Context: an optimization exercise on an open-source flow, tuned for small area, a short achievable clock period and few clock cycles per item. The choices shown serve that exercise and are no tape-out recipe.
RTL that was checked went through simulation tests only; none was proved equivalent to the original.
Some runs may be left out. An edit can pass the tests and still lose a function that they never use.
For runs 4 to 10, only the layout was checked, not whether the RTL still works.
Power figures rest on the tool's default switching activity, not on a simulated workload.

[flow/constraint.sdc]
create_clock -name core_clock -period 4.0 [get_ports {clk}]
set_input_delay 0.8000 -clock core_clock [delete_from_list [all_inputs] [get_ports {clk}]]
set_output_delay 0.8000 -clock core_clock [all_outputs]
set_load 0.01 [all_outputs]
[flow/run.sh]
#!/bin/bash
# synth_recipe.tcl (not shown) runs the flow's synth.tcl, then flattens the netlist and writes it again
# the make line also repeats each setting of config.mk as NAME=value (left out here)
make -C /OpenROAD-flow-scripts/flow DESIGN_CONFIG=/design/flow/config.mk WORK_HOME=/design/flow/orfs CLKGATE_MAP_FILE= SYNTH_SCRIPT=/design/flow/synth_recipe.tcl finish
[flow/config.mk]
export PLATFORM = sky130hd
export DESIGN_NAME = MGU
export DESIGN_NICKNAME = MGU
export VERILOG_FILES = /design/flow/design.v
export SDC_FILE = /design/flow/constraint.sdc
export NUM_CORES = 4
export LEC_CHECK = 0
export CAP_MARGIN = 20
export CORE_AREA = 10 10 290 290
export DIE_AREA = 0 0 300 300
export PLACE_DENSITY = 0.6
export SLEW_MARGIN = 20
[flow/design.v]
`timescale 1ns / 10ps
module MGU #(
	parameter VPropWidth   = 32,   
	parameter EIndexWidth  = 32,   
	parameter EDegreeWidth = 30,   
	parameter DataWidth    = 512,  
	parameter MsgWidth     = 64,   
	parameter VMUDataWidth = 94    
)(
    input 						 clk,             
	input 						 resetn,          
	output reg    [MsgWidth-1:0] FIFO_data_msg,   
	output reg                   FIFO_write_msg,  
    input                        FIFO_full_msg,  
	input     [VMUDataWidth-1:0] FIFO_data_vmu_a,   
	output reg                   FIFO_read_vmu_a,   
	input                        FIFO_empty_vmu_a,  
	input                        FIFO_read_valid_vmu_a,
	input     [VMUDataWidth-1:0] FIFO_data_vmu_b,   
	output reg                   FIFO_read_vmu_b,   
	input                        FIFO_empty_vmu_b,  
	input                        FIFO_read_valid_vmu_b,
	output reg [EIndexWidth-1:0] read_addr,       
	input	     [DataWidth-1:0] read_data,       
	output reg	   			     start_rd,        
	input                        end_rd           
);
reg     [DataWidth-1:0] store_read_data;  
reg               [2:0] current_edge;     
wire              [3:0] next_edge;        
reg  [EDegreeWidth-1:0] completed_edges;
wire [EDegreeWidth-1:0] completed_edges_plusone;
reg  [EDegreeWidth-1:0] total_edges;
reg    [VPropWidth-1:0] new_value;        
reg    [VPropWidth-1:0] prop;             
wire             [15:0] weight[7:0];     
wire             [47:0] neighbor[7:0];   
reg              [15:0] active_weight;
reg              [47:0] active_neighbor;
wire  [EIndexWidth-1:0] next_addr;        
reg                     fifo_a;
genvar i;
assign next_edge               = current_edge + 1'b1;
assign completed_edges_plusone = completed_edges + 1'b1;
assign next_addr               = {read_addr[31:20], (read_addr[19:6] + 1'b1), 6'b000000};
generate 
for (i=0; i < 8; i=i+1) begin
assign weight[i] = {store_read_data[55+(64*i):48+(64*i)], store_read_data[63+(64*i):56+(64*i)]};  
assign neighbor[i] = {store_read_data[7+(64*i):0+(64*i)], store_read_data[15+(64*i):8+(64*i)], store_read_data[23+(64*i):16+(64*i)],
                      store_read_data[31+(64*i):24+(64*i)], store_read_data[39+(64*i):32+(64*i)], store_read_data[47+(64*i):40+(64*i)]};  
end
endgenerate
reg [3:0] state;
localparam [3:0]
    IDLE          = 4'd0,
    READ          = 4'd1,
    READ_WAIT     = 4'd2,
    STORE_READ    = 4'd3,
    CHECK_EDGES   = 4'd4,
    COMPUTE       = 4'd5,
    PROPOGATE     = 4'd6;
localparam [2:0]
    ONE           = 3'd0,
    TWO           = 3'd1,
    THREE         = 3'd2,
    FOUR          = 3'd3,
    FIVE          = 3'd4,
    SIX           = 3'd5,
    SEVEN         = 3'd6,
    EIGHT         = 3'd7;
always @(posedge clk)
begin
if (~resetn)  
begin
    FIFO_read_vmu_a <= 1'b0;
    FIFO_read_vmu_b <= 1'b0;
    FIFO_write_msg <= 1'b0;
    FIFO_data_msg <= {MsgWidth{1'b0}};
    read_addr      <= {EIndexWidth{1'b0}};
    start_rd       <= 1'b0;
    state          <= IDLE;
end
else
begin
    case(state)
    IDLE:          
	begin
	    FIFO_write_msg      <= 1'b0;
	    FIFO_data_msg <= {MsgWidth{1'b0}};
		if(~FIFO_empty_vmu_a)  
		begin
		    FIFO_read_vmu_a  <= 1'b1;
		    fifo_a           <= 1'b1;
		    state            <= READ;
		end
		else if (~FIFO_empty_vmu_b)
		begin
		    FIFO_read_vmu_b  <= 1'b1;
		    fifo_a           <= 1'b0;
		    state            <= READ;
		end
	end
	READ:          
	begin
	   FIFO_read_vmu_a      <= 1'b0;
	   FIFO_read_vmu_b      <= 1'b0;
	   if (FIFO_read_valid_vmu_a || FIFO_read_valid_vmu_b) begin
		start_rd            <= 1'b1;
		if(fifo_a) begin
            prop                <= FIFO_data_vmu_a[93:62];
            read_addr           <= {12'h44a, FIFO_data_vmu_a[46:33], 6'b000000};  
            current_edge        <= FIFO_data_vmu_a[32:30];  
            total_edges         <= FIFO_data_vmu_a[29:0];
	    end
	    else begin
            prop                <= FIFO_data_vmu_b[93:62];
            read_addr           <= {12'h44a, FIFO_data_vmu_b[46:33], 6'b000000};  
            current_edge        <= FIFO_data_vmu_b[32:30];  
            total_edges         <= FIFO_data_vmu_b[29:0];
	    end
	    completed_edges     <= {EDegreeWidth{1'b0}};
		state               <= READ_WAIT;
		end
	end
	READ_WAIT:     
	begin
	    FIFO_write_msg      <= 1'b0;
	    FIFO_data_msg <= {MsgWidth{1'b0}};
		start_rd            <= 1'b0;
		if (end_rd) state   <= STORE_READ;
	end
	STORE_READ:
	begin
	    store_read_data <= read_data;
		state           <= CHECK_EDGES;
	end
    CHECK_EDGES:
    begin
            FIFO_write_msg  <= 1'b0;
            FIFO_data_msg <= {MsgWidth{1'b0}};
            state           <= COMPUTE;
            case(current_edge[2:0])
            ONE:
            begin
                active_weight <= weight[0];
                active_neighbor <= neighbor[0];
            end
            TWO:
            begin
                active_weight <= weight[1];
                active_neighbor <= neighbor[1];
            end 
            THREE:
            begin
                active_weight <= weight[2];
                active_neighbor <= neighbor[2];
            end 
            FOUR:
            begin
                active_weight <= weight[3];
                active_neighbor <= neighbor[3];
            end 
            FIVE:
            begin
                active_weight <= weight[4];
                active_neighbor <= neighbor[4];
            end 
            SIX:
            begin
                active_weight <= weight[5];
                active_neighbor <= neighbor[5];
            end 
            SEVEN:
            begin
                active_weight <= weight[6];
                active_neighbor <= neighbor[6];
            end 
            EIGHT:
            begin
                active_weight <= weight[7];
                active_neighbor <= neighbor[7];
            end
            default:
            begin
                state       <= IDLE;  
            end
            endcase
    end
    COMPUTE:
    begin
        new_value           <= prop + active_weight;
        state               <= PROPOGATE;
    end
    PROPOGATE:
    begin
        if(~FIFO_full_msg) begin
        FIFO_data_msg       <= {active_neighbor[32:0], new_value[30:0]};
        FIFO_write_msg      <= 1'b1;
        if (completed_edges_plusone == total_edges)
        begin
            state           <= IDLE;  
        end
        else if (next_edge[3] == 1'b1)
        begin
            start_rd        <= 1'b1;
            read_addr       <= next_addr; 
            current_edge    <= 3'b000;
            completed_edges <= completed_edges_plusone;
            state           <= READ_WAIT;
        end
        else 
        begin 
            current_edge    <= next_edge;
            completed_edges <= completed_edges_plusone;
            state           <= CHECK_EDGES;
        end
        end
    end
    default: state <= IDLE;
    endcase
end
end
endmodule
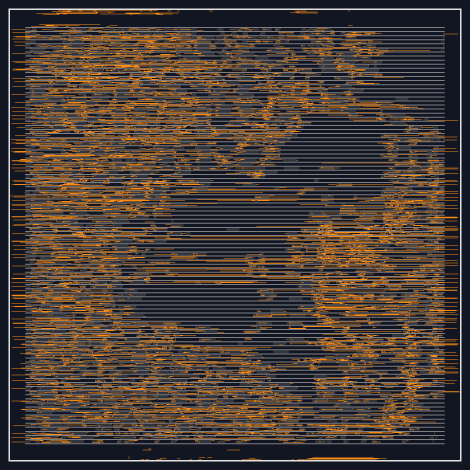
Fig. 1. Metal 1 (run 1).
Scale: 1.5 px per um. Supply wires on this layer in grey. Cells faint in the background.
main direction: horizontal
share of all routed wire: 41%
longest straight run: 179 um
nets with wire on the layer: 2924
met1 usage: 24.9%
Via Count: 18500

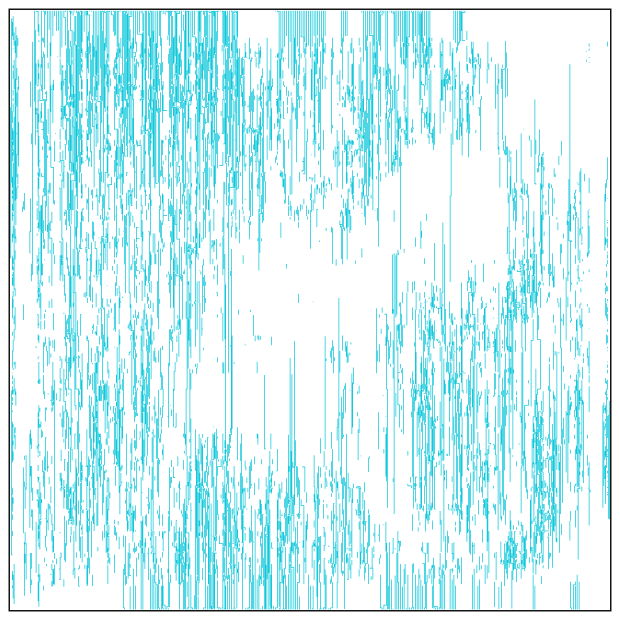
Fig. 2. Met2 routing (run 1).
Scale: 2 px per um.
main direction: vertical
share of all routed wire: 49%
nets with wire on the layer: 2693
final WL: 93.3 mm
met2 usage: 33.7%

==> results.sh, run 1 <==
export IMPL_synth_area_leaders="edfxtp_1 (63%), mux2_2 (6.6%), dfxtp_1 (6.3%), nand2_1 (2.1%), xnor2_1 (1.8%)"
export IMPL_cp_required_ns=4.33
export IMPL_async_flop_share_pct=0
export IMPL_fin_crit_sh_pct=91.8
export IMPL_max_cap_violations=0
export IMPL_drt_first_iter_violations=1438
export IMPL_cp_max_fo=33
export IMPL_cts_tree="done"
export IMPL_finClkSkew_ns=0.0403
export IMPL_cp_startpoint="completed_edges[0]$_SDFFCE_PN0P_"
export IMPL_wl_per_cell_um=25.7
export IMPL_avgViaCountPerCell=5.10
export IMPL_slew_violations=0
export IMPL_status="no timing/DRC/antenna violations"
export IMPL_dp_cells=3480
export IMPL_grt_max_degree=103
export IMPL_cts_buffer_depth=3
export IMPL_max_slew_worst_pin_slew_ns=0.971
export IMPL_peakVddDrop_mv=0.351
export IMPL_synth_top_area_share_pct=62.6
export IMPL_rr_startpoint="completed_edges[0]$_SDFFCE_PN0P_"
export IMPL_root_buffer="clkbuf_16"
export IMPL_critPathCapture="completed_edges[29]$_SDFFCE_PN0P_"
export IMPL_hold_class="reg -> reg"
export IMPL_clock_latency_ns=0.63
Testbench counts for the RTL of run 1, summed over its fixed seeds: cycles 42,662, messages 9,789.
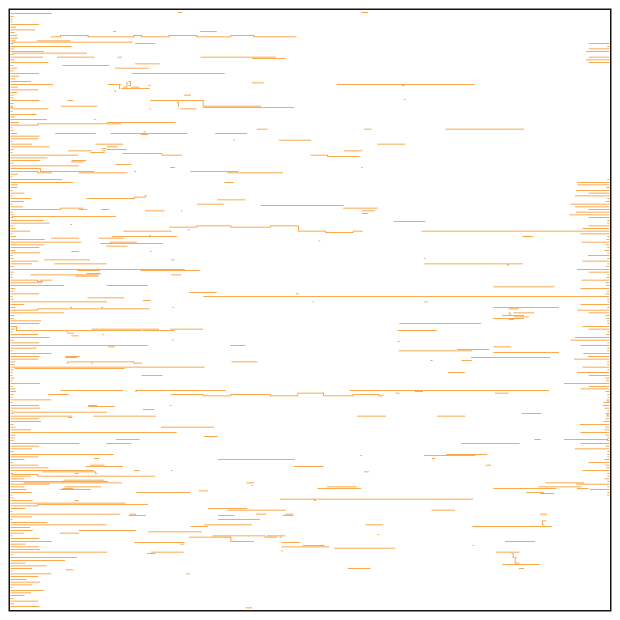
Fig. 3. Met3 routing (run 1).
Scale: 2 px per um.
wire length on this layer: 7930 um
share of all routed wire: 8.5%
nets with wire on the layer: 461
longest straight run: 203 um
main direction: horizontal
grt met3 use: 6.11%

[run 1: metrics by stage]
step	hold slack (ns)	TNS [ns]	total power [mW]	area [um^2]	util, %
after floorplan	0.481	-91.50	8.59	27300	-
after global placement	0.466	0	9.55	34800	44.8
after detailed placement	0.470	0	9.57	34800	44.8
after CTS	0.485	0	16.3	37200	47.9
after global routing	0.507	0	16.7	37200	47.9
final	0.485	0	16.1	37200	48.0
[run 1: cell families (layout without fill, tap and decap cells)]
group / after synthesis / in the layout / share of synthesized area, %
buffers and inverters: 156 / 840 / 2.71
DFF: 653 / 653 / 68.9
xor gates and xnor gates: 80 / 80 / 2.78
AOI/OAI and AO/OA: 300 / 300 / 8.41
other: 1 / 25 / 0.0138
adders and majority gates: 25 / 25 / 1.18
muxes: 178 / 178 / 7.28
and+or+nand+nor: 484 / 484 / 8.74
[run 1: cell usage after synthesis (6+ instances only)]
library cell and instances:
buf_4 25, nor3_1 18, dfxtp_1 86, o21ai_0 37, clkbuf_1 83, mux2i_1 19, a21oi_1 28, nand3_1 26
a222oi_1 49, a21o_1 10, o211ai_1 7, inv_1 26, nor2_1 130, edfxtp_1 567, xnor2_1 57, xor2_1 19
a41oi_1 49, or3_1 6, and3_1 20, nand4_1 8, a31oi_1 9, mux2_2 159, nand2_1 154, buf_1 12
and2_1 10, nor2b_1 69, a22oi_1 66, ha_1 24
[run 1: final cells by class]
type	count	area [um^2]
fill	6797	40400
clock inverter	40	418
clock buffer	94	1980
timing repair buffer	680	6810
antenna	11	27.5
sequential	653	18700
inverter	26	97.6
tap	1040	1300
multi-input combinational	1081	7840
[run 1: power by group]
part	internal, mW	switching (mW)	total, mW
clock network	3.82	2.83	6.65
registers	7.63	0.128	7.76
logic	0.883	0.772	1.66
[run 1: worst max-delay path, stage by stage (launching register included)]
cell and delay (ns):
edfxtp_1 0.43, ha_1 0.24, nand3_2 0.20, nor3_1 0.37, mux2_2 0.40, a31oi_1 0.22
o2111ai_1 0.18, nor4_1 0.45, buf_4 0.20, and2_2 0.19, o21ai_0 0.08, and3_1 0.23
buf_12 0.19
[run 1: metal layers]
layer / wire length, um / vias up
met5: 188 / -
met4: 1420 / 24
met3: 7930 / 131
met2: 45900 / 773
met1: 37900 / 9088
li1: - / 8467
==> run 2, diff against run 1 <==
==> flow/design.v (replaced) <==
`timescale 1ns / 10ps
module MGU #(
	parameter VPropWidth   = 32,
	parameter EIndexWidth  = 32,
	parameter EDegreeWidth = 30,
	parameter DataWidth    = 512,
	parameter MsgWidth     = 64,
	parameter VMUDataWidth = 94
)(
    input 						 clk,
	input 						 resetn,
	output reg    [MsgWidth-1:0] FIFO_data_msg,
	output                       FIFO_write_msg,
    input                        FIFO_full_msg,
	input     [VMUDataWidth-1:0] FIFO_data_vmu_a,
	output                       FIFO_read_vmu_a,
	input                        FIFO_empty_vmu_a,
	input                        FIFO_read_valid_vmu_a,
	input     [VMUDataWidth-1:0] FIFO_data_vmu_b,
	output                       FIFO_read_vmu_b,
	input                        FIFO_empty_vmu_b,
	input                        FIFO_read_valid_vmu_b,
	output       [EIndexWidth-1:0] read_addr,
	input	     [DataWidth-1:0] read_data,
	output	   			         start_rd,
	input                        end_rd
);
localparam [1:0] S_RST = 2'd0, S_IDLE = 2'd1, S_WAIT = 2'd2, S_DATA = 2'd3;
reg  [1:0]  state;
reg  [30:0] prop;        
reg  [13:0] blk;         
reg  [7:0]  slot;        
reg  [29:0] rem;         
reg         msg_v;       
reg         full_q;      
wire        rv  = FIFO_read_valid_vmu_a | FIFO_read_valid_vmu_b;
wire [93:0] rec = ({94{FIFO_read_valid_vmu_a}} & FIFO_data_vmu_a) |
                  ({94{FIFO_read_valid_vmu_b}} & FIFO_data_vmu_b);
wire data    = (state == S_DATA);
wire cap     = data & (~msg_v | ~full_q);    
wire rem1    = (rem == 30'd1);
wire rem2    = (rem == 30'd2);
wire newrec  = rv & state[0];                
wire nextblk = cap & slot[7] & ~rem1;
assign FIFO_write_msg = msg_v & ~full_q;
assign start_rd       = newrec | nextblk;
assign read_addr      = {12'h44a, rv ? rec[46:33] : blk + 14'd1, 6'b000000};
wire msg_v_n = cap | (msg_v & full_q);
wire cap_n   = ~FIFO_full_msg | ~msg_v_n;
wire last_n  = (data & cap & ~slot[7] & rem2) |
               (data & ~cap & rem1) |
               ((state == S_WAIT) & end_rd & rem1);
wire want    = resetn & (((state == S_IDLE) & ~rv) | (last_n & cap_n));
assign FIFO_read_vmu_a = want & ~FIFO_empty_vmu_a;
assign FIFO_read_vmu_b = want & FIFO_empty_vmu_a & ~FIFO_empty_vmu_b;
reg [63:0] e;
integer i;
always @* begin
    e = 64'd0;
    for (i = 0; i < 8; i = i + 1)
        e = e | ({64{slot[i]}} & read_data[64*i +: 64]);
end
wire [15:0] weight   = {e[55:48], e[63:56]};
wire [32:0] neighbor = {e[8], e[23:16], e[31:24], e[39:32], e[47:40]};
wire [16:0] sum_lo   = {1'b0, prop[15:0]} + {1'b0, weight};
wire [14:0] sum_hi   = sum_lo[16] ? prop[30:16] + 15'd1 : prop[30:16];
always @(posedge clk) begin
    full_q <= FIFO_full_msg;
    if (cap)
        FIFO_data_msg <= {neighbor, sum_hi, sum_lo[15:0]};
    if (newrec) begin
        prop <= rec[92:62];
        blk  <= rec[46:33];
        slot <= 8'd1 << rec[32:30];
        rem  <= rec[29:0];
    end else if (cap) begin
        rem  <= rem - 30'd1;
        slot <= {slot[6:0], slot[7]};
        if (slot[7]) blk <= blk + 14'd1;
    end
    if (~resetn) begin
        state <= S_RST;
        msg_v <= 1'b0;
    end else begin
        msg_v <= msg_v_n;
        case (state)
        S_RST:  state <= S_IDLE;
        S_IDLE: if (rv) state <= S_WAIT;
        S_WAIT: if (end_rd) state <= S_DATA;
        S_DATA: if (cap & (slot[7] | rem1)) state <= (rem1 & ~rv) ? S_IDLE : S_WAIT;
        endcase
    end
end
endmodule
==> flow/flow/run.sh (new file) <==
#!/bin/bash
# Standard layout, except that the port buffers use the smallest buffer cell.
set -euo pipefail
export BUFFER_PORTS_ARGS="-buffer_cell sky130_fd_sc_hd__buf_1"
bash standard.sh finish > standard_make.log 2>&1
==> flow/standard.sh (new file) <==
#!/bin/bash
# synth_recipe.tcl (not shown) runs the flow's synth.tcl, then flattens the netlist and writes it again
# the make line also repeats each setting of config.mk as NAME=value (left out here)
make -C /OpenROAD-flow-scripts/flow DESIGN_CONFIG=/design/flow/config.mk WORK_HOME=/design/flow/orfs CLKGATE_MAP_FILE= SYNTH_SCRIPT=/design/flow/synth_recipe.tcl "${@:-finish}"
removed: flow/run.sh
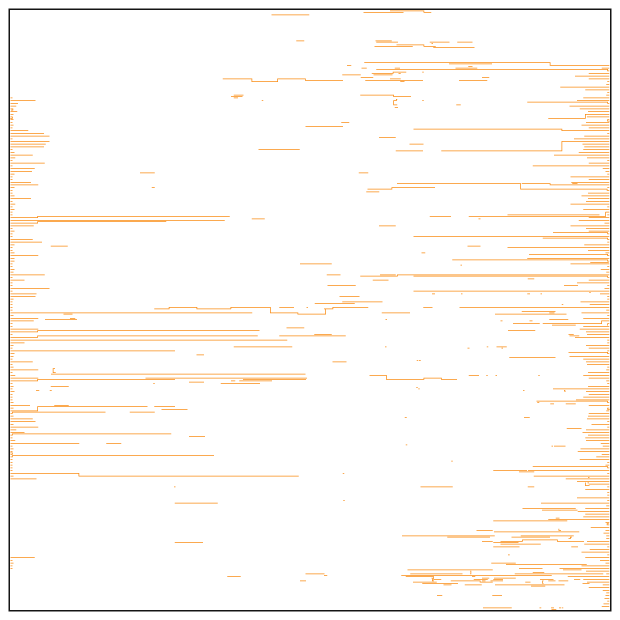
Fig. 4. Met3 routing (run 2).
Scale: 2 px per um.
main direction: horizontal
longest straight run: 138 um
nets with wire on the layer: 466

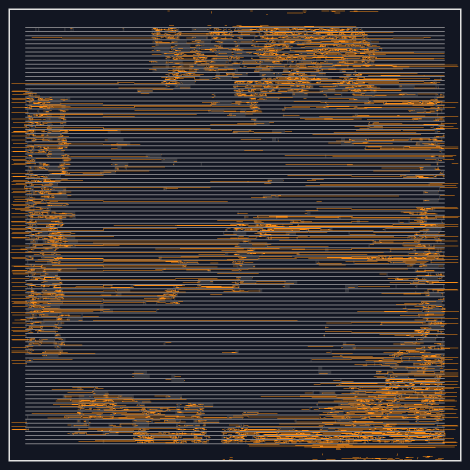
Fig. 5. Metal 1 (run 2).
Scale: 1.5 px per um. Supply wires on this layer in grey. Cells faint in the background.
wire length on this layer: 28.9 mm
nets with wire on the layer: 1974
main direction: horizontal
share of all routed wire: 40%
longest straight run: 151 um
final WL: 72.9 mm
Via Count: 11600
met1 usage: 18.1%

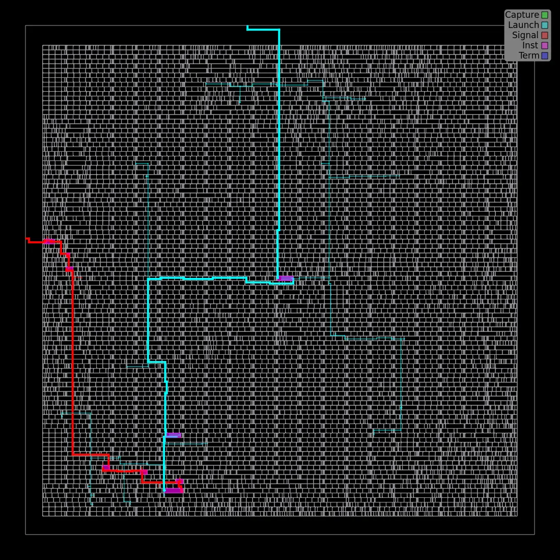
Fig. 6. Worst path highlighted (run 2).
final core utilization: 18.6%
Final Non-Filler Cells: 2658
setup total negative slack: 0 ns
worst setup margin: 0.180 ns

==> results.sh, run 2 <==
export IMPL_pwr_share_clk_pct=33.1
export IMPL_wl_per_cell_um=27.4
export IMPL_max_cap_violations=0
export IMPL_root_buffer="clkbuf_16"
export IMPL_avgViaCountPerCell=4.38
export IMPL_cp_required_ns=3.20
export IMPL_cts_buffer_depth=2
export IMPL_cts_tree="done"
export IMPL_p_sw_mw=1.97
export IMPL_synth_area_leaders="edfxtp_1 (44%), a22oi_1 (15%), a22o_1 (4.4%), nand4_1 (3.9%), xor2_1 (3.1%)"
export IMPL_synth_top_area_share_pct=44.1
export IMPL_hold_ws_ns=0.466
export IMPL_dpl_instance_area_um2=13700
export IMPL_async_flop_share_pct=0
export IMPL_peakVddDrop_mv=0.304
export IMPL_status="no timing/DRC/antenna violations"
export IMPL_max_freq_mhz=262
export IMPL_path_buf_inv=1
export IMPL_fin_crit_sh_pct=95.5
export IMPL_drt_first_iter_violations=817
export IMPL_max_slew_worst_pin_slew_ns=1.08
export IMPL_synth_top_cells_by_count="a22oi_1 (203), edfxtp_1 (147), clkbuf_1 (68)"
export IMPL_cpPeakStageDelay_ns=0.59
export IMPL_critical_path_most_common_cell="or4_4"
export IMPL_combPwrFrac_pct=29.5
export IMPL_clock_latency_ns=0.49
export IMPL_cp_max_fo=4
export IMPL_slew_violations=0
export IMPL_path_cells="or4_4 > or4_4 > and4b_2 > a21boi_2 > o21ai_1 > nor3b_2 > buf_1"
export IMPL_yosysMostFrequentCell="a22oi_1"
export IMPL_rr_startpoint="slot[0]$_DFFE_PP_"
Testbench counts for the RTL of run 2, summed over its fixed seeds: cycles 16,922, messages 9,789.
[run 2: power by group through the flow]
stage	registers (mW)	clock network, mW	logic [mW]
detailed placement	2.11	0	1.63
global route	2.09	1.96	1.78
CTS	2.07	1.91	1.64
floorplan	2.07	0	0.874
finish	2.07	1.83	1.63
global placement	2.10	0	1.62
[run 2: cells by family (layout without fill, tap and decap cells)]
| family | after synthesis | in the layout | share of synthesized area, % |
|---|---|---|---|
| muxes | 11 | 11 | 1.11 |
| and+or+nand+nor | 204 | 204 | 11.6 |
| AOI/OAI and AO/OA | 408 | 408 | 29.5 |
| xor gates and xnor gates | 61 | 61 | 5.33 |
| adders and majority gates | 22 | 22 | 2.82 |
| other | 2 | 35 | 0.0750 |
| buffers and inverters | 107 | 726 | 4.74 |
| DFF | 151 | 151 | 44.9 |
[run 2: worst max path at each step]
stage / end / depth (start not counted) / start
3_5_place_dp: FIFO_data_msg[30]$_DFFE_PP_ / 13 / read_data[120]
6_report: FIFO_read_vmu_b / 7 / rem[18]$_DFFE_PP_
3_3_place_gp: FIFO_data_msg[30]$_DFFE_PP_ / 13 / read_data[120]
4_1_cts: FIFO_read_vmu_b / 7 / rem[18]$_DFFE_PP_
5_1_grt: FIFO_read_vmu_b / 7 / rem[18]$_DFFE_PP_
2_1_floorplan: start_rd / 4 / state[0]$_SDFFE_PN0P_
[run 2: what timing repair did]
item                       4_1_cts  5_1_grt
resized for setup                1        2
hold buffers                     0        0
setup endpoints to repair        2        2
[run 2: metal layers]
metal	share of wire, %	GRT usage, %
met5	0.38	0
met4	2.8	5.19
met1	40	18.1
met2	47	25.3
met3	11	6.27
[run 2: stage by stage]
step           total power [mW]  std cells  setup WS, ns  utilization [%]
2_1_floorplan              2.94        982         0.339                -
3_3_place_gp               3.73       2609       -0.0600             17.7
3_5_place_dp               3.74       2609        -0.119             17.7
4_1_cts                    5.63       2641        0.0210             18.5
5_1_grt                    5.83       2648        0.0103             18.6
6_report                   5.53       2658         0.180             18.6
[run 2: area by class of cell]
type | instances | area, um^2
flip-flops and latches | 151 | 4490
fillers | 8839 | 63200
clock buffers | 17 | 425
multi-input cells | 724 | 5140
inverters | 6 | 22.5
well taps | 1040 | 1300
diodes | 17 | 42.5
repair buffers | 688 | 2810
clock inverters | 15 | 190
==> run 3, diff against run 2 <==
==> flow/run.sh (new file) <==
#!/bin/bash
# synth_recipe.tcl (not shown) runs the flow's synth.tcl, then flattens the netlist and writes it again
# the make line also repeats each setting of config.mk as NAME=value (left out here)
make -C /OpenROAD-flow-scripts/flow DESIGN_CONFIG=/design/flow/config.mk WORK_HOME=/design/flow/orfs CLKGATE_MAP_FILE= SYNTH_SCRIPT=/design/flow/synth_recipe.tcl finish
removed: flow/flow/run.sh
removed: flow/standard.sh
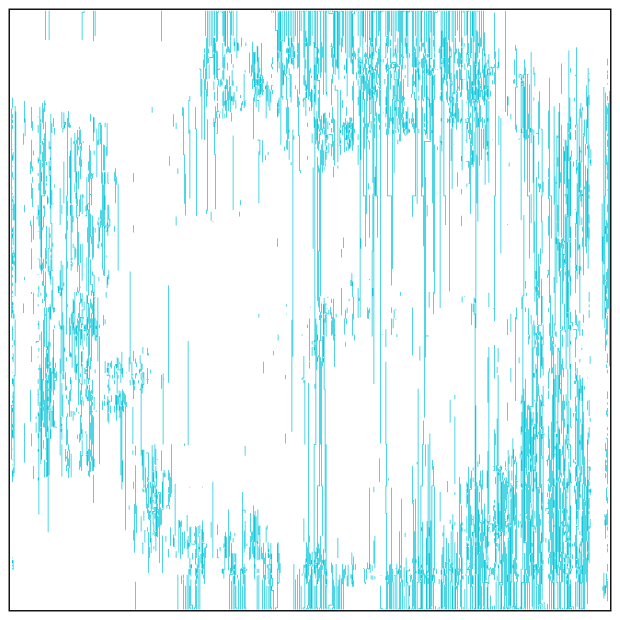
Fig. 7. Met2 routing (run 3).
Scale: 2 px per um.
longest straight run: 177 um
wire length on this layer: 35.3 mm
share of all routed wire: 47%
main direction: vertical

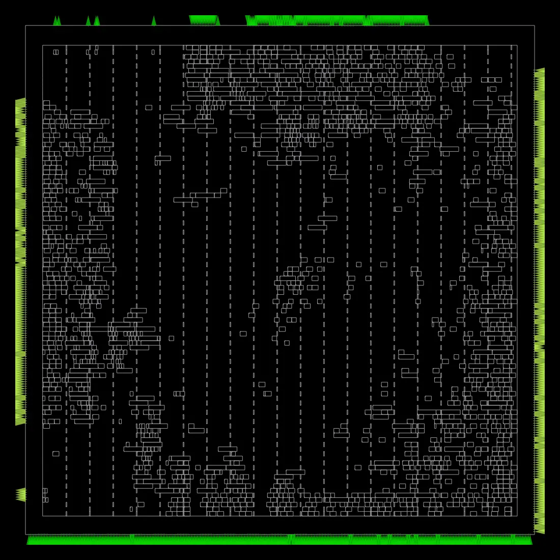
Fig. 8. Cell outlines without signal wires (run 3).
Rows: 102
sequential cells: 151
Core Area: 77600 um^2
Final Non-Filler Cells: 2669
final core utilization: 23.8%

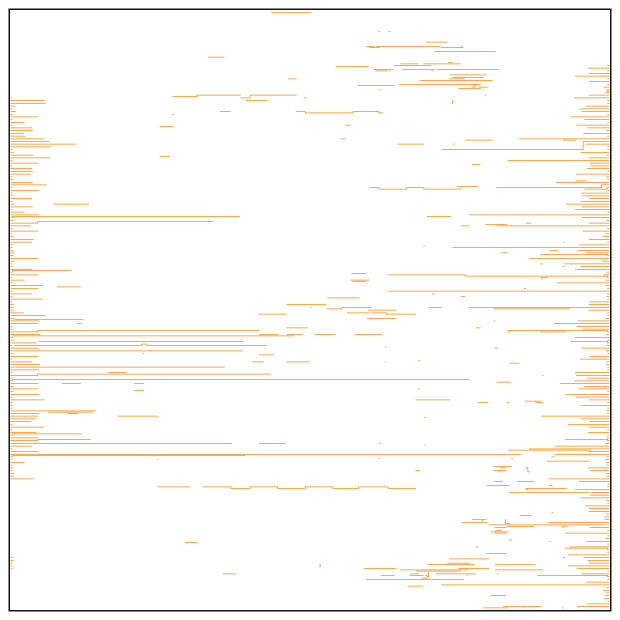
Fig. 9. Met3 routing (run 3).
Scale: 2 px per um.
main direction: horizontal
longest straight run: 255 um
nets with wire on the layer: 439
share of all routed wire: 9.9%

==> results.sh, run 3 <==
export IMPL_met1_usage_pct=18.5
export IMPL_gr_usage_met2_pct=26.4
export IMPL_grt_max_degree=68
export IMPL_clock_latency_ns=0.48
export IMPL_power_internal_mw=3.98
export IMPL_yosysMostFrequentCell="a22oi_1"
export IMPL_cp_max_fo=4
export IMPL_combPwrFrac_pct=34.8
export IMPL_max_slew_worst_pin_slew_ns=0.975
export IMPL_drt_wl_total_mm=75.3
export IMPL_cp_required_ns=3.20
export IMPL_pwr_share_clk_pct=30.1
export IMPL_max_freq_mhz=260
export IMPL_synth_seq_cells=151
export IMPL_dp_cells=2618
export IMPL_hold_path_depth=1
export IMPL_hold_ws_ns=0.562
export IMPL_synth_top_area_share_pct=44.1
export IMPL_finClkSkew_ns=0.0151
export IMPL_p_sw_share_pct=32.9
export IMPL_fin_ws_ns=0.161
export IMPL_drt_first_iter_violations=822
export IMPL_fin_crit_sh_pct=96.0
export IMPL_rr_startpoint="slot[7]$_DFFE_PP_"
export IMPL_wl_per_cell_um=28.2
export IMPL_p_sw_mw=1.96
export IMPL_die_y_um=300
export IMPL_vias=11700
export IMPL_die_w_um=300
export IMPL_cts_buffer_depth=2
export IMPL_synth_area_leaders="edfxtp_1 (44%), a22oi_1 (15%), a22o_1 (4.4%), nand4_1 (3.9%), xor2_1 (3.1%)"
export IMPL_ys_flop_type="edfxtp_1"
export IMPL_root_buffer="clkbuf_16"
export IMPL_ctsHoldBuffers=0
export IMPL_top_usage_layer="met2"
export IMPL_dpl_instance_area_um2=17800
export IMPL_status="no timing/DRC/antenna violations"
export IMPL_gr_usage_met3_pct=6.40
export IMPL_critPathLaunchType="register"
export IMPL_async_flop_share_pct=0
export IMPL_fillCellCount=8327
export IMPL_cts_tree="done"
export IMPL_peakVddDrop_mv=0.322
export IMPL_final_cell_mix="clkdlybuf4s50_1 (632), a22oi_1 (203), edfxtp_1 (147)"
export IMPL_die_area_um2=90000
export IMPL_crit_arrival_ns=3.04
export IMPL_slew_violations=0
export IMPL_hold_class="reg -> reg"
export IMPL_top_regs="FIFO_data_msg (64), prop (31), rem (30)"
export IMPL_power_frac_seq_pct=35.1
export IMPL_pre_cts_slack_ns=-0.115
export IMPL_avgViaCountPerCell=4.37
export IMPL_synth_top_cells_by_count="a22oi_1 (203), edfxtp_1 (147), clkbuf_1 (68)"
export IMPL_max_cap_violations=0
export IMPL_final_area_um2=18500
[run 3: cell counts after synthesis]
No cell type changed its count.
[run 3: power by group through the flow]
stage,Sequential (mW),Clock (mW),Combinational (mW)
floorplan,2.07,0,0.874
global placement,2.12,0,2.03
detailed placement,2.13,0,2.06
CTS,2.09,1.87,2.08
global route,2.11,1.92,2.22
finish,2.08,1.79,2.07
[run 3: final cells by class]
class                           count  area, um^2  area share (%)
Sequential cell                   151        4490            24.4
Antenna cell                       16        40.0           0.217
Clock inverter                     13         168           0.908
Tap cell                         1040        1300            7.05
Multi-Input combinational cell    724        5130            27.8
Inverter                            6        22.5           0.122
Clock buffer                       19         433            2.35
Timing Repair Buffer              700        6870            37.2
[run 3: worst max path at each step]
stage	slack, ns	end	depth (start not counted)	from
after floorplan	0.34	start_rd	4	state[0]$_SDFFE_PN0P_
after detailed placement	-0.12	FIFO_data_msg[30]$_DFFE_PP_	14	read_data[56]
after global placement	-0.10	FIFO_data_msg[30]$_DFFE_PP_	14	read_data[56]
after CTS	0.02	FIFO_read_vmu_b	7	rem[18]$_DFFE_PP_
after global routing	0.01	FIFO_read_vmu_b	7	rem[18]$_DFFE_PP_
final	0.16	FIFO_read_vmu_b	7	rem[18]$_DFFE_PP_
[run 3: cell families (layout without fill, tap and decap cells)]
family | count (synthesis) | count (layout) | share of synthesized area (%)
compound gates | 408 | 408 | 29.5
simple gates | 204 | 204 | 11.6
flops | 151 | 151 | 44.9
buf+inv | 107 | 738 | 4.74
xor+xnor | 61 | 61 | 5.33
fa+ha+maj | 22 | 22 | 2.82
mux | 11 | 11 | 1.11
other cells | 2 | 34 | 0.0750
[run 3: critical path: stages (launching register included)]
cell	delay (ns)
edfxtp_1	0.40
or4_4	0.58
or4_4	0.51
and4b_2	0.36
a21boi_2	0.20
o21ai_2	0.10
nor3b_2	0.16
clkdlybuf4s15_2	0.25
[run 3: timing repair]
action	4_1_cts	5_1_grt
gates resized for setup	6	1
setup buffers	0	3
setup endpoints to repair	3	2
[run 3: layer usage]
metal	share of wire (%)	vias up
li1	-	5210
met1	40	5671
met2	47	620
met3	9.9	125
met4	3.0	42
met5	0.32	-
[run 3: metrics by stage]
step	power [mW]	TNS (ns)	utilization, %
final	5.94	0	23.8
after CTS	6.04	0	23.7
after floorplan	2.94	0	-
after detailed placement	4.19	-0.659	22.9
after global routing	6.24	0	23.8
after global placement	4.16	-0.510	22.9
==> run 4, diff against run 3 <==
--- a/flow/design.v
+++ b/flow/design.v
@@ -28,7 +28,9 @@
 localparam [1:0] S_RST = 2'd0, S_IDLE = 2'd1, S_WAIT = 2'd2, S_DATA = 2'd3;
 reg  [1:0]  state;
 reg  [30:0] prop;        
-reg  [13:0] blk;         
+reg  [13:0] nblk;        
+reg         rem1;        
+reg         rem2;        
 reg  [7:0]  slot;        
 reg  [29:0] rem;         
 reg         msg_v;       
@@ -38,13 +40,11 @@
                   ({94{FIFO_read_valid_vmu_b}} & FIFO_data_vmu_b);
 wire data    = (state == S_DATA);
 wire cap     = data & (~msg_v | ~full_q);    
-wire rem1    = (rem == 30'd1);
-wire rem2    = (rem == 30'd2);
 wire newrec  = rv & state[0];                
 wire nextblk = cap & slot[7] & ~rem1;
 assign FIFO_write_msg = msg_v & ~full_q;
 assign start_rd       = newrec | nextblk;
-assign read_addr      = {12'h44a, rv ? rec[46:33] : blk + 14'd1, 6'b000000};
+assign read_addr      = {12'h44a, rec[46:33] | ({14{~rv}} & nblk), 6'b000000};
 wire msg_v_n = cap | (msg_v & full_q);
 wire cap_n   = ~FIFO_full_msg | ~msg_v_n;
 wire last_n  = (data & cap & ~slot[7] & rem2) |
@@ -70,13 +70,17 @@
         FIFO_data_msg <= {neighbor, sum_hi, sum_lo[15:0]};
     if (newrec) begin
         prop <= rec[92:62];
-        blk  <= rec[46:33];
+        nblk <= rec[46:33] + 14'd1;
+        rem1 <= (rec[29:0] == 30'd1);
+        rem2 <= (rec[29:0] == 30'd2);
         slot <= 8'd1 << rec[32:30];
         rem  <= rec[29:0];
     end else if (cap) begin
         rem  <= rem - 30'd1;
         slot <= {slot[6:0], slot[7]};
-        if (slot[7]) blk <= blk + 14'd1;
+        rem1 <= rem2;
+        rem2 <= (rem == 30'd3);
+        if (slot[7]) nblk <= nblk + 14'd1;
     end
     if (~resetn) begin
         state <= S_RST;
==> flow/flow/run.sh (new file) <==
#!/bin/bash
# Standard layout, except that the port buffers use the smallest buffer cell.
set -euo pipefail
export BUFFER_PORTS_ARGS="-buffer_cell sky130_fd_sc_hd__buf_1"
bash standard.sh finish > standard_make.log 2>&1
==> flow/standard.sh (new file) <==
#!/bin/bash
# synth_recipe.tcl (not shown) runs the flow's synth.tcl, then flattens the netlist and writes it again
# the make line also repeats each setting of config.mk as NAME=value (left out here)
make -C /OpenROAD-flow-scripts/flow DESIGN_CONFIG=/design/flow/config.mk WORK_HOME=/design/flow/orfs CLKGATE_MAP_FILE= SYNTH_SCRIPT=/design/flow/synth_recipe.tcl "${@:-finish}"
--- a/flow/config.mk
+++ b/flow/config.mk
@@ -9,4 +9,5 @@
 export CORE_AREA = 10 10 290 290
 export DIE_AREA = 0 0 300 300
 export PLACE_DENSITY = 0.6
+export SETUP_SLACK_MARGIN = 1.0
 export SLEW_MARGIN = 20
removed: flow/run.sh
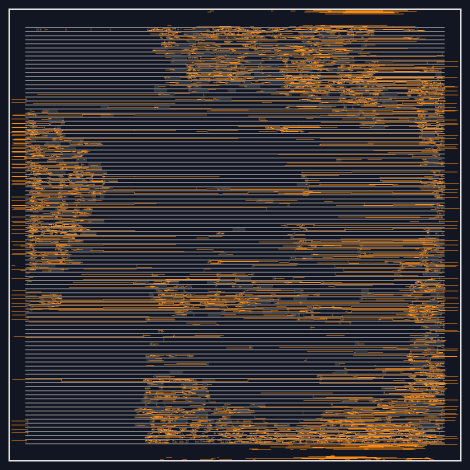
Fig. 10. Metal 1 (run 4).
Scale: 1.5 px per um. Supply wires on this layer in grey. Cells faint in the background.
wire length on this layer: 28.1 mm
nets with wire on the layer: 1997
share of all routed wire: 38%
final WL: 73.3 mm
met1 usage: 18.0%
Via Count: 11700

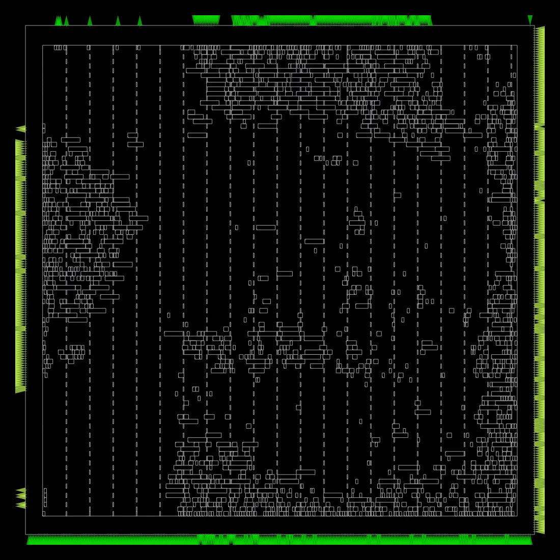
Fig. 11. Cell outlines without signal wires (run 4).
Final Non-Filler Cells: 2690
# fillers: 8746
final core utilization: 19.6%
tap cells: 1040

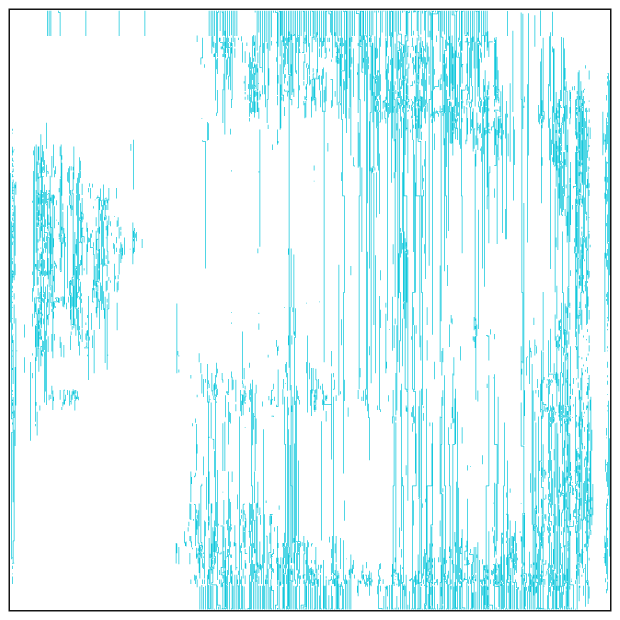
Fig. 12. Met2 routing (run 4).
Scale: 2 px per um.
longest straight run: 165 um
nets with wire on the layer: 1922
main direction: vertical
share of all routed wire: 47%
met2 usage: 25.6%

==> results.sh, run 4 <==
export IMPL_die_w_um=300
export IMPL_peakVddDrop_mv=0.294
export IMPL_synth_area_leaders="edfxtp_1 (44%), a22oi_1 (15%), a22o_1 (4.6%), xnor2_1 (4.1%), nand4_1 (3.6%)"
export IMPL_ctsHoldBuffers=0
export IMPL_grt_max_degree=74
export IMPL_synth_seq_cells=153
export IMPL_status="no timing/DRC/antenna violations"
export IMPL_wl_per_cell_um=27.3
export IMPL_power_frac_seq_pct=37.0
export IMPL_hold_class="in -> reg"
export IMPL_avgViaCountPerCell=4.36
export IMPL_power_internal_mw=3.56
export IMPL_final_setup_tns_ns=0
export IMPL_max_slew_worst_pin_slew_ns=0.940
export IMPL_die_y_um=300
export IMPL_p_sw_share_pct=36.8
export IMPL_critPathCapture="FIFO_data_msg[17]$_DFFE_PP_"
export IMPL_cp_required_ns=4.24
export IMPL_async_flop_share_pct=0
export IMPL_synth_top_cells_by_count="a22oi_1 (210), edfxtp_1 (149), clkbuf_1 (68)"
export IMPL_core_area_um2=77600
export IMPL_finClkSkew_ns=0.0207
export IMPL_path_cells="buf_6 > a22oi_2 > buf_4 > nand4_1 > ha_4 > fa_2 > a211oi_4 > o21ai_4 > a31oi_4 > o211ai_4 > buf_12 > mux2_2"
export IMPL_final_area_um2=15200
export IMPL_rows=102
export IMPL_slowest_stage="fa_2"
==> run 4: layout make-up <==
class | instances | area, um^2
fill | 8746 | 62400
multi-input combinational | 735 | 5630
sequential | 153 | 4560
timing repair buffer | 708 | 3030
tap | 1040 | 1300
clock buffer | 17 | 425
clock inverter | 15 | 168
inverter | 9 | 33.8
antenna | 13 | 32.5
==> run 4: how the worst min path moves through the flow <==
stage	from	to	slack (ns)	cells after the start
2_1_floorplan	state[1]$_SDFFE_PN0P_	msg_v$_SDFF_PN0_	0.50	2
3_5_place_dp	state[1]$_SDFFE_PN0P_	msg_v$_SDFF_PN0_	0.54	2
4_1_cts	FIFO_full_msg	full_q$_DFF_P_	0.42	1
3_3_place_gp	state[1]$_SDFFE_PN0P_	msg_v$_SDFF_PN0_	0.54	2
5_1_grt	FIFO_full_msg	full_q$_DFF_P_	0.46	1
6_report	FIFO_full_msg	full_q$_DFF_P_	0.47	1
==> run 4: through the flow <==
stage	setup WS [ns]	power, mW	cells	utilization (%)
floorplan	1.00	3.01	996	-
CTS	0.817	5.62	2670	19.0
global placement	0.207	3.76	2618	17.9
detailed placement	0.191	3.78	2618	17.9
finish	0.825	5.64	2690	19.6
global route	0.683	5.96	2682	19.5
==> run 4: repair_timing <==
item	CTS	global route
cloned	0	1
pin swaps	9	26
setup endpoints to repair	68	24
setup buffers	20	6
resized for setup	32	57
==> run 4: routing by layer <==
| layer | track usage [%] | wire length [um] | vias up |
|---|---|---|---|
| met2 | 25.6 | 34600 | 655 |
| li1 | - | - | 5295 |
| met4 | 4.86 | 2060 | 48 |
| met1 | 18.0 | 28100 | 5602 |
| met5 | 0 | 300 | - |
| met3 | 5.91 | 8200 | 135 |
==> run 4: power groups by stage <==
stage	Combinational (mW)	Sequential, mW	Clock, mW
2_1_floorplan	0.913	2.09	0
3_3_place_gp	1.61	2.16	0
3_5_place_dp	1.62	2.16	0
4_1_cts	1.75	2.08	1.79
5_1_grt	2.01	2.11	1.84
6_report	1.84	2.09	1.71
==> run 4: cells by family after synthesis <==
family / share of synthesized area [%]
buf+inv: 4.87
flops: 44.7
compound gates: 29.0
simple gates: 13.1
fa+ha+maj: 2.65
mux: 0.111
xor+xnor: 5.50
other cells: 0.0737
==> run 5, diff against run 4 <==
--- a/flow/config.mk
+++ b/flow/config.mk
@@ -5,9 +5,10 @@
 export SDC_FILE = /design/flow/constraint.sdc
 export NUM_CORES = 4
 export LEC_CHECK = 0
+export ABC_CLOCK_PERIOD_IN_PS = 2500
 export CAP_MARGIN = 20
 export CORE_AREA = 10 10 290 290
 export DIE_AREA = 0 0 300 300
 export PLACE_DENSITY = 0.6
-export SETUP_SLACK_MARGIN = 1.0
+export SETUP_SLACK_MARGIN = 1.5
 export SLEW_MARGIN = 20
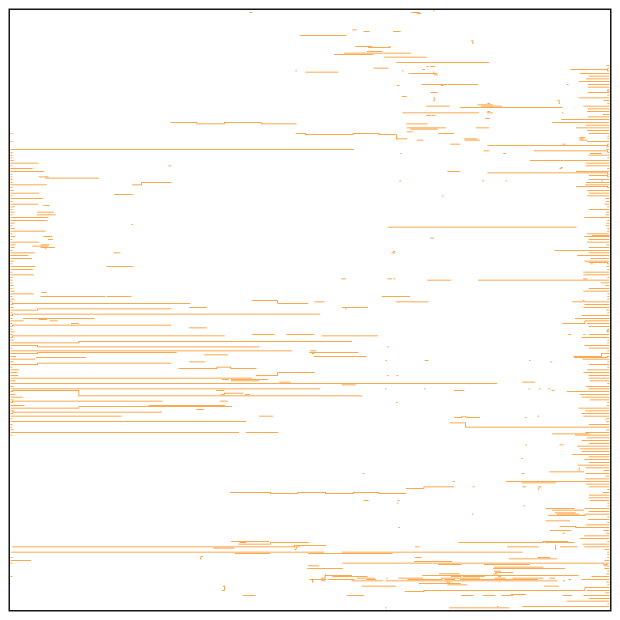
Fig. 13. Met3 routing (run 5).
Scale: 2 px per um.
main direction: horizontal
longest straight run: 243 um

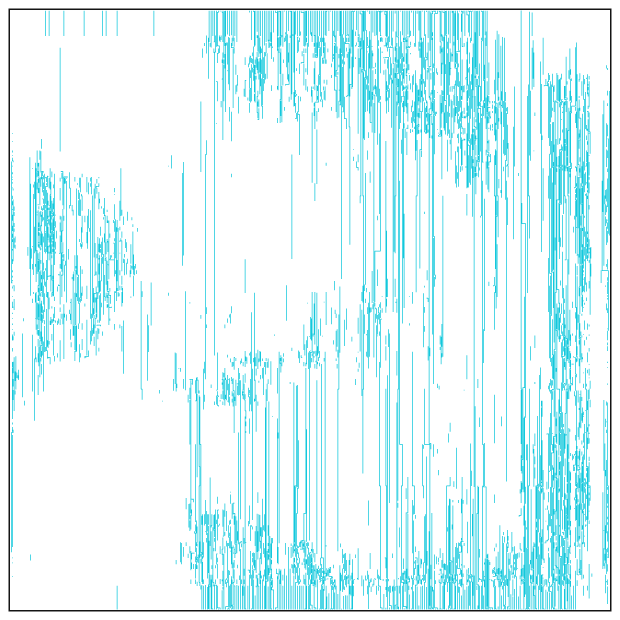
Fig. 14. Met2 routing (run 5).
Scale: 2 px per um.
share of all routed wire: 47%
nets with wire on the layer: 1942

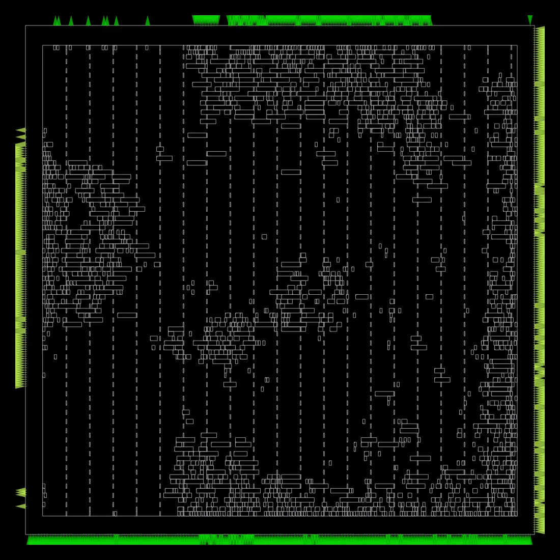
Fig. 15. Cell outlines without signal wires (run 5).
# fillers: 8697
Final Non-Filler Cells: 2709

==> results.sh, run 5 <==
export IMPL_status="no timing/DRC/antenna violations"
export IMPL_drt_wl_total_mm=75.9
export IMPL_synth_top_area_share_pct=43.9
export IMPL_hold_ws_ns=0.524
export IMPL_ctsHoldBuffers=0
export IMPL_max_cap_violations=0
export IMPL_async_flop_share_pct=0
export IMPL_peakVddDrop_mv=0.301
export IMPL_wl_per_cell_um=28.0
export IMPL_hold_class="in -> reg"
export IMPL_yosysMostFrequentCell="a22oi_1"
export IMPL_cts_htree_levels=4
export IMPL_synth_area_leaders="edfxtp_1 (44%), a22oi_1 (15%), a22o_1 (4.6%), xnor2_1 (4.1%), nand4_1 (3.6%)"
export IMPL_rows=102
export IMPL_final_area_um2=15500
export IMPL_crit_arrival_ns=3.33
export IMPL_dp_cells=2603
export IMPL_vias=12000
export IMPL_grt_max_degree=74
export IMPL_cp_max_fo=6
export IMPL_grt_setup_unrepaired="yes"
export IMPL_root_buffer="clkbuf_16"
export IMPL_hold_path_depth=1
export IMPL_avgViaCountPerCell=4.44
export IMPL_slew_violations=0
export IMPL_die_area_um2=90000
export IMPL_drt_first_iter_violations=929
export IMPL_die_y_um=300
export IMPL_ys_flop_type="edfxtp_1"
export IMPL_die_w_um=300
export IMPL_cts_buffer_depth=2
export IMPL_top_regs="FIFO_data_msg (64), prop (31), rem (30)"
export IMPL_synth_seq_cells=153
export IMPL_final_cell_mix="buf_1 (626), a22oi_1 (188), edfxtp_1 (149)"
export IMPL_critPathLaunchType="register"
export IMPL_area_delta_synth_final_pct=52.1
export IMPL_finClkSkew_ns=0.0224
export IMPL_cts_tree="done"
export IMPL_core_area_um2=77600
export IMPL_grt_usage_pct=16.0
export IMPL_cp_required_ns=4.23
export IMPL_max_slew_worst_pin_slew_ns=0.863
export IMPL_max_freq_mhz=322
export IMPL_synth_top_cells_by_count="a22oi_1 (210), edfxtp_1 (149), clkbuf_1 (68)"
export IMPL_fin_crit_sh_pct=77.6
export IMPL_fin_total_pwr_mw=5.81
## run 5: cell counts after synthesis
Identical to the previous run, type by type.
## run 5: logic make-up after synthesis
group	after synthesis	share of synthesized area [%]
mux	1	0.111
other cells	2	0.0737
xor+xnor	64	5.50
buf+inv	108	4.87
fa+ha+maj	21	2.65
flops	153	44.7
compound gates	402	29.0
simple gates	229	13.1
## run 5: layout make-up
cell class / count / area [um^2]
sequential: 153 / 4560
clock inverter: 15 / 175
tap: 1040 / 1300
clock buffer: 17 / 425
timing repair buffer: 715 / 3280
fill: 8697 / 62100
antenna: 25 / 62.6
inverter: 9 / 33.8
multi-input combinational: 735 / 5660
## run 5: critical path, stage by stage, from the launching register on
cell and delay [ns]:
edfxtp_1 0.37, buf_4 0.17, a22oi_2 0.28, nand4_1 0.23
ha_4 0.24, fa_2 0.37, a211oi_4 0.31, o21ai_4 0.12
a31oi_4 0.22, o211ai_2 0.10, buf_6 0.14, buf_6 0.13
nand4_1 0.10, xnor2_1 0.08
## run 5: metal layers
layer	track usage [%]	share of wire, %	up-vias	wire length, um
li1	-	-	5321	-
met1	18.2	38	5811	29000
met2	26.4	47	720	35800
met3	6.37	11	150	8250
met4	6.20	3.4	34	2550
met5	0	0.28	-	213
## run 5: timing repair
item / in CTS / in global routing
gates cloned: 5 / 0
setup endpoints to repair: 107 / 34
buffers inserted: 35 / 9
pin swaps: 43 / 29
gates resized for setup: 86 / 42
## run 5: per-stage QoR
stage	setup slack, ns	utilization, %
after detailed placement	0.331	17.8
after global routing	0.770	19.9
after floorplan	1.07	-
after global placement	0.394	17.8
final	0.895	20.0
after CTS	0.836	19.6
## run 5: power by group
group | leakage [nW] | switching (mW) | internal (mW) | total (mW)
combinational | 3.13 | 1.16 | 0.805 | 1.96
sequential | 1.40 | 0.108 | 1.98 | 2.09
clock | 0.294 | 0.871 | 0.893 | 1.76
## run 5: path summary, 6_finish.rpt
| kind | start | slack, ns | end |
|---|---|---|---|
| worst min-delay path | FIFO_full_msg | 0.52 | full_q$_DFF_P_ |
| worst max-delay path | slot[3]$_DFFE_PP_ | 0.90 | FIFO_data_msg[24]$_DFFE_PP_ |
| worst min register to register | state[1]$_SDFFE_PN0P_ | 0.53 | msg_v$_SDFF_PN0_ |
| worst max register to register | slot[3]$_DFFE_PP_ | 0.90 | FIFO_data_msg[24]$_DFFE_PP_ |
==> run 6, diff against run 5 <==
--- a/flow/config.mk
+++ b/flow/config.mk
@@ -7,8 +7,8 @@
 export LEC_CHECK = 0
 export ABC_CLOCK_PERIOD_IN_PS = 2500
 export CAP_MARGIN = 20
-export CORE_AREA = 10 10 290 290
-export DIE_AREA = 0 0 300 300
+export CORE_AREA = 5 5 195 195
+export DIE_AREA = 0 0 200 200
 export PLACE_DENSITY = 0.6
 export SETUP_SLACK_MARGIN = 1.5
 export SLEW_MARGIN = 20
==> results.sh, run 6 <==
export IMPL_ys_flop_type="edfxtp_1"
export IMPL_async_flop_share_pct=0
export IMPL_rows=69
export IMPL_yosysUniqueCellTypes=64
export IMPL_synth_top_area_share_pct=43.9
export IMPL_avgSynthCellArea_um2=10.4
export IMPL_ys_warn_count=1
export IMPL_yosysMostFrequentCell="a22oi_1"
export IMPL_status="did not finish"
export IMPL_synth_top_cells_by_count="a22oi_1 (210), edfxtp_1 (149), clkbuf_1 (68)"
export IMPL_die_y_um=200
export IMPL_netlist_instances=980
export IMPL_die_w_um=200
export IMPL_start_util_pct=28.6
export IMPL_ys_seq_area_share_pct=44.7
export IMPL_synth_seq_cells=153
export IMPL_lastStage="I/O pin placement (3_2_place_iop)"
export IMPL_synth_edf_count=149
export IMPL_stop_error="[ERROR PPL-0024] Number of IO pins (808) exceeds maximum number of available positions (718). Increase the die perimeter from 800.00um to 1098.88um."
export IMPL_syn_area_um2=10200
export IMPL_synth_area_leaders="edfxtp_1 (44%), a22oi_1 (15%), a22o_1 (4.6%), xnor2_1 (4.1%), nand4_1 (3.6%)"
export IMPL_netlist_top_cell_by_area="edfxtp_1"
==> run 6: logic make-up after synthesis <==
family | share of synthesized area, %
AOI/OAI and AO/OA | 29.0
other | 0.0737
and+or+nand+nor | 13.1
DFF | 44.7
buffers and inverters | 4.87
xor gates and xnor gates | 5.50
adders and majority gates | 2.65
muxes | 0.111
==> run 7, diff against run 6 <==
--- a/flow/design.v
+++ b/flow/design.v
@@ -62,12 +62,30 @@
 end
 wire [15:0] weight   = {e[55:48], e[63:56]};
 wire [32:0] neighbor = {e[8], e[23:16], e[31:24], e[39:32], e[47:40]};
-wire [16:0] sum_lo   = {1'b0, prop[15:0]} + {1'b0, weight};
-wire [14:0] sum_hi   = sum_lo[16] ? prop[30:16] + 15'd1 : prop[30:16];
+reg  [15:0] gg, tt;
+reg  [16:0] cc;
+reg  [14:0] ones;        
+integer l, k;
+always @* begin
+    gg = prop[15:0] & weight;
+    tt = prop[15:0] | weight;
+    for (l = 0; l < 4; l = l + 1)
+        for (k = 0; k < 16; k = k + 1)
+            if (k[l]) begin
+                gg[k] = gg[k] | (tt[k] & gg[((k >> l) << l) - 1]);
+                tt[k] = tt[k] & tt[((k >> l) << l) - 1];
+            end
+    cc = {gg, 1'b0};
+    ones[0] = 1'b1;
+    for (k = 1; k < 15; k = k + 1)
+        ones[k] = ones[k-1] & prop[16+k-1];
+end
+wire [15:0] sum_lo = prop[15:0] ^ weight ^ cc[15:0];
+wire [14:0] sum_hi = prop[30:16] ^ ({15{cc[16]}} & ones);
 always @(posedge clk) begin
     full_q <= FIFO_full_msg;
     if (cap)
-        FIFO_data_msg <= {neighbor, sum_hi, sum_lo[15:0]};
+        FIFO_data_msg <= {neighbor, sum_hi, sum_lo};
     if (newrec) begin
         prop <= rec[92:62];
         nblk <= rec[46:33] + 14'd1;
==> flow/config.mk (replaced) <==
export PLATFORM = sky130hd
export DESIGN_NAME = MGU
export DESIGN_NICKNAME = MGU
export VERILOG_FILES = /design/flow/design.v
export SDC_FILE = /design/flow/constraint.sdc
export NUM_CORES = 4
export LEC_CHECK = 0
export CAP_MARGIN = 20
export CORE_AREA = 10 10 290 290
export DIE_AREA = 0 0 300 300
export PLACE_DENSITY = 0.6
export SETUP_SLACK_MARGIN = 1.0
export SLEW_MARGIN = 20
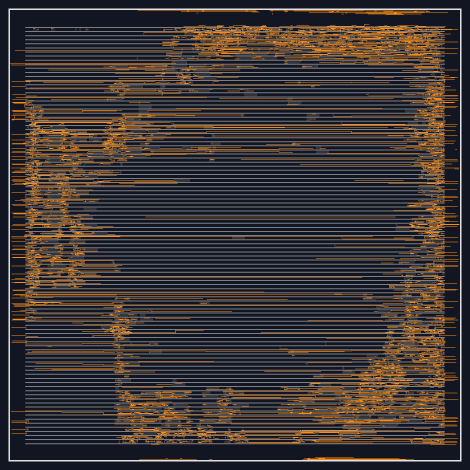
Fig. 16. Metal 1 (run 7).
Scale: 1.5 px per um. Supply wires on this layer in grey. Cells faint in the background.
main direction: horizontal
nets with wire on the layer: 2058
longest straight run: 246 um
wire length on this layer: 26.9 mm
share of all routed wire: 40%

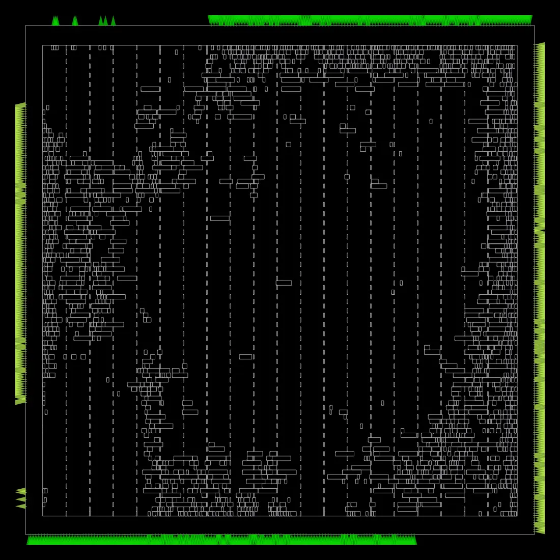
Fig. 17. Cell outlines without signal wires (run 7).
final core utilization: 20.2%
Final Non-Filler Cells: 2736

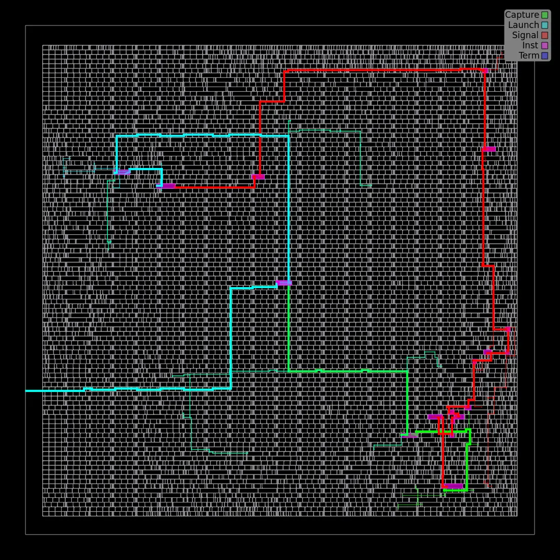
Fig. 18. Worst path highlighted (run 7).
Final min period: 3.37 ns
worst setup margin: 0.634 ns

==> results.sh, run 7 <==
export IMPL_drt_first_iter_violations=841
export IMPL_rows=102
export IMPL_synth_top_area_share_pct=43.2
export IMPL_root_buffer="clkbuf_16"
export IMPL_yosysUniqueCellTypes=58
export IMPL_synth_edf_count=149
export IMPL_ys_seq_area_share_pct=43.9
export IMPL_max_cap_violations=0
export IMPL_die_w_um=300
export IMPL_cp_max_fo=10
export IMPL_start_util_pct=13.4
export IMPL_clock_latency_ns=0.48
export IMPL_cpPeakStageDelay_ns=0.47
export IMPL_netlist_top_cell_by_area="edfxtp_1"
export IMPL_grt_usage_pct=13.9
export IMPL_fin_crit_sh_pct=84.2
export IMPL_path_buf_inv=4
export IMPL_top_regs="FIFO_data_msg (64), prop (31), rem (30)"
export IMPL_max_freq_mhz=297
export IMPL_min_to="full_q$_DFF_P_"
export IMPL_hold_path_depth=1
export IMPL_r2r_end="FIFO_data_msg[8]$_DFFE_PP_"
export IMPL_hold_ws_ns=0.495
export IMPL_grt_max_degree=59
export IMPL_cts_htree_levels=4
export IMPL_avgViaCountPerCell=4.37
export IMPL_slowest_stage="edfxtp_1"
export IMPL_ys_flop_type="edfxtp_1"
export IMPL_drt_wl_total_mm=67.4
export IMPL_netlist_instances=1009
export IMPL_holdCritStartpoint="FIFO_full_msg"
export IMPL_max_slew_worst_pin_slew_ns=0.726
export IMPL_area_delta_synth_final_pct=51.2
export IMPL_path_delay_family="simple AND/OR/NAND/NOR gates"
export IMPL_pre_cts_slack_ns=0.0123
export IMPL_cts_tree="done"
export IMPL_r2r_slack_ns=0.63
export IMPL_fin_total_pwr_mw=5.48
export IMPL_peakVddDrop_mv=0.272
export IMPL_die_y_um=300
export IMPL_wl_per_cell_um=24.6
export IMPL_status="no timing/DRC/antenna violations"
export IMPL_synth_area_leaders="edfxtp_1 (43%), a22oi_1 (15%), a22o_1 (4.4%), ha_1 (4.0%), nand4_1 (3.3%)"
export IMPL_dp_cells=2653
-- run 7: changes by cell type after synthesis, sizes merged, moves of 5 or more --
cell    previous run  this run
a211oi             7         0
buf               31        40
clkbuf            68        53
ha                20        33
inv                9        46
nand2             51        42
nand3             18        13
nand4             59        54
nor2              31        41
nor3              11        19
o21ai             32        22
xnor2             48        38
xor2              16        22
-- run 7: worst max path at each step --
stage                                startpoint                          end  slack (ns)  cells past startpoint
after global placement        slot[4]$_DFFE_PP_  FIFO_data_msg[27]$_DFFE_PP_        0.17                     10
after CTS                     slot[0]$_DFFE_PP_   FIFO_data_msg[8]$_DFFE_PP_        0.56                     13
after global routing          slot[7]$_DFFE_PP_  FIFO_data_msg[27]$_DFFE_PP_        0.51                     13
after detailed placement      slot[4]$_DFFE_PP_  FIFO_data_msg[27]$_DFFE_PP_        0.01                     10
after floorplan           state[0]$_SDFFE_PN0P_              FIFO_read_vmu_b        0.85                      8
final                         slot[7]$_DFFE_PP_   FIFO_data_msg[8]$_DFFE_PP_        0.63                     14
-- run 7: final cells by class --
cell class	count	area (um^2)
clock inverters	15	159
diodes	9	22.5
well taps	1040	1300
clock buffers	17	425
flip-flops and latches	153	4560
fillers	8651	61900
inverters	47	178
repair buffers	723	3350
multi-input cells	732	5680
-- run 7: power by group --
group	switching [mW]	total, mW	internal, mW
clock network	0.820	1.70	0.883
registers	0.0937	2.05	1.95
logic	1.01	1.73	0.725
total	1.92	5.48	3.56
-- run 7: logic make-up after synthesis --
group	share of synthesized area, %
buffers and inverters	5.82
multiplexers	0.290
XOR/XNOR	5.07
AO/OA/AOI/OAI	27.8
flip-flops	43.9
AND/OR/NAND/NOR	12.3
adder cells (fa/ha/maj)	4.76
other	0.0724
-- run 7: what timing repair did --
action | 4_1_cts | 5_1_grt
gates cloned | 2 | 3
pin swaps | 21 | 30
endpoints found under the setup margin | 26 | 27
hold buffers | 0 | 0
setup buffers | 27 | 10
resized for setup | 38 | 59
-- run 7: worst reg2reg max path, delay by kind of cell (launching register included) --
kind                       cells  cell delay [ns]
and+or+nand+nor                5             0.92
adders and majority gates      2             0.71
AOI/OAI and AO/OA              3             0.59
buffers and inverters          4             0.55
DFF                            1             0.47
-- run 7: metal layers --
layer	wire length, um	track usage (%)
met4	2390	5.92
met3	6170	4.87
met1	26900	16.2
met2	31900	22.9
met5	63	0
==> run 8, diff against run 7 <==
==> flow/flow/run.sh (replaced) <==
#!/bin/bash
# Standard layout, except that the port buffers use the smallest buffer cell
# and synthesis leaves adders to ABC instead of mapping them to adder cells.
set -euo pipefail
export BUFFER_PORTS_ARGS="-buffer_cell sky130_fd_sc_hd__buf_1"
bash standard.sh ADDER_MAP_FILE= finish > standard_make.log 2>&1
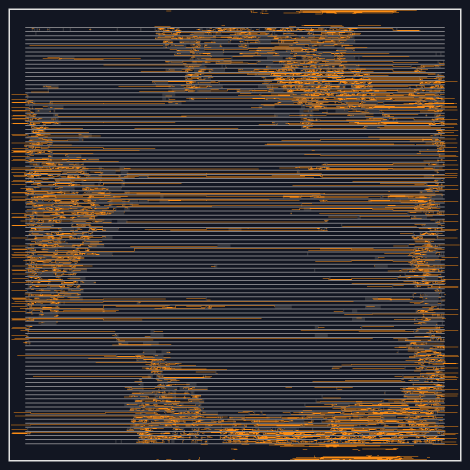
Fig. 19. Metal 1 (run 8).
Scale: 1.5 px per um. Supply wires on this layer in grey. Cells faint in the background.
main direction: horizontal
wire length on this layer: 29.2 mm
nets with wire on the layer: 2001
met1 usage: 17.5%
Via Count: 11900

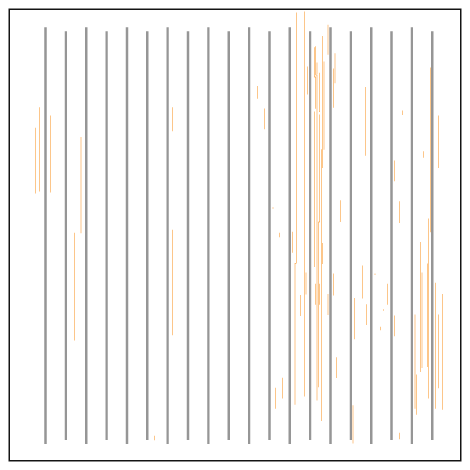
Fig. 20. Met4 routing (run 8).
Scale: 1.5 px per um. Supply wires on this layer in grey.
nets with wire on the layer: 55
longest straight run: 256 um
final WL: 72.8 mm

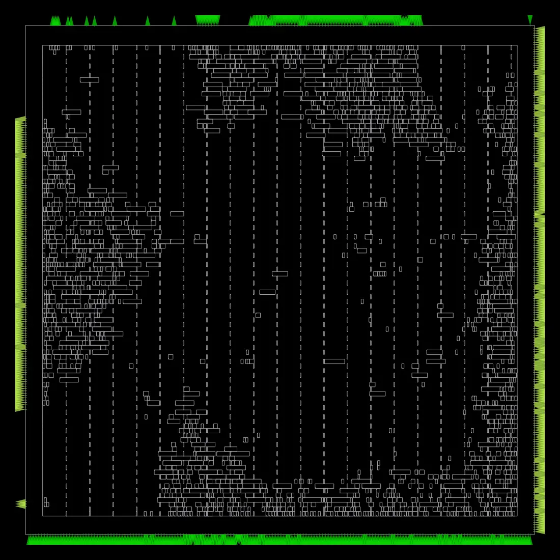
Fig. 21. Cell outlines without signal wires (run 8).
Final Non-Filler Cells: 2712
# fillers: 8759
final core utilization: 19.8%

==> results.sh, run 8 <==
export IMPL_critPathLaunchType="register"
export IMPL_cts_tree="done"
export IMPL_p_sw_mw=1.92
export IMPL_gr_usage_met2_pct=24.5
export IMPL_max_freq_mhz=307
export IMPL_period_minus_slack_ns=3.25
export IMPL_final_setup_tns_ns=0
export IMPL_netlist_top_cell_by_area="edfxtp_1"
export IMPL_start_util_pct=13.0
export IMPL_yosysMostFrequentCell="a22oi_1"
export IMPL_max_slew_worst_pin_slew_ns=0.691
export IMPL_cts_buffer_depth=2
export IMPL_r2r_end="FIFO_data_msg[13]$_DFFE_PP_"
export IMPL_combPwrFrac_pct=30.5
export IMPL_status="no timing/DRC/antenna violations"
export IMPL_path_buf_inv=3
export IMPL_peakVddDrop_mv=0.277
export IMPL_rows=102
export IMPL_async_flop_share_pct=0
export IMPL_ys_seq_area_share_pct=45.1
export IMPL_hold_path_depth=1
export IMPL_r2r_slack_ns=0.75
export IMPL_pre_cts_slack_ns=0.179
export IMPL_dpl_instance_area_um2=13800
export IMPL_final_area_um2=15300
export IMPL_holdCritStartpoint="FIFO_full_msg"
export IMPL_fin_ws_ns=0.747
export IMPL_netlist_instances=980
export IMPL_syn_area_um2=10100
export IMPL_clock_latency_ns=0.49
==> run 8: cell count changes in the layout (fill, tap and decap cells not counted), sizes merged, moves of 9 or more <==
cell    change
xnor2      +17
nor4       -17
nand2      +17
xor2        -9
ha         -33
inv        -34
a21oi      -12
a221oi     -14
o21ai      +16
==> run 8: cell families after synthesis <==
kind of cell	count (synthesis)	share of synthesized area (%)
compound gates	411	30.5
simple gates	230	12.5
flops	153	45.1
buf+inv	105	4.88
xor+xnor	68	5.90
fa+ha+maj	8	0.793
mux	3	0.297
other cells	2	0.0743
==> run 8: timing repair <==
item | in CTS | in global routing
buffers inserted | 27 | 20
endpoints found under the setup margin | 43 | 41
gates resized for setup | 52 | 47
hold buffers | 0 | 0
pin swaps | 17 | 32
cloned | 1 | 2
==> run 8: how the worst max path moves through the flow <==
stage | startpoint | endpoint | slack [ns] | cells past startpoint
after detailed placement | read_data[120] | FIFO_data_msg[30]$_DFFE_PP_ | 0.18 | 9
after CTS | slot[7]$_DFFE_PP_ | FIFO_data_msg[30]$_DFFE_PP_ | 0.77 | 11
after global placement | read_data[120] | FIFO_data_msg[30]$_DFFE_PP_ | 0.20 | 9
after floorplan | FIFO_read_valid_vmu_b | nblk[13]$_DFFE_PP_ | 0.81 | 10
after global routing | slot[1]$_DFFE_PP_ | FIFO_data_msg[13]$_DFFE_PP_ | 0.69 | 13
final | slot[6]$_DFFE_PP_ | FIFO_data_msg[13]$_DFFE_PP_ | 0.75 | 11
==> run 8: area by class of cell <==
type                            instances  area [um^2]
Sequential cell                       153         4560
Timing Repair Buffer                  720         3300
Multi-Input combinational cell        738         5470
Clock inverter                         15          211
Antenna cell                           16         40.0
Tap cell                             1040         1300
Inverter                               13         48.8
Fill cell                            8759        62200
Clock buffer                           17          425
==> run 8: power by group through the flow <==
stage / Sequential (mW) / Combinational [mW] / Clock [mW]
6_report: 2.05 / 1.72 / 1.88
5_1_grt: 2.06 / 1.85 / 1.98
4_1_cts: 2.05 / 1.62 / 1.95
3_5_place_dp: 2.09 / 1.48 / 0
3_3_place_gp: 2.08 / 1.46 / 0
2_1_floorplan: 2.06 / 0.820 / 0
==> run 8: layer usage <==
metal  wire length, um  part of all wire [%]  up-vias
li1                  -                     -     5322
met1             29200                    40     5683
met2             33300                    46      696
met3              7140                   9.8      140
met4              3070                   4.2       18
met5               120                  0.16        -
==> run 9, diff against run 8 <==
==> flow/design.v (replaced) <==
`timescale 1ns / 10ps
module MGU #(
	parameter VPropWidth   = 32,
	parameter EIndexWidth  = 32,
	parameter EDegreeWidth = 30,
	parameter DataWidth    = 512,
	parameter MsgWidth     = 64,
	parameter VMUDataWidth = 94
)(
    input 						 clk,
	input 						 resetn,
	output reg    [MsgWidth-1:0] FIFO_data_msg,
	output                       FIFO_write_msg,
    input                        FIFO_full_msg,
	input     [VMUDataWidth-1:0] FIFO_data_vmu_a,
	output                       FIFO_read_vmu_a,
	input                        FIFO_empty_vmu_a,
	input                        FIFO_read_valid_vmu_a,
	input     [VMUDataWidth-1:0] FIFO_data_vmu_b,
	output                       FIFO_read_vmu_b,
	input                        FIFO_empty_vmu_b,
	input                        FIFO_read_valid_vmu_b,
	output       [EIndexWidth-1:0] read_addr,
	input	     [DataWidth-1:0] read_data,
	output	   			         start_rd,
	input                        end_rd
);
localparam [1:0] S_RST = 2'd0, S_IDLE = 2'd1, S_WAIT = 2'd2, S_DATA = 2'd3;
reg  [1:0]  state;
reg  [30:0] prop;        
reg  [13:0] nblk;        
reg  [29:0] rem;         
reg         rem1;        
reg         rem2;        
reg  [7:0]  slot;        
reg  [7:0]  slot_n;      
reg         msg_v;       
reg         full_q;      
wire        rv  = FIFO_read_valid_vmu_a | FIFO_read_valid_vmu_b;
wire [93:0] rec = ({94{FIFO_read_valid_vmu_a}} & FIFO_data_vmu_a) |
                  ({94{FIFO_read_valid_vmu_b}} & FIFO_data_vmu_b);
wire idle    = (state == S_IDLE);
wire wait_rd = (state == S_WAIT);
wire data    = (state == S_DATA);
wire cap     = data & (~msg_v | ~full_q);    
wire newrec  = rv & state[0];                
wire nextblk = cap & slot[7] & ~rem1;
assign FIFO_write_msg = msg_v & ~full_q;
assign start_rd       = newrec | nextblk;
assign read_addr      = {12'h44a, rec[46:33] | ({14{~rv}} & nblk), 6'b000000};
wire last_d  = data & (cap ? (~slot[7] & rem2) : rem1);
wire last_w  = wait_rd & rem1 & ~(msg_v & full_q);
wire want    = resetn & ((idle & ~rv) |
                         (~FIFO_full_msg & last_d) |
                         (end_rd & last_w) |
                         (end_rd & wait_rd & rem1 & ~FIFO_full_msg));
assign FIFO_read_vmu_a = want & ~FIFO_empty_vmu_a;
assign FIFO_read_vmu_b = want & FIFO_empty_vmu_a & ~FIFO_empty_vmu_b;
reg [15:0] weight;
reg [32:0] neighbor;
integer i;
always @* begin
    weight   = 16'd0;
    neighbor = 33'd0;
    for (i = 0; i < 8; i = i + 1) begin
        weight   = weight | ({16{slot[i]}} &
                   {read_data[64*i+48 +: 8], read_data[64*i+56 +: 8]});
        neighbor = neighbor | ({33{~slot_n[i]}} &
                   {read_data[64*i+8], read_data[64*i+16 +: 8], read_data[64*i+24 +: 8],
                    read_data[64*i+32 +: 8], read_data[64*i+40 +: 8]});
    end
end
wire [16:0] sum_lo = {1'b0, prop[15:0]} + {1'b0, weight};
wire [14:0] sum_hi = sum_lo[16] ? prop[30:16] + 15'd1 : prop[30:16];
always @(posedge clk) begin
    full_q <= FIFO_full_msg;
    if (cap)
        FIFO_data_msg <= {neighbor, sum_hi, sum_lo[15:0]};
    if (newrec) begin
        prop   <= rec[92:62];
        nblk   <= rec[46:33];
        rem    <= rec[29:0];
        rem1   <= (rec[29:0] == 30'd1);
        rem2   <= (rec[29:0] == 30'd2);
        slot   <= 8'd1 << rec[32:30];
        slot_n <= ~(8'd1 << rec[32:30]);
    end else begin
        if (wait_rd & end_rd)
            nblk <= nblk + 14'd1;
        if (cap) begin
            rem    <= rem - 30'd1;
            rem1   <= rem2;
            rem2   <= (rem == 30'd3);
            slot   <= {slot[6:0], slot[7]};
            slot_n <= {slot_n[6:0], slot_n[7]};
        end
    end
    if (~resetn) begin
        state <= S_RST;
        msg_v <= 1'b0;
    end else begin
        msg_v <= cap | (msg_v & full_q);
        case (state)
        S_RST:  state <= S_IDLE;
        S_IDLE: if (rv) state <= S_WAIT;
        S_WAIT: if (end_rd) state <= S_DATA;
        S_DATA: if (cap & (slot[7] | rem1)) state <= (rem1 & ~rv) ? S_IDLE : S_WAIT;
        endcase
    end
end
endmodule
==> flow/flow/run.sh (replaced) <==
#!/bin/bash
# Standard layout, except that the port buffers use the smallest buffer cell.
set -euo pipefail
export BUFFER_PORTS_ARGS="-buffer_cell sky130_fd_sc_hd__buf_1"
bash standard.sh finish > standard_make.log 2>&1
--- a/flow/config.mk
+++ b/flow/config.mk
@@ -9,5 +9,5 @@
 export CORE_AREA = 10 10 290 290
 export DIE_AREA = 0 0 300 300
 export PLACE_DENSITY = 0.6
-export SETUP_SLACK_MARGIN = 1.0
+export SETUP_SLACK_MARGIN = 1.6
 export SLEW_MARGIN = 20
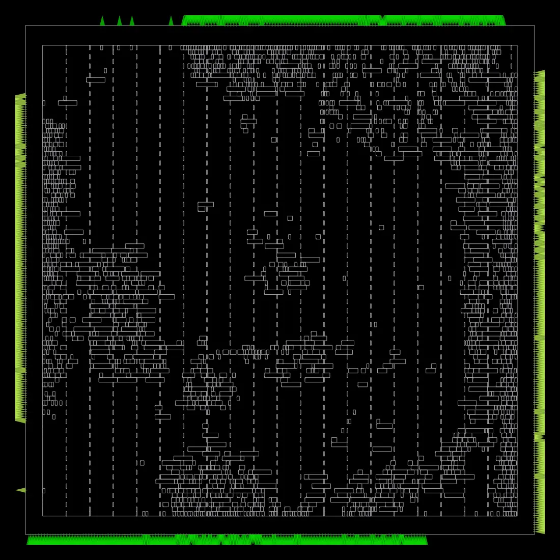
Fig. 22. Cell outlines without signal wires (run 9).
final core utilization: 22.0%
sequential cells: 161

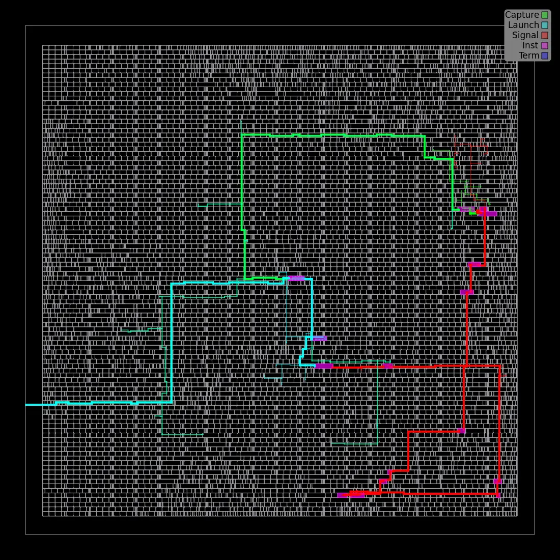
Fig. 23. Worst path highlighted (run 9).
worst setup margin: 0.572 ns
Final min period: 3.43 ns
Final Non-Filler Cells: 3048

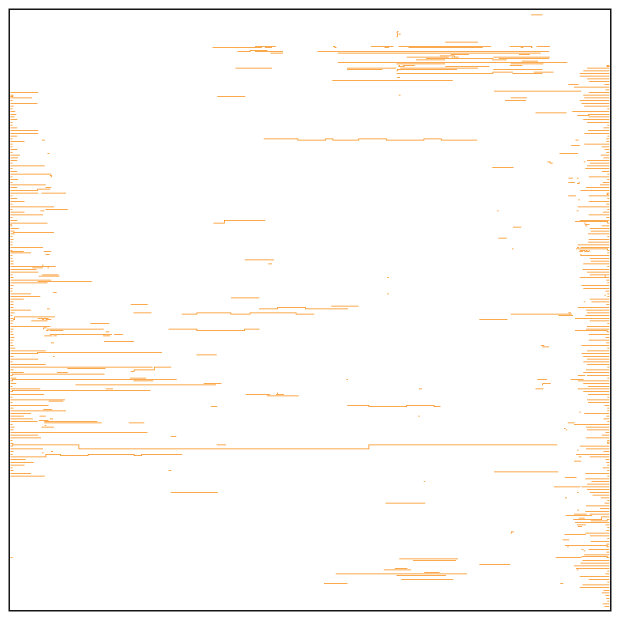
Fig. 24. Met3 routing (run 9).
Scale: 2 px per um.
longest straight run: 145 um
nets with wire on the layer: 474
wire length on this layer: 5860 um

==> results.sh, run 9 <==
export IMPL_multi_input_area_um2=5660
export IMPL_hold_ws_ns=0.460
export IMPL_netlist_instances=1302
export IMPL_die_w_um=300
export IMPL_status="no timing/DRC/antenna violations"
export IMPL_root_buffer="clkbuf_16"
export IMPL_ys_warn_count=1
export IMPL_dpl_instance_area_um2=15300
export IMPL_top_regs="FIFO_data_msg (64), prop (31), rem (30)"
export IMPL_clock_latency_ns=0.49
export IMPL_yosys_area_share_simple_pct=12.4
export IMPL_grt_max_degree=52
export IMPL_die_y_um=300
export IMPL_peakVddDrop_mv=0.490
export IMPL_max_freq_mhz=292
export IMPL_synth_seq_cells=161
export IMPL_fin_crit_sh_pct=85.7
export IMPL_fillCellCount=8628
export IMPL_cp_required_ns=4.23
export IMPL_final_setup_tns_ns=0
export IMPL_drt_first_iter_violations=1068
export IMPL_ys_seq_area_share_pct=41.9
export IMPL_cpPeakStageDelay_ns=0.45
export IMPL_yosys_mux_area_fraction_pct=0.186
export IMPL_start_util_pct=14.8
export IMPL_synth_top_family_by_area="compound AO/OA/AOI/OAI gates"
export IMPL_max_slew_worst_pin_slew_ns=1.04
export IMPL_avgViaCountPerCell=4.31
export IMPL_synth_adder_area_share_pct=2.80
export IMPL_max_cap_violations=0
export IMPL_netlist_top_cell_by_area="edfxtp_1"
export IMPL_avgSynthCellArea_um2=8.79
export IMPL_yosysMostFrequentCell="inv_1"
export IMPL_syn_area_um2=11500
export IMPL_synth_edf_count=157
export IMPL_synth_area_leaders="edfxtp_1 (41%), inv_1 (9.0%), o22ai_1 (7.3%), a22oi_1 (4.5%), a22o_1 (3.9%)"
export IMPL_critPathLaunchType="register"
export IMPL_drt_wl_total_mm=69.6
export IMPL_seqCellArea_um2=4790
export IMPL_final_cell_mix="buf_1 (618), inv_1 (275), edfxtp_1 (157)"
export IMPL_synth_xor_area_share_pct=4.82
export IMPL_cts_buffer_depth=2
export IMPL_slew_violations=0
export IMPL_synth_compound_area_share_pct=24.9
run 9: repair_timing:
| item | CTS | global route |
|---|---|---|
| gates cloned | 4 | 1 |
| hold buffers | 0 | 0 |
| gates resized for setup | 77 | 47 |
| setup endpoints to repair | 97 | 58 |
| buffers inserted | 45 | 25 |
| pin swaps | 29 | 38 |
| hold endpoints to repair | 0 | 0 |
run 9: final cells by class:
cell class | instances | share of cell area, %
clock buffers | 17 | 2.49
multi-input cells | 780 | 33.2
diodes | 3 | 0.0440
repair buffers | 755 | 21.6
flip-flops and latches | 161 | 28.1
well taps | 1040 | 7.63
clock inverters | 15 | 0.851
inverters | 277 | 6.12
run 9: final timing paths:
check | from | end | slack [ns] | cells past startpoint
worst max register to register | slot[3]$_DFFE_PP_ | FIFO_data_msg[17]$_DFFE_PP_ | 0.57 | 11
worst min-delay path | FIFO_full_msg | full_q$_DFF_P_ | 0.46 | 1
worst max-delay path | slot[3]$_DFFE_PP_ | FIFO_data_msg[17]$_DFFE_PP_ | 0.57 | 11
worst min register to register | msg_v$_SDFF_PN0_ | msg_v$_SDFF_PN0_ | 0.58 | 2
run 9: routing by layer:
metal / routed length, um / vias to the layer above / GRT usage, %
met1: 28900 / 6242 / 17.6
met5: 43 / - / 0
met2: 33100 / 704 / 24.4
met3: 5860 / 102 / 4.30
met4: 1730 / 6 / 3.99
li1: - / 6071 / -
run 9: kinds of logic after synthesis:
kind of cell / Yosys count
compound gates: 412
buf+inv: 377
simple gates: 260
flops: 161
xor+xnor: 63
fa+ha+maj: 25
other cells: 2
mux: 2
run 9: through the flow:
| stage | power, mW | utilization, % |
|---|---|---|
| after CTS | 9.38 | 21.4 |
| after floorplan | 5.34 | - |
| final | 9.60 | 22.0 |
| after detailed placement | 7.08 | 19.7 |
| after global placement | 7.04 | 19.7 |
| after global routing | 10.2 | 22.0 |
run 9: critical path, delay by kind of cell (launching register included):
| family | cells | cell delay (ns) |
|---|---|---|
| AOI/OAI and AO/OA | 4 | 1.05 |
| adders and majority gates | 2 | 0.66 |
| buffers and inverters | 2 | 0.34 |
| DFF | 1 | 0.45 |
| and+or+nand+nor | 2 | 0.35 |
| muxes | 1 | 0.32 |
run 9: power breakdown:
group	switching (mW)	internal, mW	total (mW)	leakage, nW
clock	0.896	0.827	1.72	0.282
combinational	2.76	2.03	4.79	4.85
sequential	0.474	2.61	3.09	1.47
==> run 10, diff against run 9 <==
--- a/flow/config.mk
+++ b/flow/config.mk
@@ -9,5 +9,5 @@
 export CORE_AREA = 10 10 290 290
 export DIE_AREA = 0 0 300 300
 export PLACE_DENSITY = 0.6
-export SETUP_SLACK_MARGIN = 1.6
+export SETUP_SLACK_MARGIN = 1.0
 export SLEW_MARGIN = 20
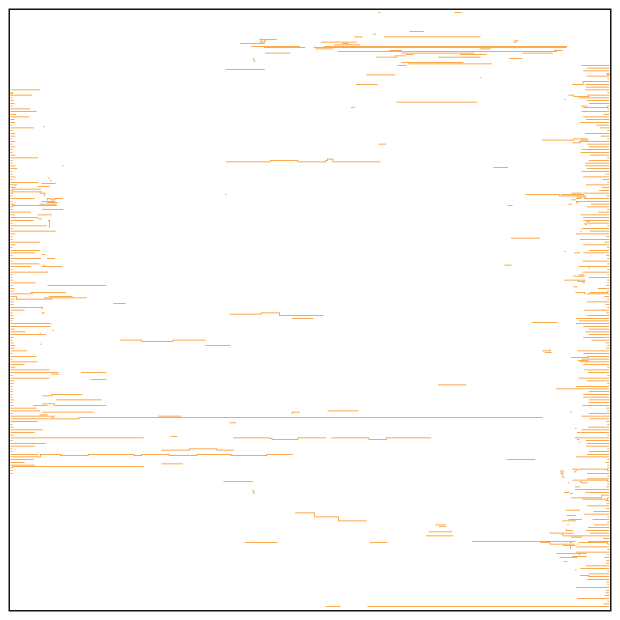
Fig. 25. Met3 routing (run 10).
Scale: 2 px per um.
main direction: horizontal
share of all routed wire: 7.7%
wire length on this layer: 5230 um
nets with wire on the layer: 446
longest straight run: 232 um

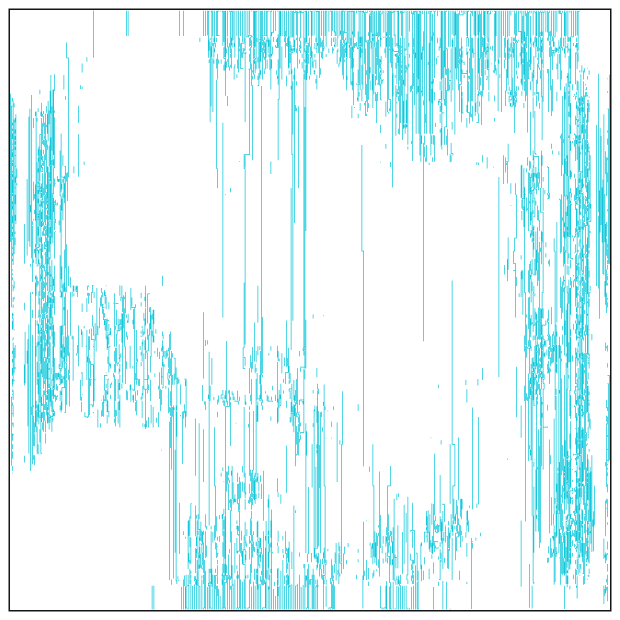
Fig. 26. Met2 routing (run 10).
Scale: 2 px per um.
nets with wire on the layer: 2116
longest straight run: 145 um
wire length on this layer: 32.7 mm
main direction: vertical
Via Count: 12900
final WL: 67.9 mm
met2 usage: 24.0%

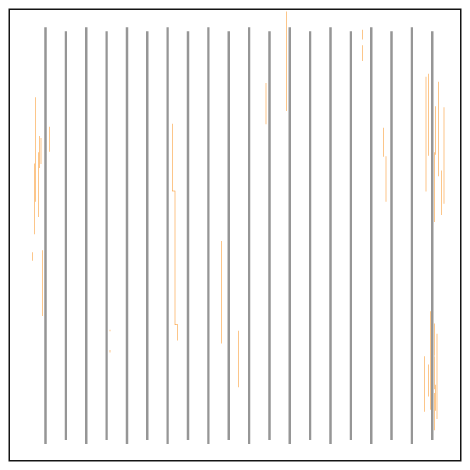
Fig. 27. Met4 routing (run 10).
Scale: 1.5 px per um. Supply wires on this layer in grey.
nets with wire on the layer: 28
wire length on this layer: 1300 um
share of all routed wire: 1.9%
main direction: vertical

==> results.sh, run 10 <==
export IMPL_yosysMostFrequentCell="inv_1"
export IMPL_holdCritStartpoint="FIFO_full_msg"
export IMPL_period_minus_slack_ns=3.37
export IMPL_grt_usage_pct=14.1
export IMPL_ys_warn_count=1
export IMPL_fin_crit_sh_pct=84.4
export IMPL_synth_area_leaders="edfxtp_1 (41%), inv_1 (9.0%), o22ai_1 (7.3%), a22oi_1 (4.5%), a22o_1 (3.9%)"
export IMPL_status="no timing/DRC/antenna violations"
export IMPL_clock_latency_ns=0.49
export IMPL_cp_max_fo=12
export IMPL_seqCellArea_um2=4800
export IMPL_ys_seq_area_share_pct=41.9
export IMPL_synth_edf_count=157
export IMPL_drt_first_iter_violations=836
export IMPL_synth_seq_cells=161
export IMPL_max_cap_violations=0
export IMPL_dp_cells=2943
export IMPL_finClkSkew_ns=0.0206
export IMPL_core_area_um2=77600
export IMPL_wl_per_cell_um=22.5
export IMPL_final_setup_tns_ns=0
export IMPL_min_to="full_q$_DFF_P_"
export IMPL_r2r_end="FIFO_data_msg[24]$_DFFE_PP_"
export IMPL_area_delta_synth_final_pct=44.2
export IMPL_yosysUniqueCellTypes=62
export IMPL_avgViaCountPerCell=4.26
## run 10: changes by cell type in the layout (fill, tap and decap cells not counted), moves of 3 or more
cell and change:
buf_4 -21, buf_1 +16, buf_2 -9, a22oi_1 -6, a22oi_2 +6, buf_8 -5
clkbuf_2 -3, o21ai_0 +3, o21ai_1 -3
## run 10: kinds of logic (layout without fill, tap and decap cells)
group / count (synthesis) / after routing / synth area share, %
AND/OR/NAND/NOR: 260 / 260 / 12.4
multiplexers: 2 / 2 / 0.186
AO/OA/AOI/OAI: 412 / 412 / 24.9
other: 2 / 23 / 0.0656
XOR/XNOR: 63 / 63 / 4.82
adder cells (fa/ha/maj): 25 / 25 / 2.80
buffers and inverters: 377 / 1035 / 13.0
flip-flops: 161 / 161 / 41.9
## run 10: final cells by class
cell class              count  share of cell area (%)
clock buffers              18                    2.60
flip-flops and latches    161                    29.1
multi-input cells         780                    33.4
well taps                1040                    7.88
clock inverters            14                    1.03
inverters                 277                    6.32
repair buffers            726                    19.6
diodes                      5                  0.0758
## run 10: where the power goes
part / total (mW) / internal, mW / switching, mW
clock: 1.81 / 0.945 / 0.870
sequential: 2.99 / 2.61 / 0.377
combinational: 4.60 / 1.85 / 2.75
total: 9.40 / 5.41 / 3.99
## run 10: per-stage QoR
step                      instance area, um^2  setup slack [ns]  hold slack (ns)  utilization (%)  total power, mW
final                                   16500             0.625            0.463             21.3             9.40
after floorplan                         11500             0.799            0.519                -             5.29
after global placement                  15200             0.165            0.541             19.6             7.00
after CTS                               16300             0.583            0.389             21.0             9.39
after detailed placement                15200             0.123            0.551             19.6             7.05
after global routing                    16500             0.449            0.418             21.3             10.0
## run 10: critical path, stage by stage (launching register included)
cell and delay (ns):
edfxtp_1 0.40, buf_6 0.16, buf_6 0.12, a22oi_2 0.13, nand4_1 0.25, ha_2 0.28, fa_2 0.35, a211oi_2 0.22
nor2_2 0.08, a221o_2 0.45, o31ai_4 0.26, buf_6 0.19, nor3_1 0.06, xor2_1 0.14
## run 10: routing by layer
metal	wire length [um]	GRT usage [%]
met5	36	0
met4	1300	3.76
met1	28600	17.1
met3	5230	4.28
met2	32700	24.0
## run 10: timing repair
item | CTS | global route
buffers inserted | 33 | 8
endpoints found under the setup margin | 24 | 39
hold buffers | 0 | 0
gates resized for setup | 53 | 31
pin swaps | 21 | 21
endpoints found under the hold margin | 0 | 0

## port drivers added, routing unchanged
How much do the figures lean on ideal ports? The routed layouts below were timed once more, with nothing changed but the port constraints. Step 1 assumes that a clkbuf_16 drives the clock port and a buf_2 every other input. Step 2 moves the port delays by t, midway between the first and last clock arrival at a register: inputs arrive t later, outputs are due t later. That takes back most of the time a late clock gives input paths. a / b / c = ideal ports / drivers / drivers and shift; a / b = the first two.
run	t, ns	setup slack, ns	clock arrival spread, ns
run 1	0.675	0.327 / 0.327 / 0.327	0.046 / 0.046
run 2	0.528	0.180 / 0.131 / -0.088	0.015 / 0.015
run 3	0.530	0.161 / 0.109 / -0.088	0.017 / 0.018
run 4	0.528	0.825 / 0.825 / 0.410	0.026 / 0.026
run 5	0.532	0.895 / 0.895 / 0.512	0.028 / 0.027
run 7	0.524	0.634 / 0.634 / 0.334	0.021 / 0.020
run 8	0.538	0.747 / 0.747 / 0.429	0.022 / 0.021
run 9	0.534	0.572 / 0.560 / 0.025	0.019 / 0.019
run 10	0.533	0.625 / 0.625 / 0.187	0.026 / 0.026
With both steps, setup timing fails in run 2 and run 3, where it was met with ideal ports. The setup slack of run 9, which loses most, moves by -0.012 ns with the drivers and by -0.547 ns with both steps.
